From an optimization exercise on the open Yosys and OpenROAD flow, aimed at small area and a short achievable clock period; shortcuts taken in it are not production practice.
Only simulation tests tie the RTL to the original design; equivalence was not proved.
Not every run is shown, and edits may drop behaviour that the tests do not exercise. The clock port is modelled as an ideal driver; clocking choices that lean on that would not hold on a real chip.

`run.sh`:
```
#!/bin/bash
# synth_recipe.tcl (not shown) runs the flow's synth.tcl, then flattens the netlist and writes it again
# the make line also repeats each setting of config.mk as NAME=value (left out here)
make -C /OpenROAD-flow-scripts/flow DESIGN_CONFIG=/design/flow/config.mk WORK_HOME=/design/flow/orfs CLKGATE_MAP_FILE= SYNTH_SCRIPT=/design/flow/synth_recipe.tcl finish
```
`config.mk`:
```
export PLATFORM = sky130hd
export DESIGN_NAME = finall
export DESIGN_NICKNAME = finall
export VERILOG_FILES = /design/flow/design.v
export SDC_FILE = /design/flow/constraint.sdc
export NUM_CORES = 8
export LEC_CHECK = 0
export CAP_MARGIN = 20
export CORE_MARGIN = 2
export CORE_UTILIZATION = 40
export SETUP_SLACK_MARGIN = 2.0
export SLEW_MARGIN = 20
```
`constraint.sdc`:
```
create_clock -name core_clock -period 32.0 [get_ports {clk}]
set_input_delay 6.4000 -clock core_clock [delete_from_list [all_inputs] [get_ports {clk}]]
set_output_delay 6.4000 -clock core_clock [all_outputs]
set_load 0.01 [all_outputs]
```
`design.v`:
```
module signextend(input [15:0] in, output [31:0] out);
    assign out = {{16{in[15]}}, in};
endmodule
module d_flip_flop (
    input wire d,
    input wire clk,
    input wire rst,
    output reg q
);
    always @(posedge clk or posedge rst) begin
        if (rst) q <= 1'b0;
        else q <= d;
    end
endmodule
module register32 (
    input wire [31:0] d,
    input wire clk,
    input wire rst,
    output wire [31:0] q
);
    genvar i;
    generate
        for (i = 0; i < 32; i = i + 1) begin : gen_reg
            d_flip_flop dff (
                .d(d[i]),
                .clk(clk),
                .rst(rst),
                .q(q[i])
            );
        end
    endgenerate
endmodule
module instruction_memory (
    input wire load_memory,
    input wire [31:0] instr_mem_input,
    input wire [7:0] mem_addr_select,
    input wire [7:0] pc_output,
    input wire clk,
    input wire inst_reset,
    output wire [31:0] instr
);
    reg [31:0] instr_mem_q [63:0];
    integer i;
    always @(posedge clk or posedge inst_reset) begin
        if (inst_reset) begin
            for (i = 0; i < 64; i = i + 1)
                instr_mem_q[i] <= 32'b0;
        end
        else if (load_memory) begin
            instr_mem_q[mem_addr_select[5:0]] <= instr_mem_input;
        end
    end
    assign instr = instr_mem_q[pc_output[5:0]];
endmodule
module data_memory (
    input wire load_memory,
    input wire [31:0] data_mem_input,
    input wire [7:0] mem_addr_select,
    input wire [31:0] ALUresult,
    input wire [31:0] write_data,
    input wire clk,
    input wire data_reset,
    output wire [31:0] data,
    input wire Memwrite,
    input wire Memread
);
    reg [31:0] data_mem_q [63:0];
    integer i;
    always @(posedge clk or posedge data_reset) begin
        if (data_reset) begin
            for (i = 0; i < 64; i = i + 1)
                data_mem_q[i] <= 32'b0;
        end
        else if (load_memory) begin
            data_mem_q[mem_addr_select[5:0]] <= data_mem_input;
        end
        else if (Memwrite) begin
            data_mem_q[ALUresult[5:0]] <= write_data;
        end
    end
    assign data = Memread ? data_mem_q[ALUresult[5:0]] : 32'b0;
endmodule
module register_file (
    input wire reg_write,
    input wire [4:0] read_reg_no_1,
    input wire [4:0] read_reg_no_2,
    input wire [4:0] write_reg_no,
    input wire [31:0] write_data,
    output wire [31:0] read_data_1,
    output wire [31:0] read_data_2,
    input wire clk,
    input wire jal,
    input wire [7:0] pc_output,
    input wire reg_file_reset
);
    wire [31:0] reg_q [31:0];
    assign reg_q[0] = 32'b0;  
    genvar i;
    generate
        for (i = 1; i < 32; i = i + 1) begin : reg_file_gen 
            wire [31:0] d_in;
            assign d_in = (i==5'b11111)&&(jal==1'b1) ? pc_output : (reg_file_reset)          ? 32'b0 :
                         (reg_write && (write_reg_no == i)) ? write_data : reg_q[i];
            register32 reg32 (
                .d(d_in),
                .clk(clk),
                .rst(reg_file_reset),
                .q(reg_q[i])
            );
        end
    endgenerate
    assign read_data_1 = (read_reg_no_1 == 0) ? 32'b0 : reg_q[read_reg_no_1];
    assign read_data_2 = (read_reg_no_2 == 0) ? 32'b0 : reg_q[read_reg_no_2];
endmodule
module alu_i (
    input wire a,
    input wire b,
    input wire less,     
    input wire [3:0] alu_control_out,
    input wire carry_in,
    output wire result,
    output wire carry_out
);
    wire b_invert, sum, and_out, or_out;
    assign b_invert = (alu_control_out == 4'b0110 || alu_control_out == 4'b0111);  
    wire b_mux = b_invert ? ~b : b;
    assign and_out = a & b;
    assign or_out = a | b;
    assign sum = a ^ b_mux ^ carry_in;
    assign carry_out = (a & b_mux) | (a & carry_in) | (b_mux & carry_in);
    assign result = (alu_control_out == 4'b0000) ? and_out :
                    (alu_control_out == 4'b0001) ? or_out  :
                    (alu_control_out == 4'b0010 || alu_control_out == 4'b0110) ? sum :
                    (alu_control_out == 4'b0111) ? less :
                    (alu_control_out == 4'b1100) ? ~(a | b) :
                    1'b0;
endmodule
module alu_msb (
    input wire a,
    input wire b,
    input wire [3:0] alu_control_out,
    input wire carry_in,
    input wire less,          
    output wire result,
    output wire carry_out,
    output wire set,          
    output wire overflow
);
    wire b_invert = (alu_control_out == 4'b0110 || alu_control_out == 4'b0111);
    wire b_mux = b_invert ? ~b : b;
    wire sum = a ^ b_mux ^ carry_in;
    assign carry_out = (a & b_mux) | (a & carry_in) | (b_mux & carry_in);
    assign overflow = carry_in ^ carry_out;
    assign set = sum;
    assign result = (alu_control_out == 4'b0000) ? (a & b) :
                    (alu_control_out == 4'b0001) ? (a | b) :
                    (alu_control_out == 4'b0010 || alu_control_out == 4'b0110) ? sum :
                    (alu_control_out == 4'b0111) ? less :
                    (alu_control_out == 4'b1100) ? ~(a | b) :
                    1'b0;
endmodule
module alu (
    input wire [31:0] a,
    input wire [31:0] b,
    input wire [3:0] alu_control_out,
    output wire zero,
    output wire [31:0] result,
    output wire overflow
);
    wire [31:0] carry;
    wire [31:0] r;
    wire set;
    genvar i;
    generate
        for (i = 0; i < 31; i = i + 1) begin : alu_bits
            if (i == 0) begin
                alu_i alu_bit (
                    .a(a[i]),
                    .b(b[i]),
                    .less(set), 
                    .alu_control_out(alu_control_out),
                    .carry_in((alu_control_out == 4'b0110 || alu_control_out == 4'b0111) ? 1'b1 : (alu_control_out == 4'b0010) ? 1'b0 : 1'b0),
                    .result(r[i]),
                    .carry_out(carry[i])
                );
            end else begin
                alu_i alu_bit (
                    .a(a[i]),
                    .b(b[i]),
                    .less(1'b0),
                    .alu_control_out(alu_control_out),
                    .carry_in(carry[i-1]),
                    .result(r[i]),
                    .carry_out(carry[i])
                );
            end
        end
    endgenerate
    alu_msb alu_bit31 (
        .a(a[31]),
        .b(b[31]),
        .alu_control_out(alu_control_out),
        .carry_in(carry[30]),
        .less(1'b0),
        .result(r[31]),
        .carry_out(),
        .set(set),
        .overflow(overflow)
    );
    assign result = r;
    assign zero = ~|result; 
endmodule
module control(
    input wire [5:0] opcode,
    output wire RegDst,
    output wire ALUSrc,
    output wire MemtoReg,
    output wire reg_write,
    output wire Memread,
    output wire Memwrite,
    output wire branch,
    output wire [1:0] ALUop,
    output wire Jump,
    output wire jal
);
    assign RegDst   = (opcode == 6'b000000) ? 1'b1 : 1'b0;
    assign ALUSrc   = (opcode == 6'b100011 || opcode == 6'b101011) ? 1'b1 : 1'b0;
    assign MemtoReg = (opcode == 6'b100011) ? 1'b1 : 1'b0;
    assign reg_write= (opcode == 6'b000000 || opcode == 6'b100011) ? 1'b1 : 1'b0;
    assign Memread  = (opcode == 6'b100011) ? 1'b1 : 1'b0;
    assign Memwrite = (opcode == 6'b101011) ? 1'b1 : 1'b0;
    assign branch   = (opcode == 6'b000100) ? 1'b1 : 1'b0;
    assign ALUop    = (opcode == 6'b000000) ? 2'b10 :
                      (opcode == 6'b000100) ? 2'b01 :
                      2'b00;
    assign Jump=(opcode == 6'b000010) ? 1'b1 : 1'b0;
    assign jal=(opcode==6'b000011) ? 1'b1 :1'b0;
endmodule
module alucontrol(
    input wire [5:0] instr_last_6,
    input wire [1:0] ALUop,
    output wire [3:0] alu_control_out
);
    assign alu_control_out = (ALUop == 2'b00) ? 4'b0010 :
                             (ALUop == 2'b01) ? 4'b0110 :
                             (instr_last_6 == 6'b100000) ? 4'b0010 :  
                             (instr_last_6 == 6'b100010) ? 4'b0110 :  
                             (instr_last_6 == 6'b100100) ? 4'b0000 :  
                             (instr_last_6 == 6'b100101) ? 4'b0001 :  
                             (instr_last_6 == 6'b101010) ? 4'b0111 :  
                             4'b0000; 
endmodule
module program_counter(
    input wire pc_select_line,
    input wire [7:0] pc_input_0,
    input wire [7:0] pc_input_1,
    input wire Jump,
    input wire jal,
    input wire [7:0] pc_input_2,
    input wire clk,
    input wire rst,
    output reg [7:0] pc_output
);
    always @(posedge clk or posedge rst) begin
        if (rst) begin
            pc_output <= 8'b0;  
        end
        else begin
            pc_output <= (Jump | jal ) ? pc_input_2 : pc_select_line ? pc_input_1 : pc_input_0;
        end
    end
endmodule
module full_adder_8bit (
    input  [7:0] a,
    input  [7:0] b,
    input  cin,
    output [7:0] sum,
    output  cout
);
    wire [7:0] carry;
    assign sum[0]   = a[0] ^ b[0] ^ cin;
    assign carry[0] = (a[0] & b[0]) | (a[0] & cin) | (b[0] & cin);
    genvar i;
    generate
        for (i = 1; i < 8; i = i + 1) begin : adder_bits
            assign sum[i]   = a[i] ^ b[i] ^ carry[i-1];
            assign carry[i] = (a[i] & b[i]) | (a[i] & carry[i-1]) | (b[i] & carry[i-1]);
        end
    endgenerate
    assign cout = carry[7];
endmodule
module finall (
    input wire load_memory,
    input wire [31:0] instr_mem_input,
    input wire [31:0] data_mem_input,
    input wire [7:0] mem_addr_select_instr,
    input wire [7:0] mem_addr_select_data,
    input wire clk,
    input wire reset,
    input wire rst,
    output wire [7:0] pc_out,
    output wire rf_we,
    output wire [4:0] rf_waddr,
    output wire [31:0] rf_wdata,
    output wire dm_we,
    output wire [7:0] dm_addr,
    output wire [31:0] dm_wdata
);
    wire [31:0] instr;
    wire [7:0] pc_input,pc_output;
    instruction_memory im (
        .load_memory(load_memory),
        .instr_mem_input(instr_mem_input),
        .mem_addr_select(mem_addr_select_instr),
        .pc_output(pc_output),
        .clk(clk),
        .inst_reset(reset),
        .instr(instr)
    );
    wire zeroo;
    wire RegDst,ALUSrc,MemtoReg,reg_write,Memread,Memwrite,branch;
    wire pc_select_line;
    and and_gate(pc_select_line,branch,zeroo);
    wire [7:0] pc_input_0,pc_input_1;
    wire carr_out_idc,carr_out_idc2;
    wire [1:0] ALUop;
    wire Jump;
    wire jal;
  control c(.opcode(instr[31:26]),.RegDst(RegDst),.ALUSrc(ALUSrc),.MemtoReg(MemtoReg),.reg_write(reg_write),.Memread(Memread),.Memwrite(Memwrite),.branch(branch),.ALUop(ALUop),.Jump(Jump),.jal(jal));
    full_adder_8bit add1(.a(pc_output),.b(8'b00000001),.cin(1'b0),.sum(pc_input_0),.cout(carr_out_idc));
    program_counter pc(.pc_select_line(pc_select_line),.pc_input_0(pc_input_0),.pc_input_1(pc_input_1),.Jump(Jump),.jal(jal),.pc_input_2(instr[7:0]),.clk(clk),.rst(rst),.pc_output(pc_output));
    wire [31:0] read_data_1,read_data_2;
     wire [31:0] data_mem_out;
      wire [31:0] sign_ext_out;
    signextend sextend(.in(instr[15:0]),.out(sign_ext_out));
  full_adder_8bit add2(.a(pc_input_0),.b(sign_ext_out[7:0]),.cin(1'b0),.sum(pc_input_1),.cout(carr_out_idc2));
    wire [3:0] alu_control_out;
    wire [31:0] alu_result;
    wire overflow;
    alu alu_main(.a(read_data_1),.b(ALUSrc?sign_ext_out:read_data_2),.alu_control_out(alu_control_out),.zero(zeroo),.result(alu_result),.overflow(overflow));
    alucontrol a_c(.instr_last_6(instr[5:0]),.ALUop(ALUop),.alu_control_out(alu_control_out));
    register_file rf(
        .reg_write(reg_write),
        .read_reg_no_1(instr[25:21]),
        .read_reg_no_2(instr[20:16]),
        .write_reg_no(RegDst ? instr[15:11] : instr[20:16]),
        .write_data(MemtoReg?data_mem_out:alu_result),
        .read_data_1(read_data_1),
        .read_data_2(read_data_2),
        .clk(clk),
        .jal(jal),
        .pc_output(pc_output),
        .reg_file_reset(rst)
    );
    assign pc_out   = pc_output;
    assign rf_we    = jal | (reg_write & ((RegDst ? instr[15:11] : instr[20:16]) != 5'd0));
    assign rf_waddr = jal ? 5'd31 : (RegDst ? instr[15:11] : instr[20:16]);
    assign rf_wdata = jal ? {24'b0, pc_output} : (MemtoReg ? data_mem_out : alu_result);
    assign dm_we    = Memwrite & ~load_memory;
    assign dm_addr  = alu_result[7:0];
    assign dm_wdata = read_data_2;
    data_memory datam(.load_memory(load_memory),.data_mem_input(data_mem_input),.mem_addr_select(mem_addr_select_data),.ALUresult(alu_result),.write_data(read_data_2),.clk(clk),.data_reset(reset),.data(data_mem_out),.Memwrite(Memwrite),.Memread(Memread));
endmodule
```
run_1/cell_classes.png
Bar = 200 um. Fill, decap, tap and diode cells in grey.
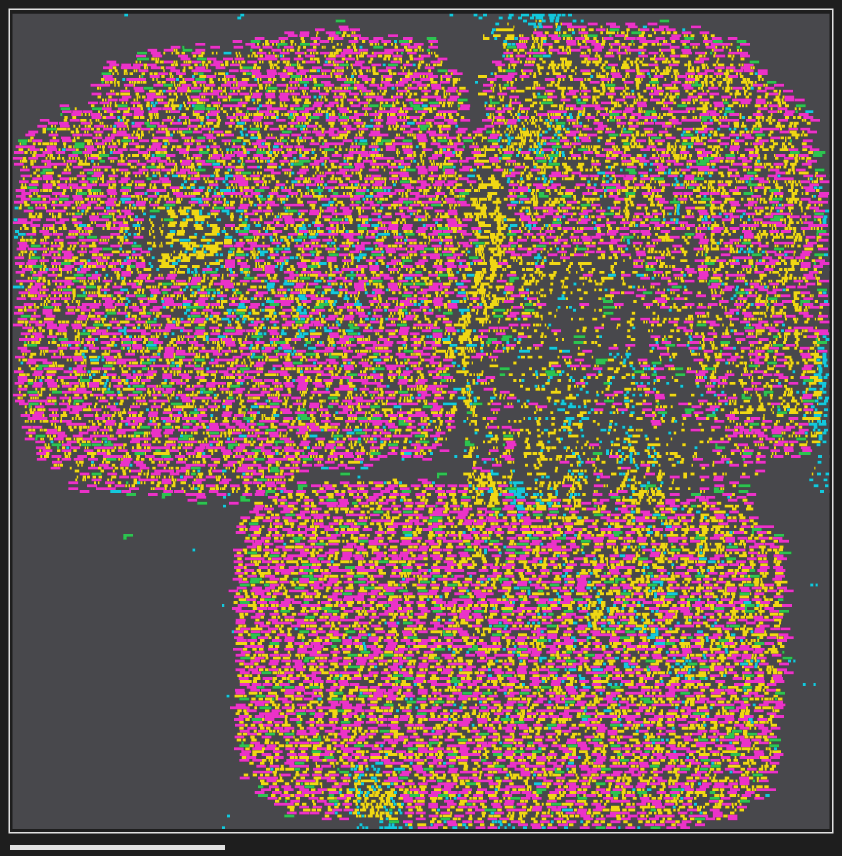
all other logic -> yellow  # cells 14674, share of their area 38%
flip-flops -> magenta  # cells 5096, share of their area 49%
clock drivers and dummy loads -> green  # cells 997, share of their area 7.3%
other buffers and delay cells -> cyan  # cells 1638, share of their area 5.5%
final instance area: 0.271 mm^2
FP Rows: 279
CORE AREA: 0.577 mm^2

run_1/pdn.png
Pins as bars on the die edge.
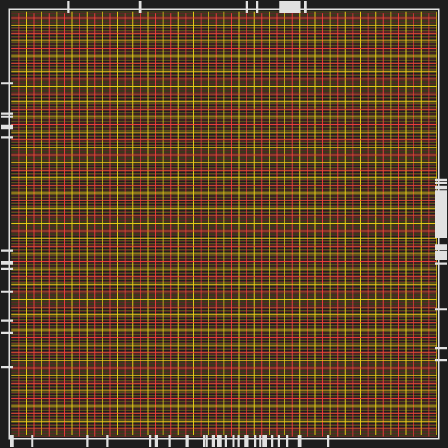
VSS -> red
VDD -> yellow
rows = 279
met1 rails = 280
met4 straps = 56
signal pins = 171
met5 straps = 55
Die Span X: 765 um
Die Span Y: 765 um

==> results.py, run 1 <==
metrics = {
    "cells_and_area": {
        "seq_cell_count": 5096,
        "seq_area_mm2": 0.128,
        "multi_input_cells": 14600,
        "biggestCellCategory": "registers",
        "nClkBuffers": 853,
        "final-clk-cell-share_pct": 7.00,
        "layout_common_cells": "dfrtp_1 (5091), a21oi_1 (2481), nor2_1 (2275)",
    },
    "clock_tree": {
        "clk_pin_slew_worst_paths_ns": 0.06,
        "postCtsSetupBuffers": 78,
        "post_cts_resized": 246,
    },
    "setup_path": {
        "crit_end": "rf_wdata[4]",
        "cpLargestDelayFamily": "adder cells",
        "r2r_slack_ns": 9.38,
    },
    "detailed_routing": {
        "top_layer": "met5",
        "detail-route-antenna-nets": 0,
        "wl_met3_um": 185000,
        "drt-met1-wl_um": 452000,
    },
    "floorplanning": {
        "n_tap_cell": 7727,
        "die-area_mm2": 0.585,
    },
    "synthesis": {
        "yosysMostFrequentCell": "dfrtp_1",
        "syn-instance-count": 21900,
    },
    "outcome": {
        "status": "timing/DRC/antenna clean",
    },
    "placement": {
        "gp_congestion": 1.05,
        "dp_hpwl_um": 765000,
    },
    "sta": {
        "slew_headroom_pct": 10.1,
        "max_freq_ghz": 0.0335,
        "setup_ws_ns": 2.13,
    },
    "global_routing": {
        "grtUsageTotal_pct": 41.1,
    },
    "flow_run": {
        "drv_cap": 0,
    },
}
run_1/met3.png
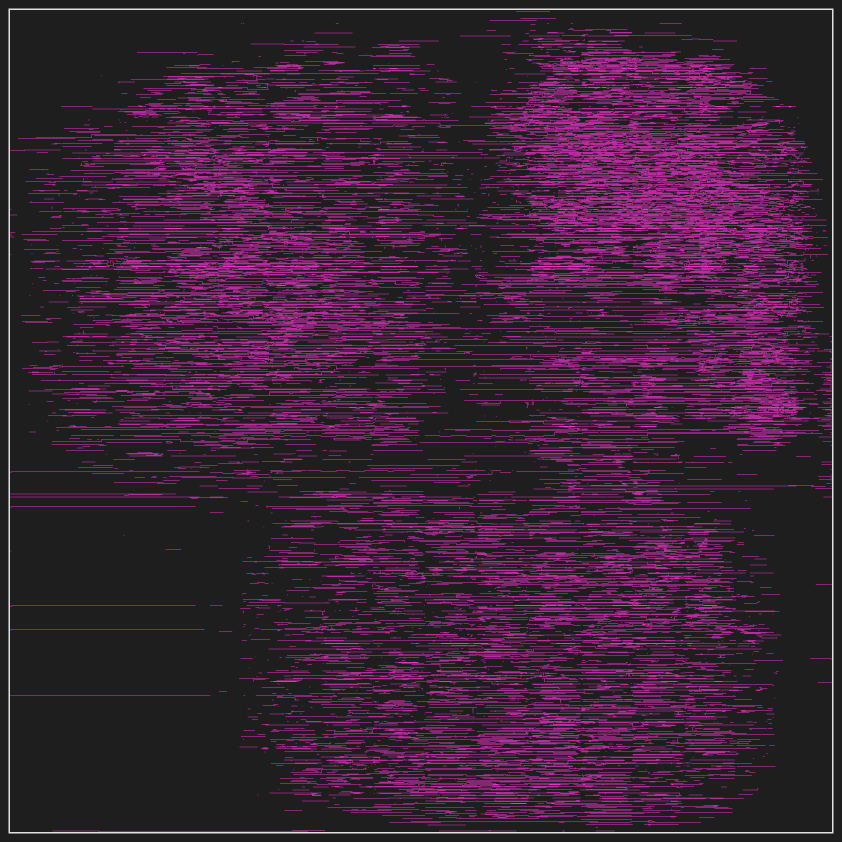
wire length on this layer = 185 mm
share of all routed wire = 15%
main direction = horizontal
Routed Wire Length: 1240000 um
total number of vias: 209000
GR Util met3: 17.1%

run_1/final_worst_path.png
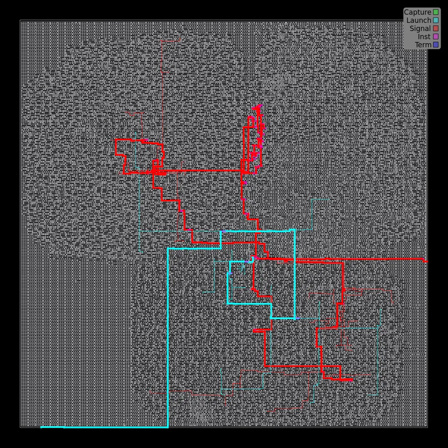
utilization after layout: 46.9%
setup_tns: 0 ns

--- run 2 (changed files replaced; the others as in run 1) ---
==> design.v <==
module finall (
    input wire load_memory,
    input wire [31:0] instr_mem_input,
    input wire [31:0] data_mem_input,
    input wire [7:0] mem_addr_select_instr,
    input wire [7:0] mem_addr_select_data,
    input wire clk,
    input wire reset,
    input wire rst,
    output wire [7:0] pc_out,
    output wire rf_we,
    output wire [4:0] rf_waddr,
    output wire [31:0] rf_wdata,
    output wire dm_we,
    output wire [7:0] dm_addr,
    output wire [31:0] dm_wdata
);
    localparam [2:0] C_NOP = 3'd0, C_R = 3'd1, C_LW = 3'd2, C_SW = 3'd3,
                     C_BEQ = 3'd4, C_J = 3'd5, C_JAL = 3'd6;
    localparam [2:0] OP_AND = 3'd0, OP_OR = 3'd1, OP_ADD = 3'd2, OP_SUB = 3'd3,
                     OP_SLT = 3'd4;
    wire [5:0] in_op = instr_mem_input[31:26];
    wire [5:0] in_fn = instr_mem_input[5:0];
    reg  [2:0] in_cls;
    reg  [2:0] in_rop;
    always @* begin
        case (in_fn)
            6'b100000: in_rop = OP_ADD;
            6'b100010: in_rop = OP_SUB;
            6'b100101: in_rop = OP_OR;
            6'b101010: in_rop = OP_SLT;
            default:   in_rop = OP_AND;
        endcase
        case (in_op)
            6'b000000: in_cls = (instr_mem_input[15:11] != 5'd0) ? C_R : C_NOP;
            6'b100011: in_cls = (instr_mem_input[20:16] != 5'd0) ? C_LW : C_NOP;
            6'b101011: in_cls = C_SW;
            6'b000100: in_cls = C_BEQ;
            6'b000010: in_cls = C_J;
            6'b000011: in_cls = C_JAL;
            default:   in_cls = C_NOP;
        endcase
    end
    wire [7:0]  in_f    = (in_op == 6'b000000) ? {in_rop, instr_mem_input[15:11]}
                                               : instr_mem_input[7:0];
    wire [20:0] in_word = {in_cls, instr_mem_input[25:16], in_f};
    wire [5:0] im_la = mem_addr_select_instr[5:0];
    reg  [20:0] im_q [0:63];
    reg  [63:0] im_v;
    integer k;
    always @(posedge clk) begin
        for (k = 0; k < 64; k = k + 1)
            if (load_memory && im_la == k) im_q[k] <= in_word;
    end
    always @(posedge clk or posedge reset) begin
        if (reset) im_v <= 64'b0;
        else if (load_memory) im_v[im_la] <= 1'b1;
    end
    reg  [7:0]  pc;
    reg  [20:0] ir;         
    reg         rst_seen;   
    wire [20:0] im0 = im_v[0] ? im_q[0] : 21'b0;
    wire [20:0] ins = rst_seen ? im0 : ir;
    wire [2:0] cls = ins[20:18];
    wire [4:0] rs  = ins[17:13];
    wire [4:0] rt  = ins[12:8];
    wire [7:0] f   = ins[7:0];
    wire [2:0] rop = f[7:5];
    wire is_r   = (cls == C_R);
    wire is_lw  = (cls == C_LW);
    wire is_sw  = (cls == C_SW);
    wire is_beq = (cls == C_BEQ);
    wire is_j   = (cls == C_J);
    wire is_jal = (cls == C_JAL);
    reg [31:0] rf_q [1:31];
    reg [31:1] rf_v;
    reg [31:0] a, b;
    always @* begin
        a = 32'b0;
        b = 32'b0;
        for (k = 1; k < 32; k = k + 1) begin
            a = a | ({32{rf_v[k] && rs == k}} & rf_q[k]);
            b = b | ({32{rf_v[k] && rt == k}} & rf_q[k]);
        end
    end
    wire        sub  = (rop == OP_SUB) || (rop == OP_SLT);
    wire [31:0] sum  = a + (sub ? ~b : b) + {31'b0, sub};
    reg  [31:0] alu;
    always @* begin
        case (rop)
            OP_OR:          alu = a | b;
            OP_ADD, OP_SUB: alu = sum;
            OP_SLT:         alu = {31'b0, sum[31]};
            default:        alu = a & b;
        endcase
    end
    wire [7:0] maddr = a[7:0] + f;
    wire [5:0]  dm_la = mem_addr_select_data[5:0];
    reg  [31:0] dm_q [0:63];
    reg  [63:0] dm_v;
    wire        st    = is_sw && !load_memory;
    wire [5:0]  dm_wa = load_memory ? dm_la : maddr[5:0];
    wire [31:0] dm_wd = load_memory ? data_mem_input : b;
    wire        dm_wr = load_memory || st;
    always @(posedge clk) begin
        for (k = 0; k < 64; k = k + 1)
            if (dm_wr && dm_wa == k) dm_q[k] <= dm_wd;
    end
    always @(posedge clk or posedge reset) begin
        if (reset) dm_v <= 64'b0;
        else if (dm_wr) dm_v[dm_wa] <= 1'b1;
    end
    reg [31:0] dm_rd;
    always @* begin
        dm_rd = 32'b0;
        for (k = 0; k < 64; k = k + 1)
            dm_rd = dm_rd | ({32{dm_v[k] && maddr[5:0] == k}} & dm_q[k]);
    end
    wire        wr_en   = is_r || is_lw || is_jal;
    wire [4:0]  wr_addr = is_jal ? 5'd31 : is_r ? f[4:0] : rt;
    wire [31:0] wr_data = is_jal ? {24'b0, pc} : is_lw ? dm_rd : alu;
    always @(posedge clk) begin
        for (k = 1; k < 32; k = k + 1)
            if (wr_en && wr_addr == k) rf_q[k] <= wr_data;
    end
    always @(posedge clk or posedge rst) begin
        if (rst) rf_v <= 31'b0;
        else
            for (k = 1; k < 32; k = k + 1)
                if (wr_en && wr_addr == k) rf_v[k] <= 1'b1;
    end
    wire [7:0] pc_inc  = pc + 8'd1;
    wire       taken   = is_beq && (a == b);
    wire [7:0] pc_next = (is_j || is_jal) ? f : taken ? pc_inc + f : pc_inc;
    always @(posedge clk or posedge rst) begin
        if (rst) pc <= 8'b0;
        else     pc <= pc_next;
    end
    always @(posedge clk or posedge rst) begin
        if (rst) rst_seen <= 1'b1;
        else     rst_seen <= 1'b0;
    end
    wire [5:0] fa = rst ? 6'd0 : pc_next[5:0];
    reg [20:0] im_rd;
    always @* begin
        im_rd = 21'b0;
        for (k = 0; k < 64; k = k + 1)
            im_rd = im_rd | ({21{im_v[k] && fa == k}} & im_q[k]);
    end
    always @(posedge clk or posedge reset) begin
        if (reset) ir <= 21'b0;
        else if (load_memory && im_la == fa) ir <= in_word;
        else ir <= im_rd;
    end
    assign pc_out   = pc;
    assign rf_we    = wr_en;
    assign rf_waddr = wr_addr;
    assign rf_wdata = wr_data;
    assign dm_we    = st;
    assign dm_addr  = maddr;
    assign dm_wdata = b;
endmodule
run_2/cell_classes.png
Bar = 200 um. Fill, decap, tap and diode cells in grey.
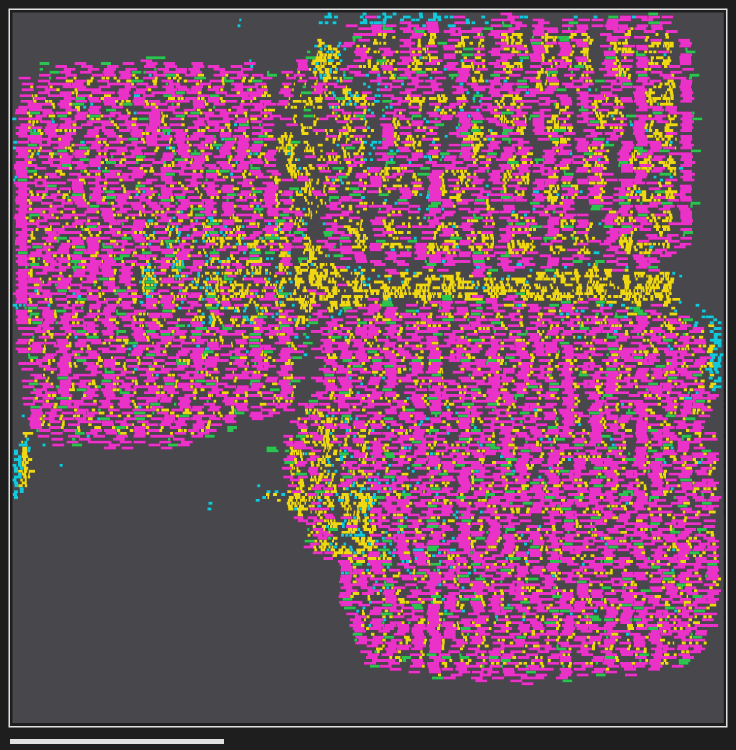
other buffers and delay cells -> cyan  # cells 702, share of their area 2.9%
clock drivers and dummy loads -> green  # cells 835, share of their area 7.3%
all other logic -> yellow  # cells 5327, share of their area 20%
flip-flops -> magenta  # cells 4573, share of their area 69%
utilization after layout: 46.2%
CORE AREA: 0.441 mm^2
final instance area: 0.204 mm^2
fraction of area in registers: 67.0%

run_2/final_worst_path.png
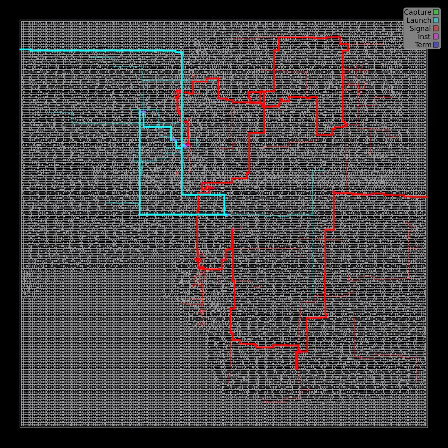
setup ws final: 13.54 ns
fin crit period: 18.46 ns
final cell count without fillers: 17400

run_2/pdn.png
Pins as bars on the die edge.
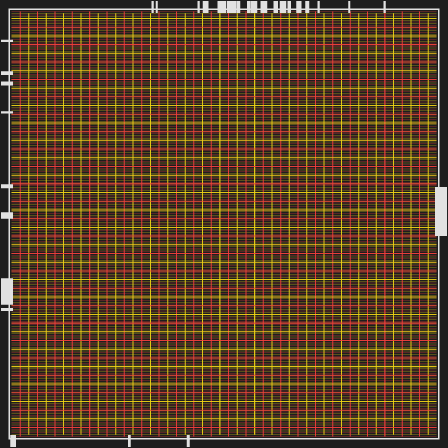
Die Span Y: 669 um
Die Span X: 669 um

==> run 2 against run 1 <==
Effect of this change:
- worst setup slack improved by 11 ns
- non-clock buffer count decreased by 936
- largest cell class unchanged
- via count decreased by 40%
- area after synthesis decreased by 24%
- synthesized cell count decreased by 52%
==> results.py, run 2 <==
metrics = {
    "cells_and_area": {
        "layout_common_cells": "edfxtp_1 (4384), a22oi_1 (1166), a22o_1 (584)",
        "biggestCellCategory": "registers",
        "multi_input_area_mm2": 0.0393,
        "multi_input_cells": 5214,
        "nClkBuffers": 552,
        "final-clk-cell-share_pct": 7.05,
        "seq_cell_count": 4573,
        "seq_area_mm2": 0.136,
    },
    "setup_path": {
        "crit_end": "rf_wdata[22]",
        "r2r_slack_ns": 19.44,
        "r2r_cells": 23,
        "regToRegEndpoint": "ir[17]$_DFF_PP0_",
        "cpLargestDelayFamily": "simple AND/OR/NAND/NOR gates",
        "cp.depth": 28,
    },
    "clock_tree": {
        "post_cts_resized": 0,
        "postCtsSetupBuffers": 0,
        "clk_pin_slew_worst_paths_ns": 0.07,
        "cts_root_buf": "clkbuf_16",
        "cts_hold_buf": 0,
    },
    "floorplanning": {
        "die-area_mm2": 0.447,
        "n_tap_cell": 5904,
        "initial_core_util_pct": 40.1,
        "rows": 244,
    },
    "detailed_routing": {
        "drt-met1-wl_um": 265000,
        "num_vias": 125000,
        "top_layer": "met5",
        "wl_um": 786000,
        "detail-route-antenna-nets": 0,
        "wl_met3_um": 130000,
    },
    "global_routing": {
        "grt_pass1_wl_um": 1030000,
        "met2_usage_pct": 48.9,
        "grtUsageTotal_pct": 34.1,
        "use_met3_pct": 11.4,
    },
    "placement": {
        "dpl-instance-area_mm2": 0.189,
        "dp_hpwl_um": 433000,
        "dp_cells": 16500,
        "gp_congestion": 0.955,
    },
    "synthesis": {
        "synth_top_family_by_area": "compound AO/OA/AOI/OAI gates",
        "synth_compound_area_share_pct": 14.2,
        "syn-instance-count": 10500,
        "yosysMostFrequentCell": "edfxtp_1",
    },
    "sta": {
        "slew_headroom_pct": 10.9,
        "setup_tns_ns": 0,
        "max_freq_ghz": 0.0542,
    },
    "flow_run": {
        "drv_cap": 0,
    },
    "outcome": {
        "status": "timing/DRC/antenna clean",
    },
    "hold_path": {
        "hold_class": "flop to flop",
        "hold_path_end": "dm_v[50]$_DFFE_PP0P_",
    },
}
run_2/met3.png
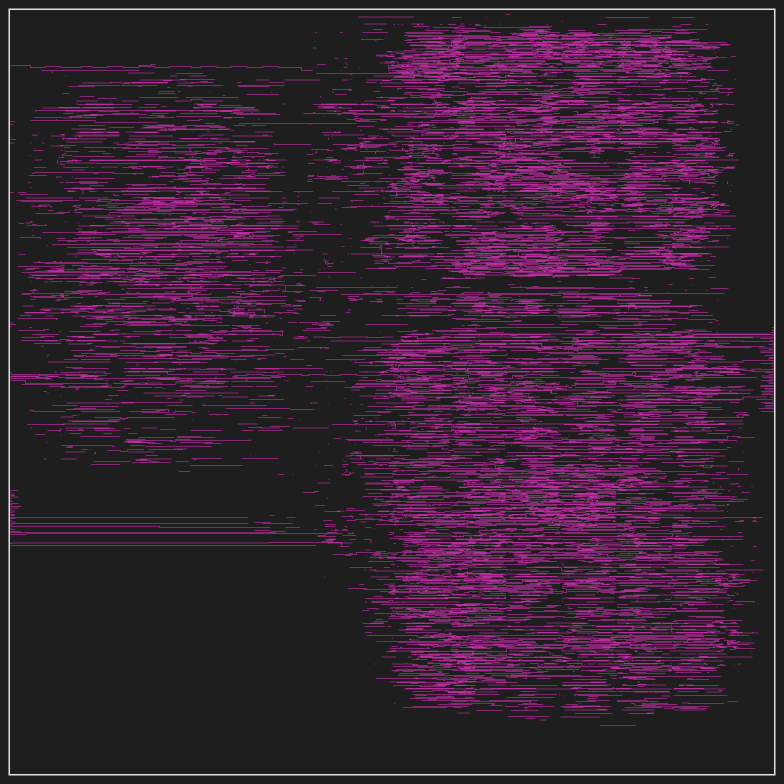

--- run 3 (changed files replaced; the others as in run 2) ---
removed: run.sh
==> design.v <==
module finall (
    input wire load_memory,
    input wire [31:0] instr_mem_input,
    input wire [31:0] data_mem_input,
    input wire [7:0] mem_addr_select_instr,
    input wire [7:0] mem_addr_select_data,
    input wire clk,
    input wire reset,
    input wire rst,
    output wire [7:0] pc_out,
    output wire rf_we,
    output wire [4:0] rf_waddr,
    output wire [31:0] rf_wdata,
    output wire dm_we,
    output wire [7:0] dm_addr,
    output wire [31:0] dm_wdata
);
    localparam [1:0] C_OTHER = 2'd0, C_R = 2'd1, C_SW = 2'd2, C_BEQ = 2'd3;
    localparam [1:0] S_NOP = 2'd0, S_LW = 2'd1, S_J = 2'd2, S_JAL = 2'd3;
    localparam [2:0] OP_AND = 3'd0, OP_OR = 3'd1, OP_ADD = 3'd2, OP_SUB = 3'd3,
                     OP_SLT = 3'd4;
    wire [5:0] in_op = instr_mem_input[31:26];
    wire [5:0] in_fn = instr_mem_input[5:0];
    reg  [1:0] in_cls;
    reg  [1:0] in_sub;
    reg  [2:0] in_rop;
    always @* begin
        case (in_fn)
            6'b100000: in_rop = OP_ADD;
            6'b100010: in_rop = OP_SUB;
            6'b100101: in_rop = OP_OR;
            6'b101010: in_rop = OP_SLT;
            default:   in_rop = OP_AND;
        endcase
        in_sub = S_NOP;
        case (in_op)
            6'b000000: in_cls = (instr_mem_input[15:11] != 5'd0) ? C_R : C_OTHER;
            6'b101011: in_cls = C_SW;
            6'b000100: in_cls = C_BEQ;
            default: begin
                in_cls = C_OTHER;
                if (in_op == 6'b100011 && instr_mem_input[20:16] != 5'd0) in_sub = S_LW;
                if (in_op == 6'b000010) in_sub = S_J;
                if (in_op == 6'b000011) in_sub = S_JAL;
            end
        endcase
    end
    wire [4:0]  in_rt   = (in_op[1] && !in_op[5]) ? {3'b000, instr_mem_input[7:6]}
                                                 : instr_mem_input[20:16];
    wire [7:0]  in_f    = (in_cls == C_R) ? {in_rop, instr_mem_input[15:11]} :
                          (in_cls == C_OTHER) ? {in_sub, instr_mem_input[5:0]} :
                          instr_mem_input[7:0];
    wire [19:0] in_word = {in_cls, instr_mem_input[25:21], in_rt, in_f};
    localparam CTL_W = 24;
    function [CTL_W-1:0] decode(input [19:0] w);
        reg [1:0] c;
        reg [4:0] wrt;
        reg [7:0] wf;
        reg r, lw, sw, beq, j, jal, wen;
        reg [4:0] wa;
        reg [2:0] op;
        begin
            c   = w[19:18];
            wrt = w[12:8];
            wf  = w[7:0];
            op  = wf[7:5];
            r   = (c == C_R);
            sw  = (c == C_SW);
            beq = (c == C_BEQ);
            lw  = (c == C_OTHER) && (wf[7:6] == S_LW);
            j   = (c == C_OTHER) && (wf[7:6] == S_J);
            jal = (c == C_OTHER) && (wf[7:6] == S_JAL);
            wen = r || lw || jal;
            wa  = jal ? 5'd31 : r ? wf[4:0] : wrt;
            decode = {wen, wa, lw, sw, jal, j || jal, beq,
                      (op == OP_SUB) || (op == OP_SLT),
                      (op == OP_ADD) || (op == OP_SUB),
                      (op != OP_ADD) && (op != OP_SUB) && (op != OP_OR) && (op != OP_SLT),
                      (op == OP_OR),
                      (op == OP_SLT),
                      (j || jal) ? {wrt[1:0], wf[5:0]} : wf};
        end
    endfunction
    wire [5:0] im_la = mem_addr_select_instr[5:0];
    reg  [19:0] im_q [0:63];
    reg  [63:0] im_v;
    integer k;
    always @(posedge clk) begin
        for (k = 0; k < 64; k = k + 1)
            if (load_memory && im_la == k) im_q[k] <= in_word;
    end
    always @(posedge clk or posedge reset) begin
        if (reset) im_v <= 64'b0;
        else if (load_memory) im_v[im_la] <= 1'b1;
    end
    reg  [7:0]       pc;
    reg  [CTL_W-1:0] ir;         
    reg  [31:0]      opa, opb;   
    reg  [7:0]       ma;         
    reg              rst_seen;   
    wire [19:0]      im0  = im_v[0] ? im_q[0] : 20'b0;
    wire [CTL_W-1:0] ctl0 = decode(im0);
    wire [CTL_W-1:0] ctl  = rst_seen ? ctl0 : ir;
    wire [7:0]       maddr = rst_seen ? im0[7:0] : ma;
    wire       wr_en   = ctl[23];
    wire [4:0] wr_addr = ctl[22:18];
    wire       is_lw   = ctl[17];
    wire       is_sw   = ctl[16];
    wire       is_jal  = ir[15];        
    wire       is_jmp  = ctl[14];
    wire       is_beq  = ctl[13];
    wire       a_sub   = ir[12];        
    wire       s_sum   = ir[11];
    wire       s_and   = ir[10];
    wire       s_or    = ir[9];
    wire       s_slt   = ir[8];
    wire [7:0] x       = ctl[7:0];
    wire [31:0] sum = opa + (a_sub ? ~opb : opb) + {31'b0, a_sub};
    wire [31:0] alu = ({32{s_sum}} & sum) | ({32{s_and}} & (opa & opb)) |
                      ({32{s_or}} & (opa | opb)) | {31'b0, s_slt & sum[31]};
    wire [5:0]  dm_la = mem_addr_select_data[5:0];
    reg  [31:0] dm_q [0:63];
    reg  [63:0] dm_v;
    wire        st    = is_sw && !load_memory;
    wire [5:0]  dm_wa = load_memory ? dm_la : maddr[5:0];
    wire [31:0] dm_wd = load_memory ? data_mem_input : opb;
    wire        dm_wr = load_memory || st;
    always @(posedge clk) begin
        for (k = 0; k < 64; k = k + 1)
            if (dm_wr && dm_wa == k) dm_q[k] <= dm_wd;
    end
    always @(posedge clk or posedge reset) begin
        if (reset) dm_v <= 64'b0;
        else if (dm_wr) dm_v[dm_wa] <= 1'b1;
    end
    reg [31:0] dm_rd;
    always @* begin
        dm_rd = 32'b0;
        for (k = 0; k < 64; k = k + 1)
            dm_rd = dm_rd | ({32{dm_v[k] && maddr[5:0] == k}} & dm_q[k]);
    end
    reg [31:0] rf_q [1:31];
    reg [31:1] rf_v;
    wire [31:0] wr_data = is_lw ? dm_rd : is_jal ? {24'b0, pc} : alu;
    always @(posedge clk) begin
        for (k = 1; k < 32; k = k + 1)
            if (wr_en && wr_addr == k) rf_q[k] <= wr_data;
    end
    always @(posedge clk or posedge rst) begin
        if (rst) rf_v <= 31'b0;
        else
            for (k = 1; k < 32; k = k + 1)
                if (wr_en && wr_addr == k) rf_v[k] <= 1'b1;
    end
    wire [7:0] pc_inc  = pc + 8'd1;
    wire       taken   = is_beq && (opa == opb);
    wire [7:0] pc_next = is_jmp ? x : taken ? pc_inc + x : pc_inc;
    always @(posedge clk or posedge rst) begin
        if (rst) pc <= 8'b0;
        else     pc <= pc_next;
    end
    always @(posedge clk or posedge rst) begin
        if (rst) rst_seen <= 1'b1;
        else     rst_seen <= 1'b0;
    end
    wire [5:0] fa = rst ? 6'd0 : pc_next[5:0];
    reg [19:0] im_rd;
    always @* begin
        im_rd = 20'b0;
        for (k = 0; k < 64; k = k + 1)
            im_rd = im_rd | ({20{im_v[k] && fa == k}} & im_q[k]);
    end
    wire [19:0] nw  = (load_memory && im_la == fa) ? in_word : im_rd;
    wire [4:0]  nrs = nw[17:13];
    wire [4:0]  nrt = nw[12:8];
    wire fwd = wr_en && !rst;
    reg [31:0] ra, rb;
    always @* begin
        ra = 32'b0;
        rb = 32'b0;
        for (k = 1; k < 32; k = k + 1) begin
            ra = ra | ({32{rf_v[k] && nrs == k}} & rf_q[k]);
            rb = rb | ({32{rf_v[k] && nrt == k}} & rf_q[k]);
        end
        if (fwd && wr_addr == nrs) ra = wr_data;
        if (fwd && wr_addr == nrt) rb = wr_data;
    end
    always @(posedge clk or posedge reset) begin
        if (reset) ir <= {CTL_W{1'b0}};
        else       ir <= decode(nw);
    end
    always @(posedge clk or posedge rst) begin
        if (rst) begin
            opa <= 32'b0;
            opb <= 32'b0;
        end else begin
            opa <= ra;
            opb <= rb;
        end
    end
    always @(posedge clk) ma <= ra[7:0] + nw[7:0];
    assign pc_out   = pc;
    assign rf_we    = wr_en;
    assign rf_waddr = wr_addr;
    assign rf_wdata = wr_data;
    assign dm_we    = st;
    assign dm_addr  = maddr;
    assign dm_wdata = opb;
endmodule
==> flow/run.sh <==
#!/bin/bash
# Layout flow: the standard ORFS flow (standard synthesis unchanged), with
#  - timing repair aiming at a larger setup slack than the standard margin,
#  - port buffers of a fixed cell (sky130_fd_sc_hd__buf_4),
#  - clock-tree sinks clustered more widely, without dummy loads.
# Each step's full log is in orfs/logs/; this script's own output in flow_*.log.
set -euo pipefail
W=$(pwd)
KNOBS=(
  "SETUP_SLACK_MARGIN=18.5"
  "BUFFER_PORTS_ARGS=-buffer_cell sky130_fd_sc_hd__buf_4"
  "CTS_ARGS=-sink_clustering_enable -repair_clock_nets -dont_use_dummy_load -sink_clustering_size 30 -sink_clustering_max_diameter 100"
)
bash standard.sh synth > "$W/flow_synth.log" 2>&1
make -C "$FLOW_HOME" DESIGN_CONFIG="$W/config.mk" WORK_HOME="$W/orfs" CLKGATE_MAP_FILE= \
  SYNTH_SCRIPT="$W/synth_recipe.tcl" "${KNOBS[@]}" finish > "$W/flow_layout.log" 2>&1
R="$W/orfs/results/$FLOW_PLATFORM/finall/base"
: # left out here: write the final layout as DEF
==> standard.sh <==
#!/bin/bash
# synth_recipe.tcl (not shown) runs the flow's synth.tcl, then flattens the netlist and writes it again
# the make line also repeats each setting of config.mk as NAME=value (left out here)
make -C /OpenROAD-flow-scripts/flow DESIGN_CONFIG=/design/flow/config.mk WORK_HOME=/design/flow/orfs CLKGATE_MAP_FILE= SYNTH_SCRIPT=/design/flow/synth_recipe.tcl "${@:-finish}"
==> config.mk <==
export PLATFORM = sky130hd
export DESIGN_NAME = finall
export DESIGN_NICKNAME = finall
export VERILOG_FILES = /design/flow/design.v
export SDC_FILE = /design/flow/constraint.sdc
export NUM_CORES = 8
export LEC_CHECK = 0
export CAP_MARGIN = 20
export CORE_MARGIN = 2
export CORE_UTILIZATION = 55
export SETUP_SLACK_MARGIN = 2.0
export SLEW_MARGIN = 20
run_3/met3.png
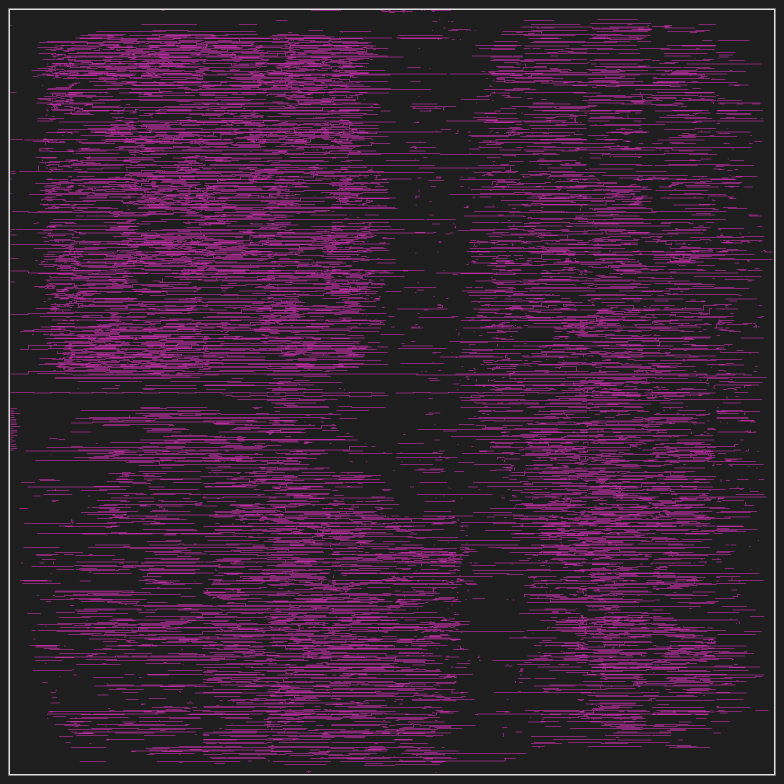
nets with wire on the layer = 1960
share of all routed wire = 16%
longest straight run = 212 um
GR Util met3: 16.3%
Routed Wire Length: 806000 um
total number of vias: 127000

run_3/pdn.png
Pins as bars on the die edge.
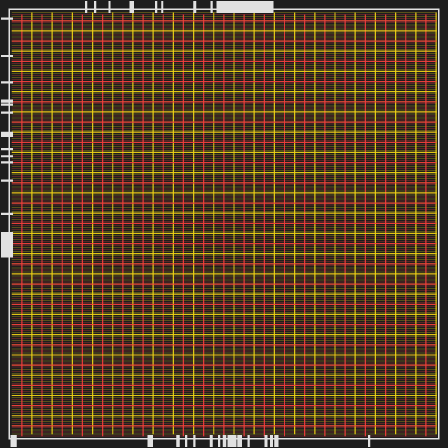
VSS -> red
VDD -> yellow
rows = 209
met4 straps = 42
met1 rails = 210
Die Span Y: 575 um
CORE AREA: 0.324 mm^2

==> run 3 against run 2 <==
Effect of this change:
- still clean
- cell count decreased by 10%
- sequential cell count increased by 11
- wire length increased by 2.5%
- worst setup slack improved by 4.6 ns
- critical path depth unchanged
- cell area decreased by 4.5%
- non-clock buffer count increased by 76
- fmax increased by 33%
- register-to-register slack improved by 0.74 ns
- core utilization increased by 14 points
- largest cell class unchanged
- highest routed layer unchanged
==> results.py, run 3 <==
metrics = {
    "detailed_routing": {
        "top_layer": "met5",
        "wl_met3_um": 131000,
        "detail-route-antenna-nets": 0,
        "drt-met1-wl_um": 258000,
    },
    "sta": {
        "setup_tns_ns": 0,
        "setup_ws_ns": 18.12,
        "slew_headroom_pct": 7.54,
        "max_freq_ghz": 0.0721,
        "min_period_ns": 13.88,
    },
    "flow_run": {
        "drv_cap": 0,
    },
    "cells_and_area": {
        "layout_common_cells": "edfxtp_1 (4320), a22oi_1 (964), buf_4 (741)",
        "design_area_mm2": 0.195,
        "nClkBuffers": 179,
        "multi_input_area_mm2": 0.0412,
        "final_cells": 15600,
        "seq_area_mm2": 0.136,
        "seq_cell_count": 4584,
        "biggestCellCategory": "registers",
    },
    "global_routing": {
        "grt_pass1_wl_um": 1050000,
        "met2_usage_pct": 69.8,
    },
    "floorplanning": {
        "die_w_um": 575,
        "die-area_mm2": 0.330,
    },
    "synthesis": {
        "yosysMostFrequentCell": "edfxtp_1",
        "synth_compound_area_share_pct": 14.0,
        "syn-instance-count": 11000,
        "synth_top_family_by_area": "compound AO/OA/AOI/OAI gates",
    },
    "clock_tree": {
        "cts_root_buf": "clkbuf_16",
        "cts_hold_buf": 0,
    },
    "outcome": {
        "status": "timing/DRC/antenna clean",
    },
    "hold_path": {
        "hold_class": "flop to flop",
    },
    "setup_path": {
        "regToRegEndpoint": "ma[7]$_DFF_P_",
        "r2r_cells": 32,
        "r2r_slack_ns": 20.18,
    },
    "placement": {
        "dpl-instance-area_mm2": 0.189,
        "dp_cells": 15400,
    },
}
run_3/cell_classes.png
Bar = 200 um. Fill, decap, tap and diode cells in grey.
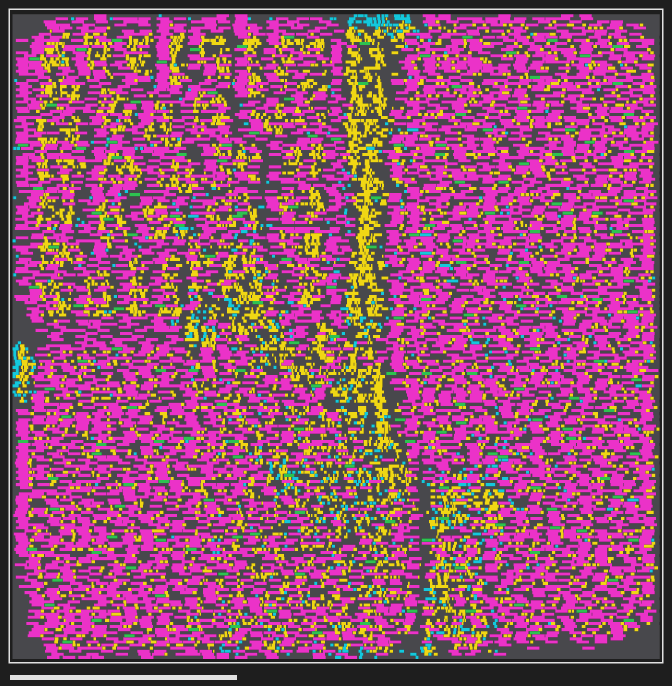
other buffers and delay cells -> cyan  # cells 778, share of their area 3.3%
all other logic -> yellow  # cells 5690, share of their area 22%
cells driving clock nets -> green  # cells 179, share of their area 2.4%
flip-flops -> magenta  # cells 4584, share of their area 72%
FP Rows: 209
utilization after layout: 60.0%
fraction of area in registers: 70.1%

run_3/final_worst_path.png
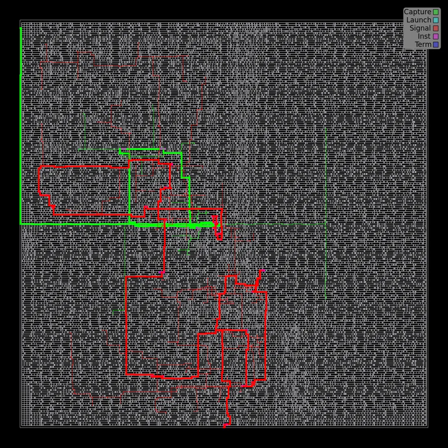

--- run 4 (diff from run 3) ---
--- a/design.v
+++ b/design.v
@@ -163,7 +163,7 @@
         if (rst) rst_seen <= 1'b1;
         else     rst_seen <= 1'b0;
     end
-    wire [5:0] fa = rst ? 6'd0 : pc_next[5:0];
+    wire [5:0] fa = pc_next[5:0];
     reg [19:0] im_rd;
     always @* begin
         im_rd = 20'b0;
@@ -173,7 +173,7 @@
     wire [19:0] nw  = (load_memory && im_la == fa) ? in_word : im_rd;
     wire [4:0]  nrs = nw[17:13];
     wire [4:0]  nrt = nw[12:8];
-    wire fwd = wr_en && !rst;
+    wire fwd = wr_en;
     reg [31:0] ra, rb;
     always @* begin
         ra = 32'b0;
run_4/final_worst_path.png
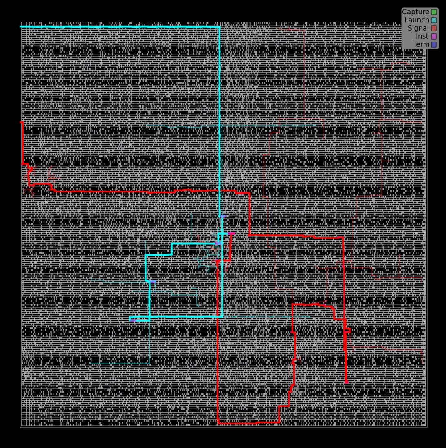
fin crit period: 13.61 ns
setup ws final: 18.39 ns
utilization after layout: 59.9%

run_4/cell_classes.png
Bar = 200 um. Fill, decap, tap and diode cells in grey.
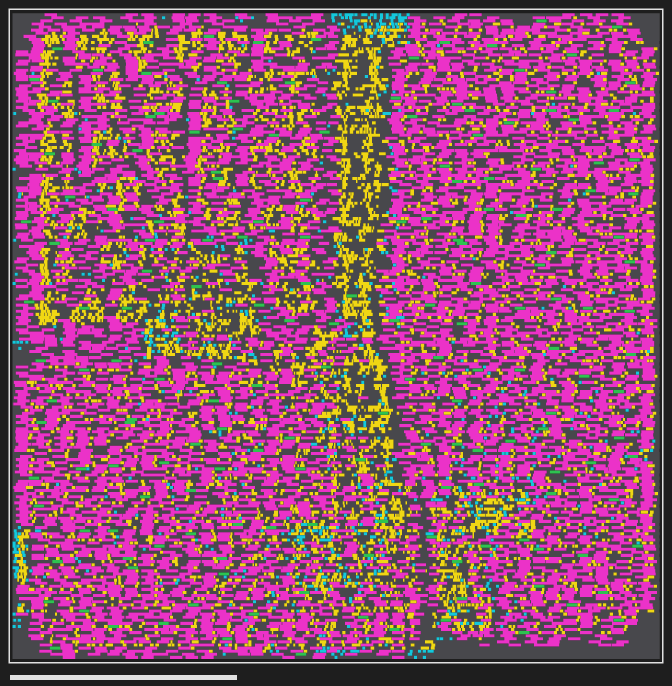
other buffers and delay cells -> cyan  # cells 750, share of their area 3.1%
flip-flops -> magenta  # cells 4584, share of their area 72%
all other logic -> yellow  # cells 5561, share of their area 22%
cells driving clock nets -> green  # cells 179, share of their area 2.4%
fraction of area in registers: 70.3%
final instance area: 0.194 mm^2
CORE AREA: 0.324 mm^2

==> run 4 against run 3 <==
Effect of this change:
- critical endpoint is now rf_wdata[4]
- count of clock-buffer cells in the layout stayed put
- die area down 0.31%
- clock skew up 0.014 ns
- largest cell class unchanged
- wire length grew 1.7%
- synthesized cell count decreased by 1.5%
- non-clock buffer count down 28
- sequential share of layout area rose by 0.22 points
- core utilization fell by 0.087 points
- global-route usage increased by 0.86 points
==> results.py, run 4 <==
metrics = {
    "detailed_routing": {
        "top_layer": "met5",
        "detail-route-antenna-nets": 0,
        "wl_met3_um": 137000,
        "drt-met1-wl_um": 258000,
    },
    "synthesis": {
        "seq_area_frac_synth_pct": 76.3,
        "synth_compound_area_share_pct": 14.6,
        "syn-instance-count": 10900,
        "yosysMostFrequentCell": "edfxtp_1",
        "syn-num-nets": 11100,
        "synth_xor_area_share_pct": 0.505,
    },
    "floorplanning": {
        "die_h_um": 574,
        "die_w_um": 574,
        "die-area_mm2": 0.329,
        "rows": 209,
    },
    "global_routing": {
        "gr-usage-met1_pct": 60.3,
        "grt_pass1_wl_um": 1070000,
        "grt_busiest_layer": "met2",
        "grtUsageTotal_pct": 48.6,
        "overflow": 0,
        "met2_usage_pct": 70.7,
    },
    "clock_tree": {
        "cts.sinks": 4584,
        "cts_hold_buf": 0,
    },
    "cells_and_area": {
        "layout_common_cells": "edfxtp_1 (4320), a22oi_1 (853), a22o_1 (734), buf_4 (734), a221oi_1 (671)",
        "seq_area_mm2": 0.136,
        "bufAreaShareNonClock_pct": 2.97,
        "biggestCellCategory": "registers",
        "seq_cell_count": 4584,
        "multi_input_area_mm2": 0.0410,
        "final_cells": 15400,
    },
    "sta": {
        "setup_tns_ns": 0,
        "max_freq_ghz": 0.0735,
        "slew_headroom_pct": 13.4,
    },
    "hold_path": {
        "hold_class": "flop to flop",
    },
    "placement": {
        "dpl-instance-area_mm2": 0.189,
        "dp_cells": 15200,
    },
    "setup_path": {
        "regToRegEndpoint": "ma[7]$_DFF_P_",
    },
    "flow_run": {
        "drv_cap": 0,
    },
    "outcome": {
        "status": "timing/DRC/antenna clean",
    },
}
run_4/met3.png
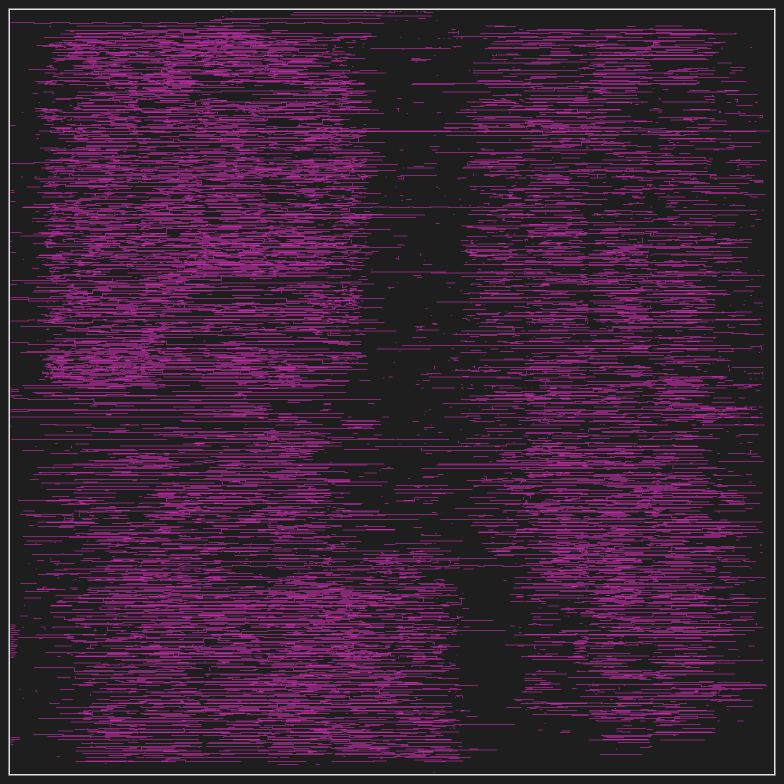
GR Util met3: 18.0%
total number of vias: 127000
Routed Wire Length: 819000 um

run_4/pdn.png
Pins as bars on the die edge.
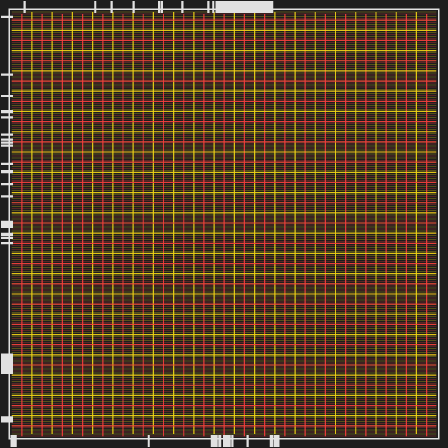

--- run 5 (diff from run 4) ---
==> flow/run.sh (replaced) <==
#!/bin/bash
# Layout flow: the standard ORFS flow (standard synthesis unchanged), with
#  - timing repair aiming at a larger setup slack than the standard margin,
#  - port buffers of a fixed cell (sky130_fd_sc_hd__buf_4),
#  - the pins of load_memory and dm_we (joined by a gate) placed side by side,
#  - clock-tree sinks clustered more widely, without dummy loads.
# Each step's full log is in orfs/logs/; this script's own output in flow_*.log.
set -euo pipefail
W=$(pwd)
KNOBS=(
  "SETUP_SLACK_MARGIN=19"
  "BUFFER_PORTS_ARGS=-buffer_cell sky130_fd_sc_hd__buf_4"
  "PLACE_PINS_ARGS=-group_pins {load_memory dm_we}"
  "CTS_ARGS=-sink_clustering_enable -repair_clock_nets -dont_use_dummy_load -sink_clustering_size 25 -sink_clustering_max_diameter 80"
)
bash standard.sh synth > "$W/flow_synth.log" 2>&1
make -C "$FLOW_HOME" DESIGN_CONFIG="$W/config.mk" WORK_HOME="$W/orfs" CLKGATE_MAP_FILE= \
  SYNTH_SCRIPT="$W/synth_recipe.tcl" "${KNOBS[@]}" finish > "$W/flow_layout.log" 2>&1
R="$W/orfs/results/$FLOW_PLATFORM/finall/base"
: # left out here: write the final layout as DEF
run_5/pdn.png
Pins as bars on the die edge.
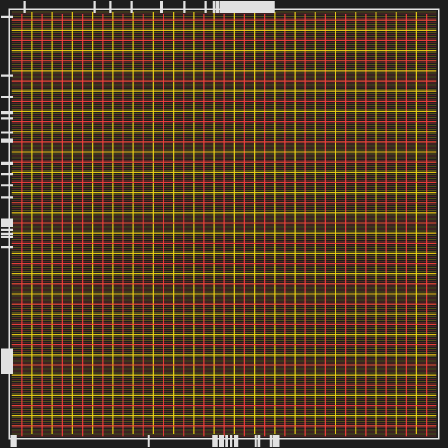
VSS -> red
VDD -> yellow
met1 rails = 210
signal pins = 171
rows = 209
met4 straps = 41
Die Span Y: 574 um
Die Span X: 574 um

run_5/met3.png
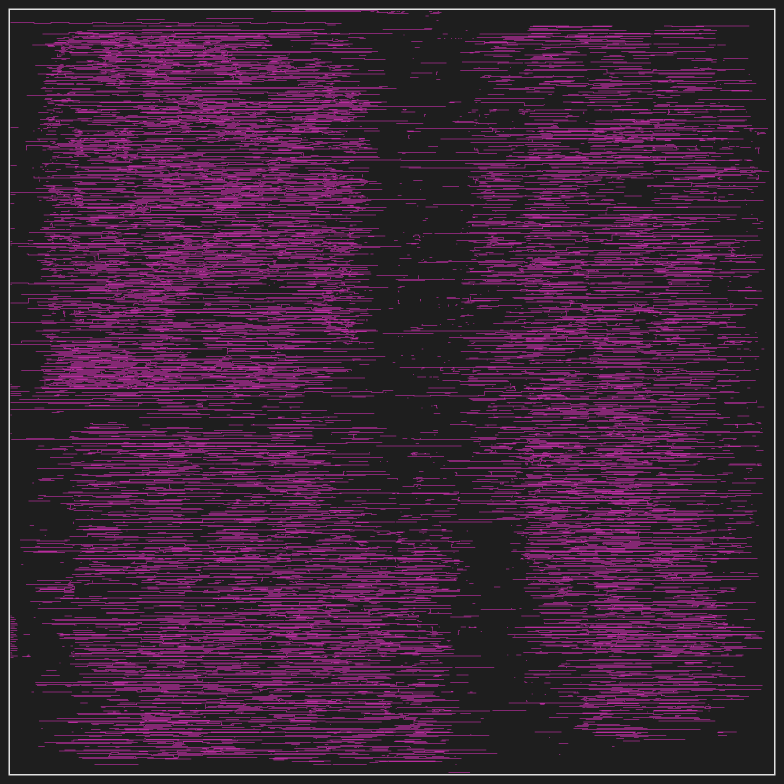
wire length on this layer = 141 mm
nets with wire on the layer = 1933
GR Util met3: 17.6%
total number of vias: 128000

run_5/final_worst_path.png
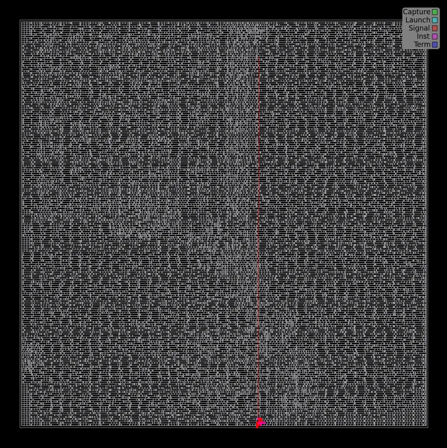
fin crit period: 13.08 ns
final cell count without fillers: 15500
utilization after layout: 60.3%
setup ws final: 18.92 ns

==> run 5 against run 4 <==
Effect of this change:
- cell area rose by 0.74%
- non-clock buffer count rose by 15
- via count rose by 0.61%
- clock skew fell by 0.012 ns
- synthesized cell count did not move
- fmax rose by 4.1%
- wire length rose by 0.93%
- register-to-register slack improved by 0.40 ns
- die area did not move
- highest routed layer unchanged
- sequential cell count did not move
==> results.py, run 5 <==
metrics = {
    "sta": {
        "fin_crit_sh_pct": 40.9,
        "setup_tns_ns": 0,
        "slew_headroom_pct": 4.98,
        "max_freq_ghz": 0.0765,
    },
    "global_routing": {
        "gr-usage-met1_pct": 61.5,
        "met2_usage_pct": 70.4,
        "grt_busiest_layer": "met2",
        "grt_pass1_wl_um": 1070000,
        "grtUsageTotal_pct": 49.0,
    },
    "floorplanning": {
        "core_mm2": 0.324,
        "rows": 209,
    },
    "clock_tree": {
        "cts_hold_buf": 0,
        "cts.sinks": 4584,
    },
    "setup_path": {
        "critPathKind": "primary input to primary output",
        "regToRegEndpoint": "ma[7]$_DFF_P_",
    },
    "cells_and_area": {
        "bufAreaShareNonClock_pct": 3.06,
        "nClkBuffers": 220,
        "biggestCellCategory": "registers",
        "design_area_mm2": 0.195,
        "seq_cell_count": 4584,
        "layout_common_cells": "edfxtp_1 (4320), a22oi_1 (853), buf_4 (749)",
        "seq_area_mm2": 0.136,
    },
    "placement": {
        "dpl-instance-area_mm2": 0.189,
        "dp_cells": 15200,
    },
    "synthesis": {
        "synthesis.area_per_instance_um2": 16.5,
        "synth_compound_area_share_pct": 14.6,
        "syn-num-nets": 11100,
        "seq_area_frac_synth_pct": 76.3,
        "yosysMostFrequentCell": "edfxtp_1",
        "syn-instance-count": 10900,
        "synth_xor_area_share_pct": 0.505,
    },
    "flow_run": {
        "drv_cap": 0,
    },
    "detailed_routing": {
        "detail-route-antenna-nets": 0,
        "top_layer": "met5",
        "wl_met3_um": 141000,
        "drt-met1-wl_um": 260000,
    },
    "outcome": {
        "status": "timing/DRC/antenna clean",
    },
}
run_5/cell_classes.png
Bar = 200 um. Fill, decap, tap and diode cells in grey.
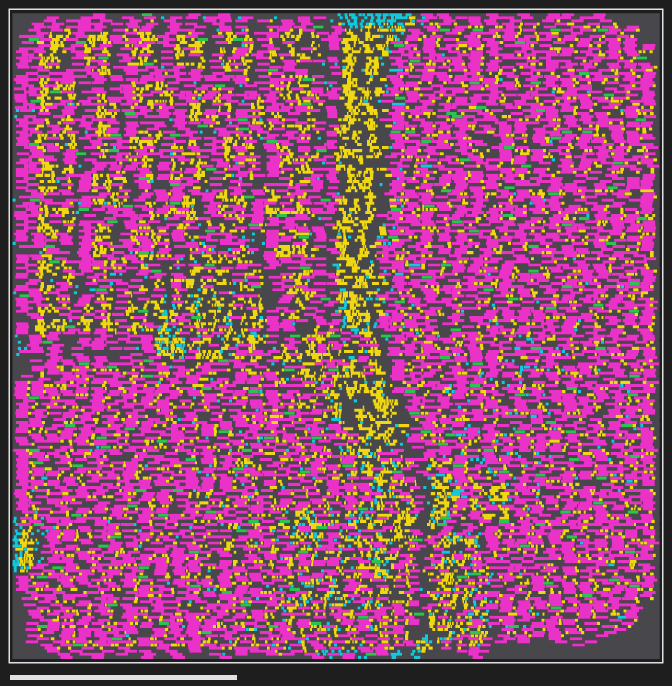

--- run 6 (diff from run 5) ---
==> flow/run.sh (replaced) <==
#!/bin/bash
# Layout flow: the ORFS flow with
#  - the standard flow's synthesis script, except that abc maps with flow/abc_area.script
#    (area-oriented; flip-flops are mapped before abc, so they are the standard ones),
#  - timing repair aiming at a larger setup slack than the standard margin,
#  - port buffers of a fixed cell (sky130_fd_sc_hd__buf_4),
#  - the pins of load_memory and dm_we (joined by a gate) placed side by side,
#  - clock-tree sinks clustered more widely, without dummy loads.
# Each step's full log is in orfs/logs/; this script's own output in flow_*.log.
set -euo pipefail
W=$(pwd)
export MY_ABC_SCRIPT="$W/flow/abc_area.script"
KNOBS=(
  "SETUP_SLACK_MARGIN=19"
  "BUFFER_PORTS_ARGS=-buffer_cell sky130_fd_sc_hd__buf_4"
  "PLACE_PINS_ARGS=-group_pins {load_memory dm_we}"
  "CTS_ARGS=-sink_clustering_enable -repair_clock_nets -dont_use_dummy_load -sink_clustering_size 25 -sink_clustering_max_diameter 80"
)
make -C "$FLOW_HOME" DESIGN_CONFIG="$W/config.mk" WORK_HOME="$W/orfs" CLKGATE_MAP_FILE= \
  SYNTH_SCRIPT="$W/flow/synth.tcl" "${KNOBS[@]}" synth > "$W/flow_synth.log" 2>&1
make -C "$FLOW_HOME" DESIGN_CONFIG="$W/config.mk" WORK_HOME="$W/orfs" CLKGATE_MAP_FILE= \
  SYNTH_SCRIPT="$W/flow/synth.tcl" "${KNOBS[@]}" finish > "$W/flow_layout.log" 2>&1
R="$W/orfs/results/$FLOW_PLATFORM/finall/base"
: # left out here: write the final layout as DEF
==> flow/abc_area.script (new file) <==
&get -n
&st
&syn2
&dch
&nf -R 1000 -p
&put
topo
stime -c
==> flow/synth.tcl (new file) <==
# The standard flow's synthesis script (synth_recipe.tcl) with one change: Yosys's abc
# call uses flow/abc_area.script, an area-oriented mapping, in place of
# ORFS's abc_speed.script. Registers are mapped before abc and are the same.
proc synth {args} { yosys synth -nofsm -noshare {*}$args }
proc abc {args} {
  set i [lsearch -exact $args -script]
  if {$i >= 0} { set args [lreplace $args [expr {$i + 1}] [expr {$i + 1}] $::env(MY_ABC_SCRIPT)] }
  yosys abc {*}$args
}
source $::env(SCRIPTS_DIR)/synth.tcl
# left out here: clear keep_hierarchy, flatten, clean up, hide names made inside functions, write 1_2_yosys.v
run_6/cell_classes.png
Bar = 200 um. Fill, decap, tap and diode cells in grey.
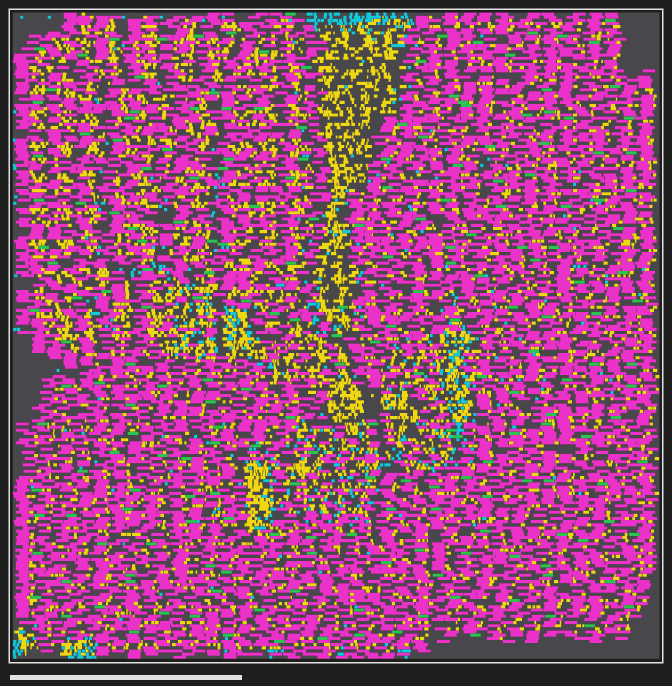
all other logic -> yellow  # cells 4952, share of their area 20%
cells driving clock nets -> green  # cells 214, share of their area 2.9%
flip-flops -> magenta  # cells 4584, share of their area 74%
other buffers and delay cells -> cyan  # cells 608, share of their area 2.5%
CORE AREA: 0.311 mm^2
fraction of area in registers: 72.0%
final instance area: 0.189 mm^2
FP Rows: 205
utilization after layout: 60.8%

run_6/pdn.png
Pins as bars on the die edge.
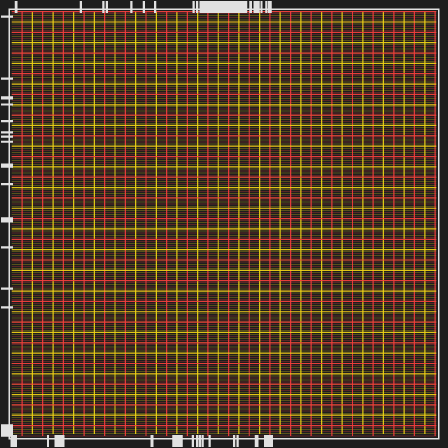
VSS -> red
VDD -> yellow
met5 straps = 41
rows = 205
signal pins = 171
met4 straps = 41
met1 rails = 206
Die Span X: 562 um

==> run 6 against run 5 <==
Effect of this change:
- register-to-register slack better by 0.18 ns
- critical path depth unchanged
- synthesized cell count down 12%
- area after synthesis down 4.0%
- wire length down 23%
- cell count down 6.4%
==> results.py, run 6 <==
metrics = {
    "setup_path": {
        "critPathKind": "primary input to primary output",
        "regToRegEndpoint": "ma[7]$_DFF_P_",
    },
    "sta": {
        "slew_headroom_pct": 7.81,
        "setup_ws_ns": 18.89,
        "setup_tns_ns": 0,
        "fin_crit_sh_pct": 41.0,
        "rsz0062_at_grt": "true",
    },
    "synthesis": {
        "seq_area_frac_synth_pct": 79.5,
        "syn-num-nets": 9740,
        "syn-instance-count": 9535,
        "synthesis.area_per_instance_um2": 18.0,
        "yosysWarnings": 4,
        "yosysMostFrequentCell": "edfxtp_1",
        "synth_xor_area_share_pct": 0.516,
    },
    "outcome": {
        "status": "timing/DRC/antenna clean",
    },
    "cells_and_area": {
        "layout_common_cells": "edfxtp_1 (4320), a222oi_1 (650), buf_4 (596)",
        "biggestCellCategory": "registers",
        "seq_cell_count": 4584,
        "nClkBuffers": 214,
        "seq_area_mm2": 0.136,
    },
    "detailed_routing": {
        "num_vias": 111000,
        "wl_met3_um": 85700,
        "drt-met1-wl_um": 219000,
        "wl_per_cell_um": 44.1,
        "top_layer": "met5",
        "detail-route-antenna-nets": 0,
    },
    "placement": {
        "dp_cells": 14300,
    },
    "global_routing": {
        "grt_pass1_wl_um": 858000,
        "use_met3_pct": 11.5,
        "met2_usage_pct": 60.7,
        "gr-usage-met1_pct": 50.7,
    },
    "hold_path": {
        "hold_class": "flop to flop",
    },
    "clock_tree": {
        "cts_hold_buf": 0,
        "cts.sinks": 4584,
    },
}
run_6/final_worst_path.png
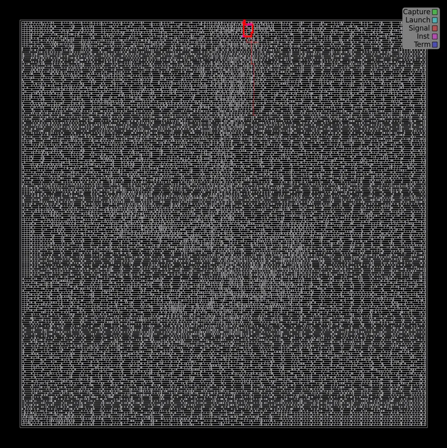
fin crit period: 13.11 ns
final cell count without fillers: 14500

run_6/met3.png
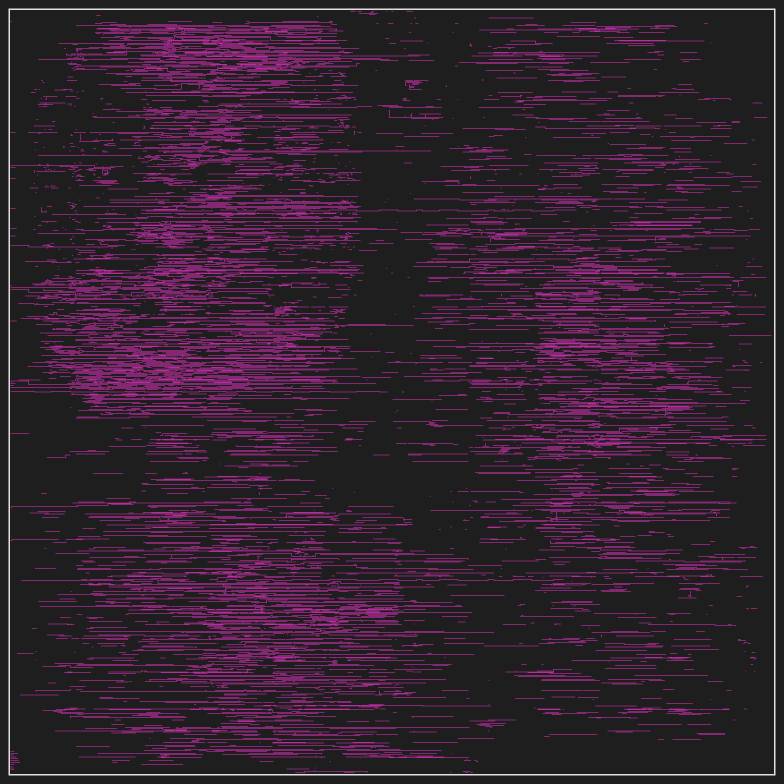

--- run 7 (diff from run 6) ---
--- a/config.mk
+++ b/config.mk
@@ -7,6 +7,6 @@
 export LEC_CHECK = 0
 export CAP_MARGIN = 20
 export CORE_MARGIN = 2
-export CORE_UTILIZATION = 55
+export CORE_UTILIZATION = 65
 export SETUP_SLACK_MARGIN = 2.0
 export SLEW_MARGIN = 20
run_7/met3.png
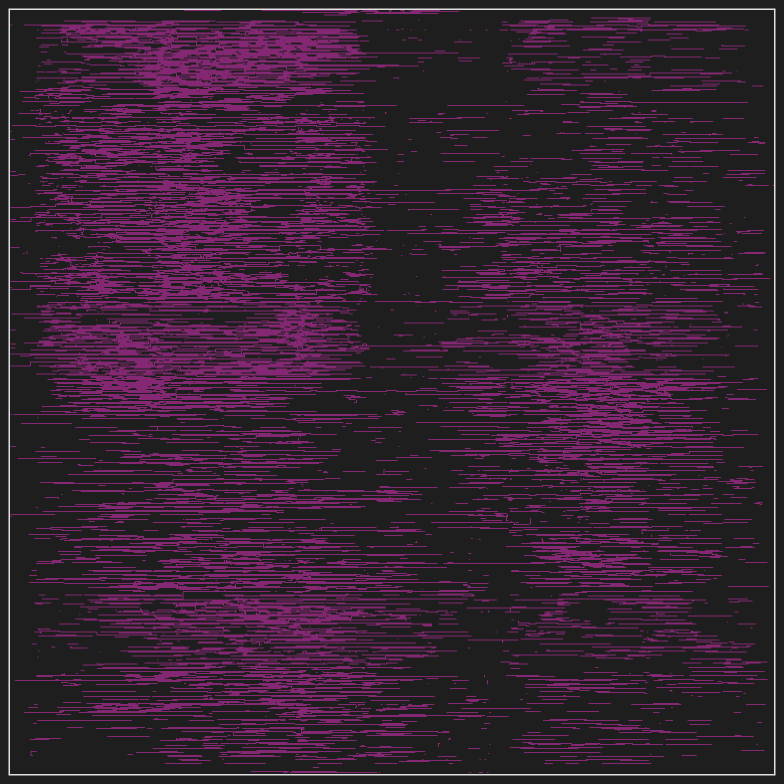
wire length on this layer = 98.0 mm
main direction = horizontal
nets with wire on the layer = 1609
share of all routed wire = 16%
total number of vias: 111000
GR Util met3: 15.3%

run_7/cell_classes.png
Bar = 200 um. Fill, decap, tap and diode cells in grey.
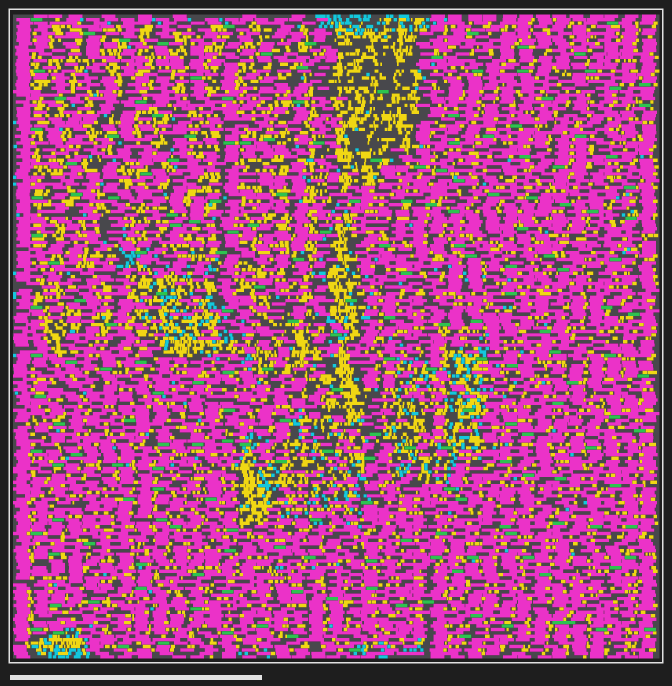
other buffers and delay cells -> cyan  # cells 582, share of their area 2.4%
all other logic -> yellow  # cells 4954, share of their area 21%
cells driving clock nets -> green  # cells 208, share of their area 2.8%
flip-flops -> magenta  # cells 4584, share of their area 74%
utilization after layout: 71.6%
final instance area: 0.188 mm^2
FP Rows: 188

run_7/final_worst_path.png
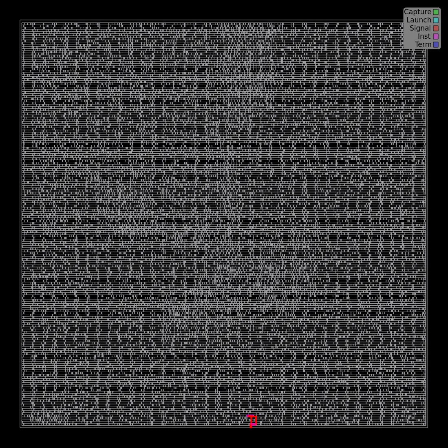
fin crit period: 13.08 ns
setup ws final: 18.92 ns
final cell count without fillers: 13900

==> run 7 against run 6 <==
Effect of this change:
- still clean on timing, DRC and antenna
- cell count fell by 4.6%
- cell area fell by 0.64%
- worst setup slack improved by 0.026 ns
- global-route usage rose by 4.9 points
- core utilization rose by 11 points
- fmax rose by 0.20%
- non-clock buffer count fell by 26
- largest cell class unchanged
- highest routed layer unchanged
==> results.py, run 7 <==
metrics = {
    "outcome": {
        "status": "timing/DRC/antenna clean",
    },
    "synthesis": {
        "syn-instance-count": 9535,
        "yosysMostFrequentCell": "edfxtp_1",
        "seq_area_frac_synth_pct": 79.5,
        "synth_mux_area_share_pct": 0.0941,
        "yosysWarnings": 4,
        "syn_area_mm2": 0.172,
        "synth_common_cells": "edfxtp_1 (4320), a222oi_1 (650), a221oi_1 (540)",
        "syn-num-nets": 9740,
        "synth_top_family_by_area": "compound AO/OA/AOI/OAI gates",
        "synthesis.area_per_instance_um2": 18.0,
    },
    "cells_and_area": {
        "layout_common_cells": "edfxtp_1 (4320), a222oi_1 (650), buf_4 (574)",
        "seq_cell_count": 4584,
        "seq_area_share_pct": 72.5,
        "nClkBuffers": 208,
        "seq_area_mm2": 0.136,
        "biggestCellCategory": "registers",
    },
    "detailed_routing": {
        "detail-route-antenna-nets": 0,
        "wl_per_cell_um": 43.8,
        "routed-wl-met2_um": 259000,
        "top_layer": "met5",
        "wl_met3_um": 98000,
    },
    "hold_path": {
        "hold_class": "flop to flop",
        "holdCritStartpoint": "dm_v[1]$_DFFE_PP0P_",
    },
    "global_routing": {
        "met2_usage_pct": 63.9,
        "gr-usage-met1_pct": 57.6,
        "grt_pass1_wl_um": 824000,
    },
    "floorplanning": {
        "core_mm2": 0.263,
        "die_w_um": 518,
    },
    "clock_tree": {
        "cts_hold_buf": 0,
        "postCtsSetupBuffers": 4,
        "cts.sinks": 4584,
    },
    "sta": {
        "fin_crit_sh_pct": 40.9,
        "setup_tns_ns": 0,
        "slew_headroom_pct": 10.1,
        "rsz0062_at_grt": "true",
    },
    "setup_path": {
        "regToRegEndpoint": "ma[7]$_DFF_P_",
        "critPathKind": "primary input to primary output",
        "cp-startpoint": "load_memory",
        "worst_setup_path_end_kind": "primary output",
    },
    "placement": {
        "dpl-instance-area_mm2": 0.182,
        "dp_cells": 13600,
    },
}
run_7/pdn.png
Pins as bars on the die edge.
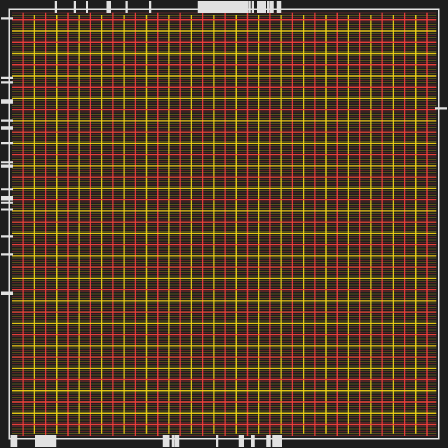

--- run 8 (diff from run 7) ---
--- a/config.mk
+++ b/config.mk
@@ -7,6 +7,6 @@
 export LEC_CHECK = 0
 export CAP_MARGIN = 20
 export CORE_MARGIN = 2
-export CORE_UTILIZATION = 65
+export CORE_UTILIZATION = 72
 export SETUP_SLACK_MARGIN = 2.0
 export SLEW_MARGIN = 20
run_8/pdn.png
Pins as bars on the die edge.
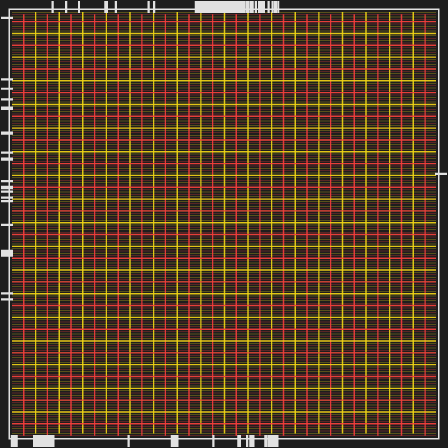
VDD -> yellow
VSS -> red
met1 rails = 180
met5 straps = 35
signal pins = 171
rows = 179
met4 straps = 35
Die Span Y: 492 um
CORE AREA: 0.237 mm^2

run_8/cell_classes.png
Bar = 100 um. Fill, decap, tap and diode cells in grey.
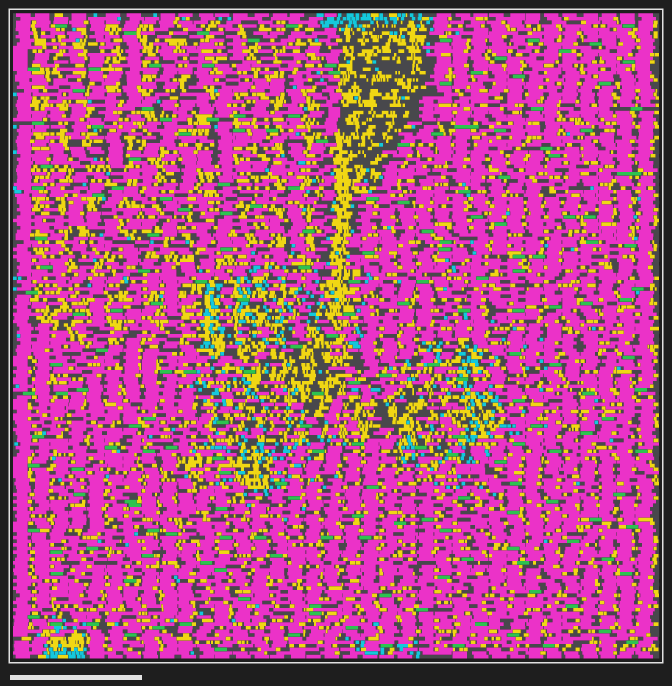
cells driving clock nets -> green  # cells 206, share of their area 2.8%
flip-flops -> magenta  # cells 4584, share of their area 74%
other buffers and delay cells -> cyan  # cells 593, share of their area 2.5%
all other logic -> yellow  # cells 4951, share of their area 20%
utilization after layout: 79.0%
final instance area: 0.187 mm^2
FP Rows: 179
fraction of area in registers: 72.7%

==> run 8 against run 7 <==
Effect of this change:
- area after synthesis is the same
- sequential cell count is the same
- clock skew is 0.055 ns lower
- critical endpoint unchanged
- largest cell class unchanged
==> results.py, run 8 <==
metrics = {
    "global_routing": {
        "met2_usage_pct": 70.5,
        "gr-usage-met1_pct": 61.1,
        "grt_pass1_wl_um": 811000,
        "antenna_found_initial": 44,
    },
    "cells_and_area": {
        "final_cells": 13500,
        "seq_cell_count": 4584,
        "seq_area_mm2": 0.136,
        "layout_common_cells": "edfxtp_1 (4320), a222oi_1 (650), buf_4 (588)",
        "biggestCellCategory": "registers",
        "nClkBuffers": 206,
    },
    "clock_tree": {
        "cts_hold_buf": 0,
        "postCtsSetupBuffers": 4,
        "htree_levels": 4,
        "post_cts_resized": 74,
        "cts.sinks": 4584,
    },
    "synthesis": {
        "seq_area_frac_synth_pct": 79.5,
        "synth_common_cells": "edfxtp_1 (4320), a222oi_1 (650), a221oi_1 (540)",
        "syn-instance-count": 9535,
        "synth_mux_area_share_pct": 0.0941,
        "synthesis.area_per_instance_um2": 18.0,
        "synth_top_family_by_area": "compound AO/OA/AOI/OAI gates",
        "syn-num-nets": 9740,
        "yosysWarnings": 4,
        "syn_area_mm2": 0.172,
    },
    "hold_path": {
        "holdCritStartpoint": "dm_v[52]$_DFFE_PP0P_",
        "hold_class": "flop to flop",
    },
    "setup_path": {
        "critPathLaunchType": "primary input",
        "critPathKind": "primary input to primary output",
        "cp-startpoint": "load_memory",
        "regToRegEndpoint": "ma[7]$_DFF_P_",
        "worst_setup_path_end_kind": "primary output",
    },
    "detailed_routing": {
        "wl_per_cell_um": 43.9,
        "detail-route-antenna-nets": 0,
        "wl_met3_um": 105000,
        "top_layer": "met5",
        "routed-wl-met2_um": 255000,
    },
    "placement": {
        "dp_cells": 13300,
        "dpl-instance-area_mm2": 0.182,
    },
    "flow_run": {
        "drv_cap": 0,
    },
    "outcome": {
        "status": "timing/DRC/antenna clean",
    },
    "sta": {
        "rsz0062_at_grt": "true",
        "min_period_ns": 13.10,
        "setup_ws_ns": 18.90,
        "setup_tns_ns": 0,
        "slew_headroom_pct": 16.8,
    },
    "floorplanning": {
        "die_w_um": 492,
        "initial_core_util_pct": 72.3,
    },
}
run_8/met3.png
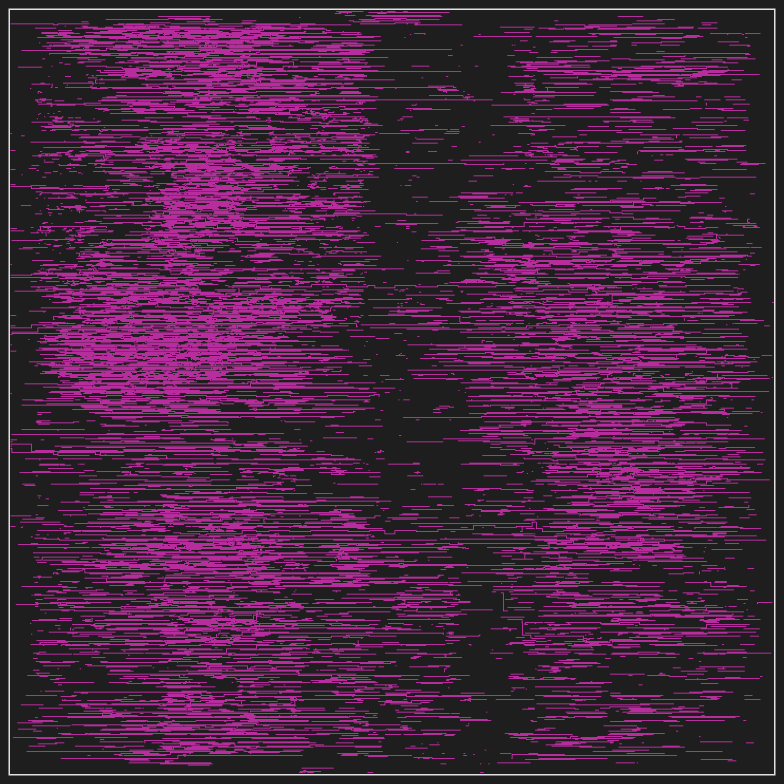
total number of vias: 113000
Routed Wire Length: 595000 um
GR Util met3: 18.2%

run_8/final_worst_path.png
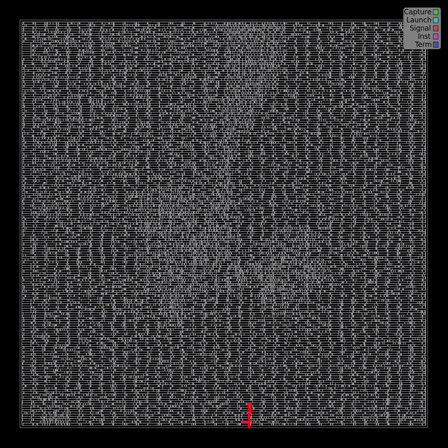

--- run 9 (diff from run 8) ---
--- a/flow/run.sh
+++ b/flow/run.sh
@@ -3,7 +3,7 @@
 #  - the standard flow's synthesis script, except that abc maps with flow/abc_area.script
 #    (area-oriented; flip-flops are mapped before abc, so they are the standard ones),
 #  - timing repair aiming at a larger setup slack than the standard margin,
-#  - port buffers of a fixed cell (sky130_fd_sc_hd__buf_4),
+#  - port buffers of a fixed cell (sky130_fd_sc_hd__buf_2),
 #  - the pins of load_memory and dm_we (joined by a gate) placed side by side,
 #  - clock-tree sinks clustered more widely, without dummy loads.
 # Each step's full log is in orfs/logs/; this script's own output in flow_*.log.
@@ -12,7 +12,7 @@
 export MY_ABC_SCRIPT="$W/flow/abc_area.script"
 KNOBS=(
   "SETUP_SLACK_MARGIN=19"
-  "BUFFER_PORTS_ARGS=-buffer_cell sky130_fd_sc_hd__buf_4"
+  "BUFFER_PORTS_ARGS=-buffer_cell sky130_fd_sc_hd__buf_2"
   "PLACE_PINS_ARGS=-group_pins {load_memory dm_we}"
   "CTS_ARGS=-sink_clustering_enable -repair_clock_nets -dont_use_dummy_load -sink_clustering_size 25 -sink_clustering_max_diameter 80"
 )
--- a/config.mk
+++ b/config.mk
@@ -7,6 +7,6 @@
 export LEC_CHECK = 0
 export CAP_MARGIN = 20
 export CORE_MARGIN = 2
-export CORE_UTILIZATION = 72
+export CORE_UTILIZATION = 65
 export SETUP_SLACK_MARGIN = 2.0
 export SLEW_MARGIN = 20
run_9/final_worst_path.png
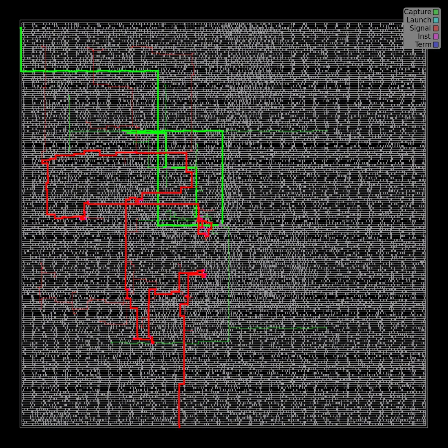
utilization after layout: 71.6%
final cell count without fillers: 13900
fin crit period: 13.15 ns

run_9/met3.png
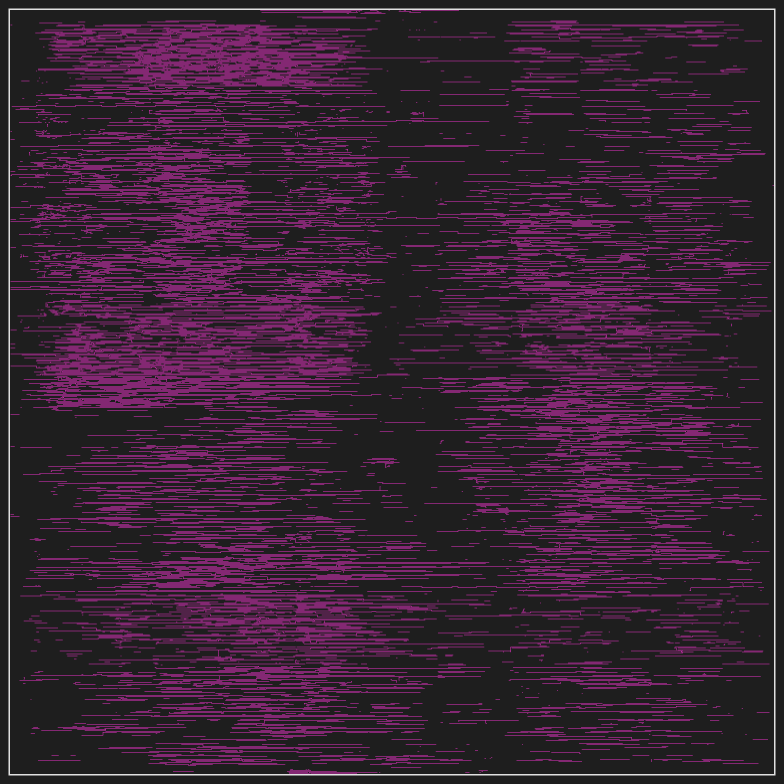
main direction = horizontal
nets with wire on the layer = 1606
longest straight run = 218 um
share of all routed wire = 16%
wire length on this layer = 96.3 mm
Routed Wire Length: 607000 um
GR Util met3: 15.0%
total number of vias: 112000

run_9/cell_classes.png
Bar = 200 um. Fill, decap, tap and diode cells in grey.
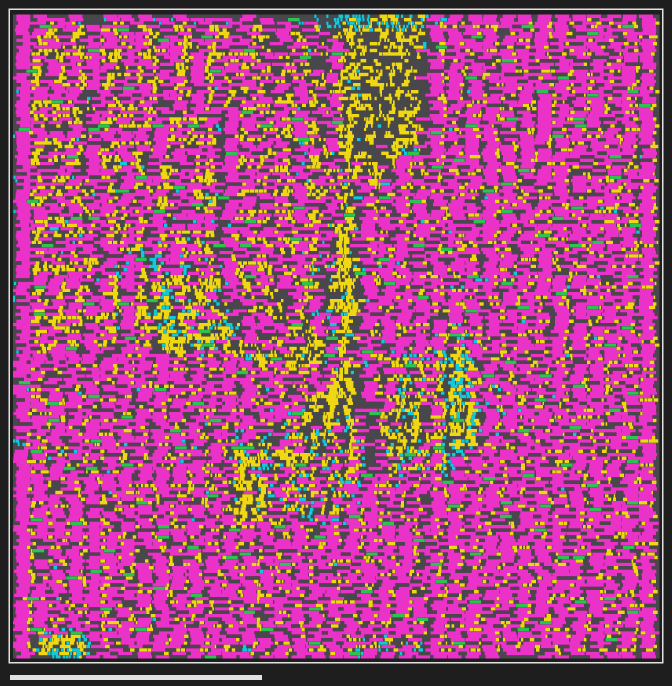
other buffers and delay cells -> cyan  # cells 587, share of their area 2.2%
cells driving clock nets -> green  # cells 212, share of their area 2.9%
flip-flops -> magenta  # cells 4584, share of their area 74%
all other logic -> yellow  # cells 4953, share of their area 21%
fraction of area in registers: 72.5%
final instance area: 0.188 mm^2

==> run 9 against run 8 <==
Effect of this change:
- still clean
- first-iteration DRC count is 4.9% lower
- cell area up 0.22%
- hold slack better by 0.0018 ns
- sequential share of layout area is 0.16 points lower
- register-to-register slack gained 0.06 ns
- cell count is 2.5% higher
- synthesized cell count unchanged
- worst setup slack lost 0.056 ns
- critical path depth grew 27
==> results.py, run 9 <==
metrics = {
    "outcome": {
        "status": "timing/DRC/antenna clean",
    },
    "placement": {
        "dpl-instance-area_mm2": 0.182,
        "dp_cells": 13600,
    },
    "detailed_routing": {
        "wl_met3_um": 96300,
        "wl_per_cell_um": 43.8,
        "routed-wl-met2_um": 261000,
        "top_layer": "met5",
        "detail-route-antenna-nets": 0,
    },
    "sta": {
        "slew_headroom_pct": 10.0,
        "setup_tns_ns": 0,
        "fin_crit_sh_pct": 41.1,
        "setup_ws_ns": 18.85,
        "rsz0062_at_grt": "true",
    },
    "synthesis": {
        "syn_area_mm2": 0.172,
        "seq_area_frac_synth_pct": 79.5,
        "synth_top_family_by_area": "compound AO/OA/AOI/OAI gates",
        "syn-instance-count": 9535,
        "yosysWarnings": 4,
        "synth_common_cells": "edfxtp_1 (4320), a222oi_1 (650), a221oi_1 (540)",
        "synth_mux_area_share_pct": 0.0941,
        "async_flop_share_pct": 5.58,
        "synthesis.area_per_instance_um2": 18.0,
        "syn-num-nets": 9740,
    },
    "setup_path": {
        "critPathKind": "primary input to flop",
        "cp-startpoint": "mem_addr_select_instr[0]",
        "regToRegEndpoint": "ma[7]$_DFF_P_",
        "worst_setup_path_end_kind": "flop",
        "critPathLaunchType": "primary input",
        "required_ns": 32.86,
    },
    "cells_and_area": {
        "seq_area_mm2": 0.136,
        "seq_cell_count": 4584,
        "layout_common_cells": "edfxtp_1 (4320), a222oi_1 (650), a221oi_1 (539)",
        "biggestCellCategory": "registers",
    },
    "clock_tree": {
        "postCtsSetupBuffers": 5,
        "cts.sinks": 4584,
        "htree_levels": 4,
        "cts_hold_buf": 0,
        "cts_root_buf": "clkbuf_16",
    },
    "floorplanning": {
        "die_w_um": 518,
        "die_h_um": 518,
        "initial_core_util_pct": 65.3,
        "core_mm2": 0.263,
    },
    "global_routing": {
        "met2_usage_pct": 64.3,
        "gr-usage-met1_pct": 57.6,
        "grt_pass1_wl_um": 823000,
        "antenna_found_initial": 31,
    },
    "hold_path": {
        "hold_class": "flop to flop",
        "holdCritStartpoint": "dm_v[23]$_DFFE_PP0P_",
    },
    "flow_run": {
        "drv_cap": 0,
    },
}
--- run 10 (diff from run 9) ---
==> flow/run.sh (replaced) <==
#!/bin/bash
# Layout flow: the ORFS flow with
#  - the standard flow's synthesis script, except that abc maps with flow/abc_area.script
#    (area-oriented; flip-flops are mapped before abc, so they are the standard ones),
#  - timing repair aiming at a larger setup slack than the standard margin,
#  - port buffers of a fixed cell (sky130_fd_sc_hd__buf_4),
#  - the pins of load_memory and dm_we (joined by a gate) placed side by side,
#  - clock-tree sinks clustered more widely, without dummy loads.
# Each step's full log is in orfs/logs/; this script's own output in flow_*.log.
set -euo pipefail
W=$(pwd)
export MY_ABC_SCRIPT="$W/flow/abc_area.script"
KNOBS=(
  "SETUP_SLACK_MARGIN=19.3"
  "BUFFER_PORTS_ARGS=-buffer_cell sky130_fd_sc_hd__buf_4"
  "PLACE_PINS_ARGS=-group_pins {load_memory dm_we}"
  "CTS_ARGS=-sink_clustering_enable -repair_clock_nets -dont_use_dummy_load -sink_clustering_size 28 -sink_clustering_max_diameter 90"
)
make -C "$FLOW_HOME" DESIGN_CONFIG="$W/config.mk" WORK_HOME="$W/orfs" CLKGATE_MAP_FILE= \
  SYNTH_SCRIPT="$W/flow/synth.tcl" "${KNOBS[@]}" synth > "$W/flow_synth.log" 2>&1
make -C "$FLOW_HOME" DESIGN_CONFIG="$W/config.mk" WORK_HOME="$W/orfs" CLKGATE_MAP_FILE= \
  SYNTH_SCRIPT="$W/flow/synth.tcl" "${KNOBS[@]}" finish > "$W/flow_layout.log" 2>&1
R="$W/orfs/results/$FLOW_PLATFORM/finall/base"
: # left out here: write the final layout as DEF
--- a/config.mk
+++ b/config.mk
@@ -7,6 +7,6 @@
 export LEC_CHECK = 0
 export CAP_MARGIN = 20
 export CORE_MARGIN = 2
-export CORE_UTILIZATION = 65
+export CORE_UTILIZATION = 55
 export SETUP_SLACK_MARGIN = 2.0
 export SLEW_MARGIN = 20
run_10/cell_classes.png
Bar = 200 um. Fill, decap, tap and diode cells in grey.
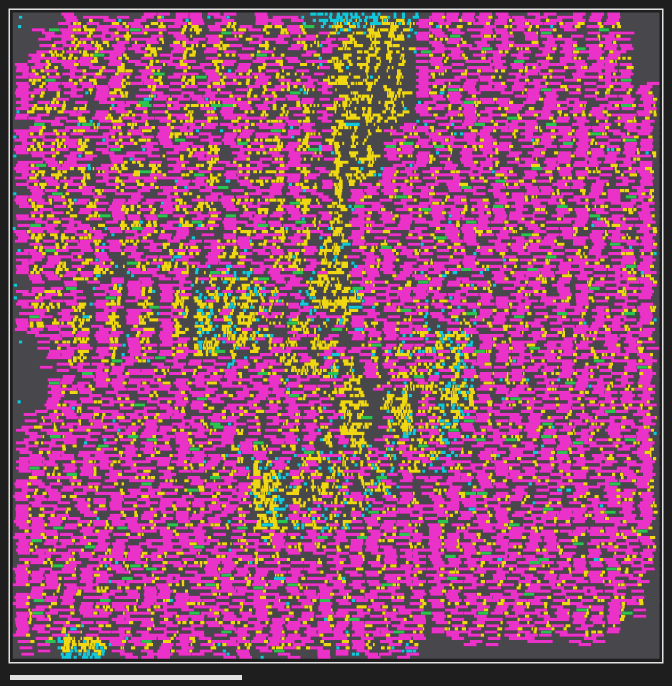
other buffers and delay cells -> cyan  # cells 633, share of their area 2.7%
cells driving clock nets -> green  # cells 192, share of their area 2.6%
flip-flops -> magenta  # cells 4584, share of their area 74%
all other logic -> yellow  # cells 4952, share of their area 21%
final instance area: 0.189 mm^2
utilization after layout: 60.8%
fraction of area in registers: 72.0%
FP Rows: 205
CORE AREA: 0.311 mm^2

run_10/final_worst_path.png
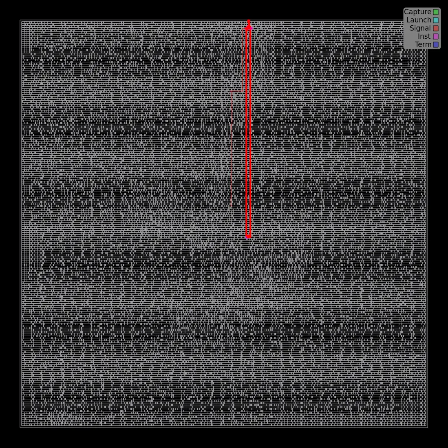
final cell count without fillers: 14500
fin crit period: 13.39 ns
setup ws final: 18.61 ns

==> run 10 against run 9 <==
Effect of this change:
- via count fell by 1.2%
- highest routed layer unchanged
- cell area rose by 0.72%
- sequential share of layout area fell by 0.52 points
- die area rose by 18%
==> results.py, run 10 <==
metrics = {
    "synthesis": {
        "seq_area_frac_synth_pct": 79.5,
        "syn-instance-count": 9535,
        "synthesis.area_per_instance_um2": 18.0,
        "yosysWarnings": 4,
        "synth_mux_area_share_pct": 0.0941,
    },
    "global_routing": {
        "grt_pass1_wl_um": 855000,
        "use_met3_pct": 11.2,
        "gr-usage-met1_pct": 51.6,
        "antenna_found_initial": 29,
        "met2_usage_pct": 59.2,
    },
    "clock_tree": {
        "cts_root_buf": "clkbuf_16",
        "cts_hold_buf": 0,
        "postCtsSetupBuffers": 20,
        "htree_levels": 4,
    },
    "placement": {
        "dp_cells": 14300,
        "dpl-instance-area_mm2": 0.183,
    },
    "sta": {
        "fin_crit_sh_pct": 41.9,
        "setup_tns_ns": 0,
        "slew_headroom_pct": 15.0,
        "rsz0062_at_grt": "true",
    },
    "setup_path": {
        "regToRegEndpoint": "ma[7]$_DFF_P_",
        "critPathLaunchType": "primary input",
        "required_ns": 25.60,
        "cp-startpoint": "load_memory",
        "worst_setup_path_end_kind": "primary output",
    },
    "cells_and_area": {
        "biggestCellCategory": "registers",
        "seq_cell_count": 4584,
        "reg.largest.list": "dm_q (2048), im_q (1280), rf_q (992)",
    },
    "flow_run": {
        "drv_cap": 0,
    },
    "outcome": {
        "status": "timing/DRC/antenna clean",
    },
    "detailed_routing": {
        "wl_per_cell_um": 43.9,
        "detail-route-antenna-nets": 0,
        "wl_um": 637000,
        "routed-wl-met2_um": 281000,
        "num_vias": 110000,
    },
    "hold_path": {
        "holdCritStartpoint": "dm_v[37]$_DFFE_PP0P_",
    },
    "floorplanning": {
        "die_w_um": 562,
    },
}
run_10/pdn.png
Pins as bars on the die edge.
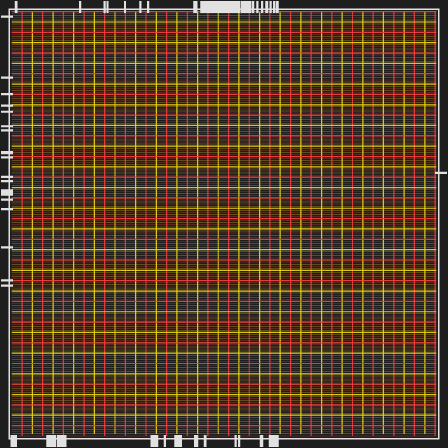
VSS -> red
VDD -> yellow
rows = 205
signal pins = 171
met5 straps = 41
met1 rails = 206
Die Span Y: 562 um

## re-timing with driven ports
No port has a modelled driver above. Below, the same layouts with a new extraction and two added sets of constraints.
Step 1 sets driving cells, clkbuf_16 on the clock port and buf_2 on the other inputs (assumed; they add their load-dependent delay and slew).
Step 2 times the ports against the registers' clock, not the clock port: input delays grow and output delays shrink by t, the midpoint of the rising clock arrivals with the driver on.
Three values: ideal ports, drivers, drivers and shift; two values: the first two.
| run | t, ns | setup WS [ns] | worst setup path after step 2 |
|---|---|---|---|
| run 1 | 1.217 | 2.126 / 2.000 / 3.217 | register to output |
| run 2 | 1.125 | 13.543 / 13.419 / 14.544 | register to output |
| run 3 | 1.014 | 18.122 / 18.174 / 17.160 | input to register |
| run 4 | 1.037 | 18.391 / 18.276 / 17.775 | input to register |
| run 5 | 1.058 | 18.921 / 18.497 / 17.827 | input to register |
| run 6 | 1.026 | 18.894 / 18.798 / 18.060 | input to register |
| run 7 | 0.999 | 18.920 / 18.821 / 18.073 | input to register |
| run 8 | 1.042 | 18.901 / 18.829 / 17.945 | input to register |
| run 9 | 1.044 | 18.845 / 18.768 / 17.725 | input to register |
| run 10 | 1.016 | 18.606 / 18.404 / 18.017 | input to register |
After both steps every run listed still meets setup and hold. The setup slack of run 9, which loses most, moves by -0.077 ns with the drivers and by -1.120 ns with both steps.
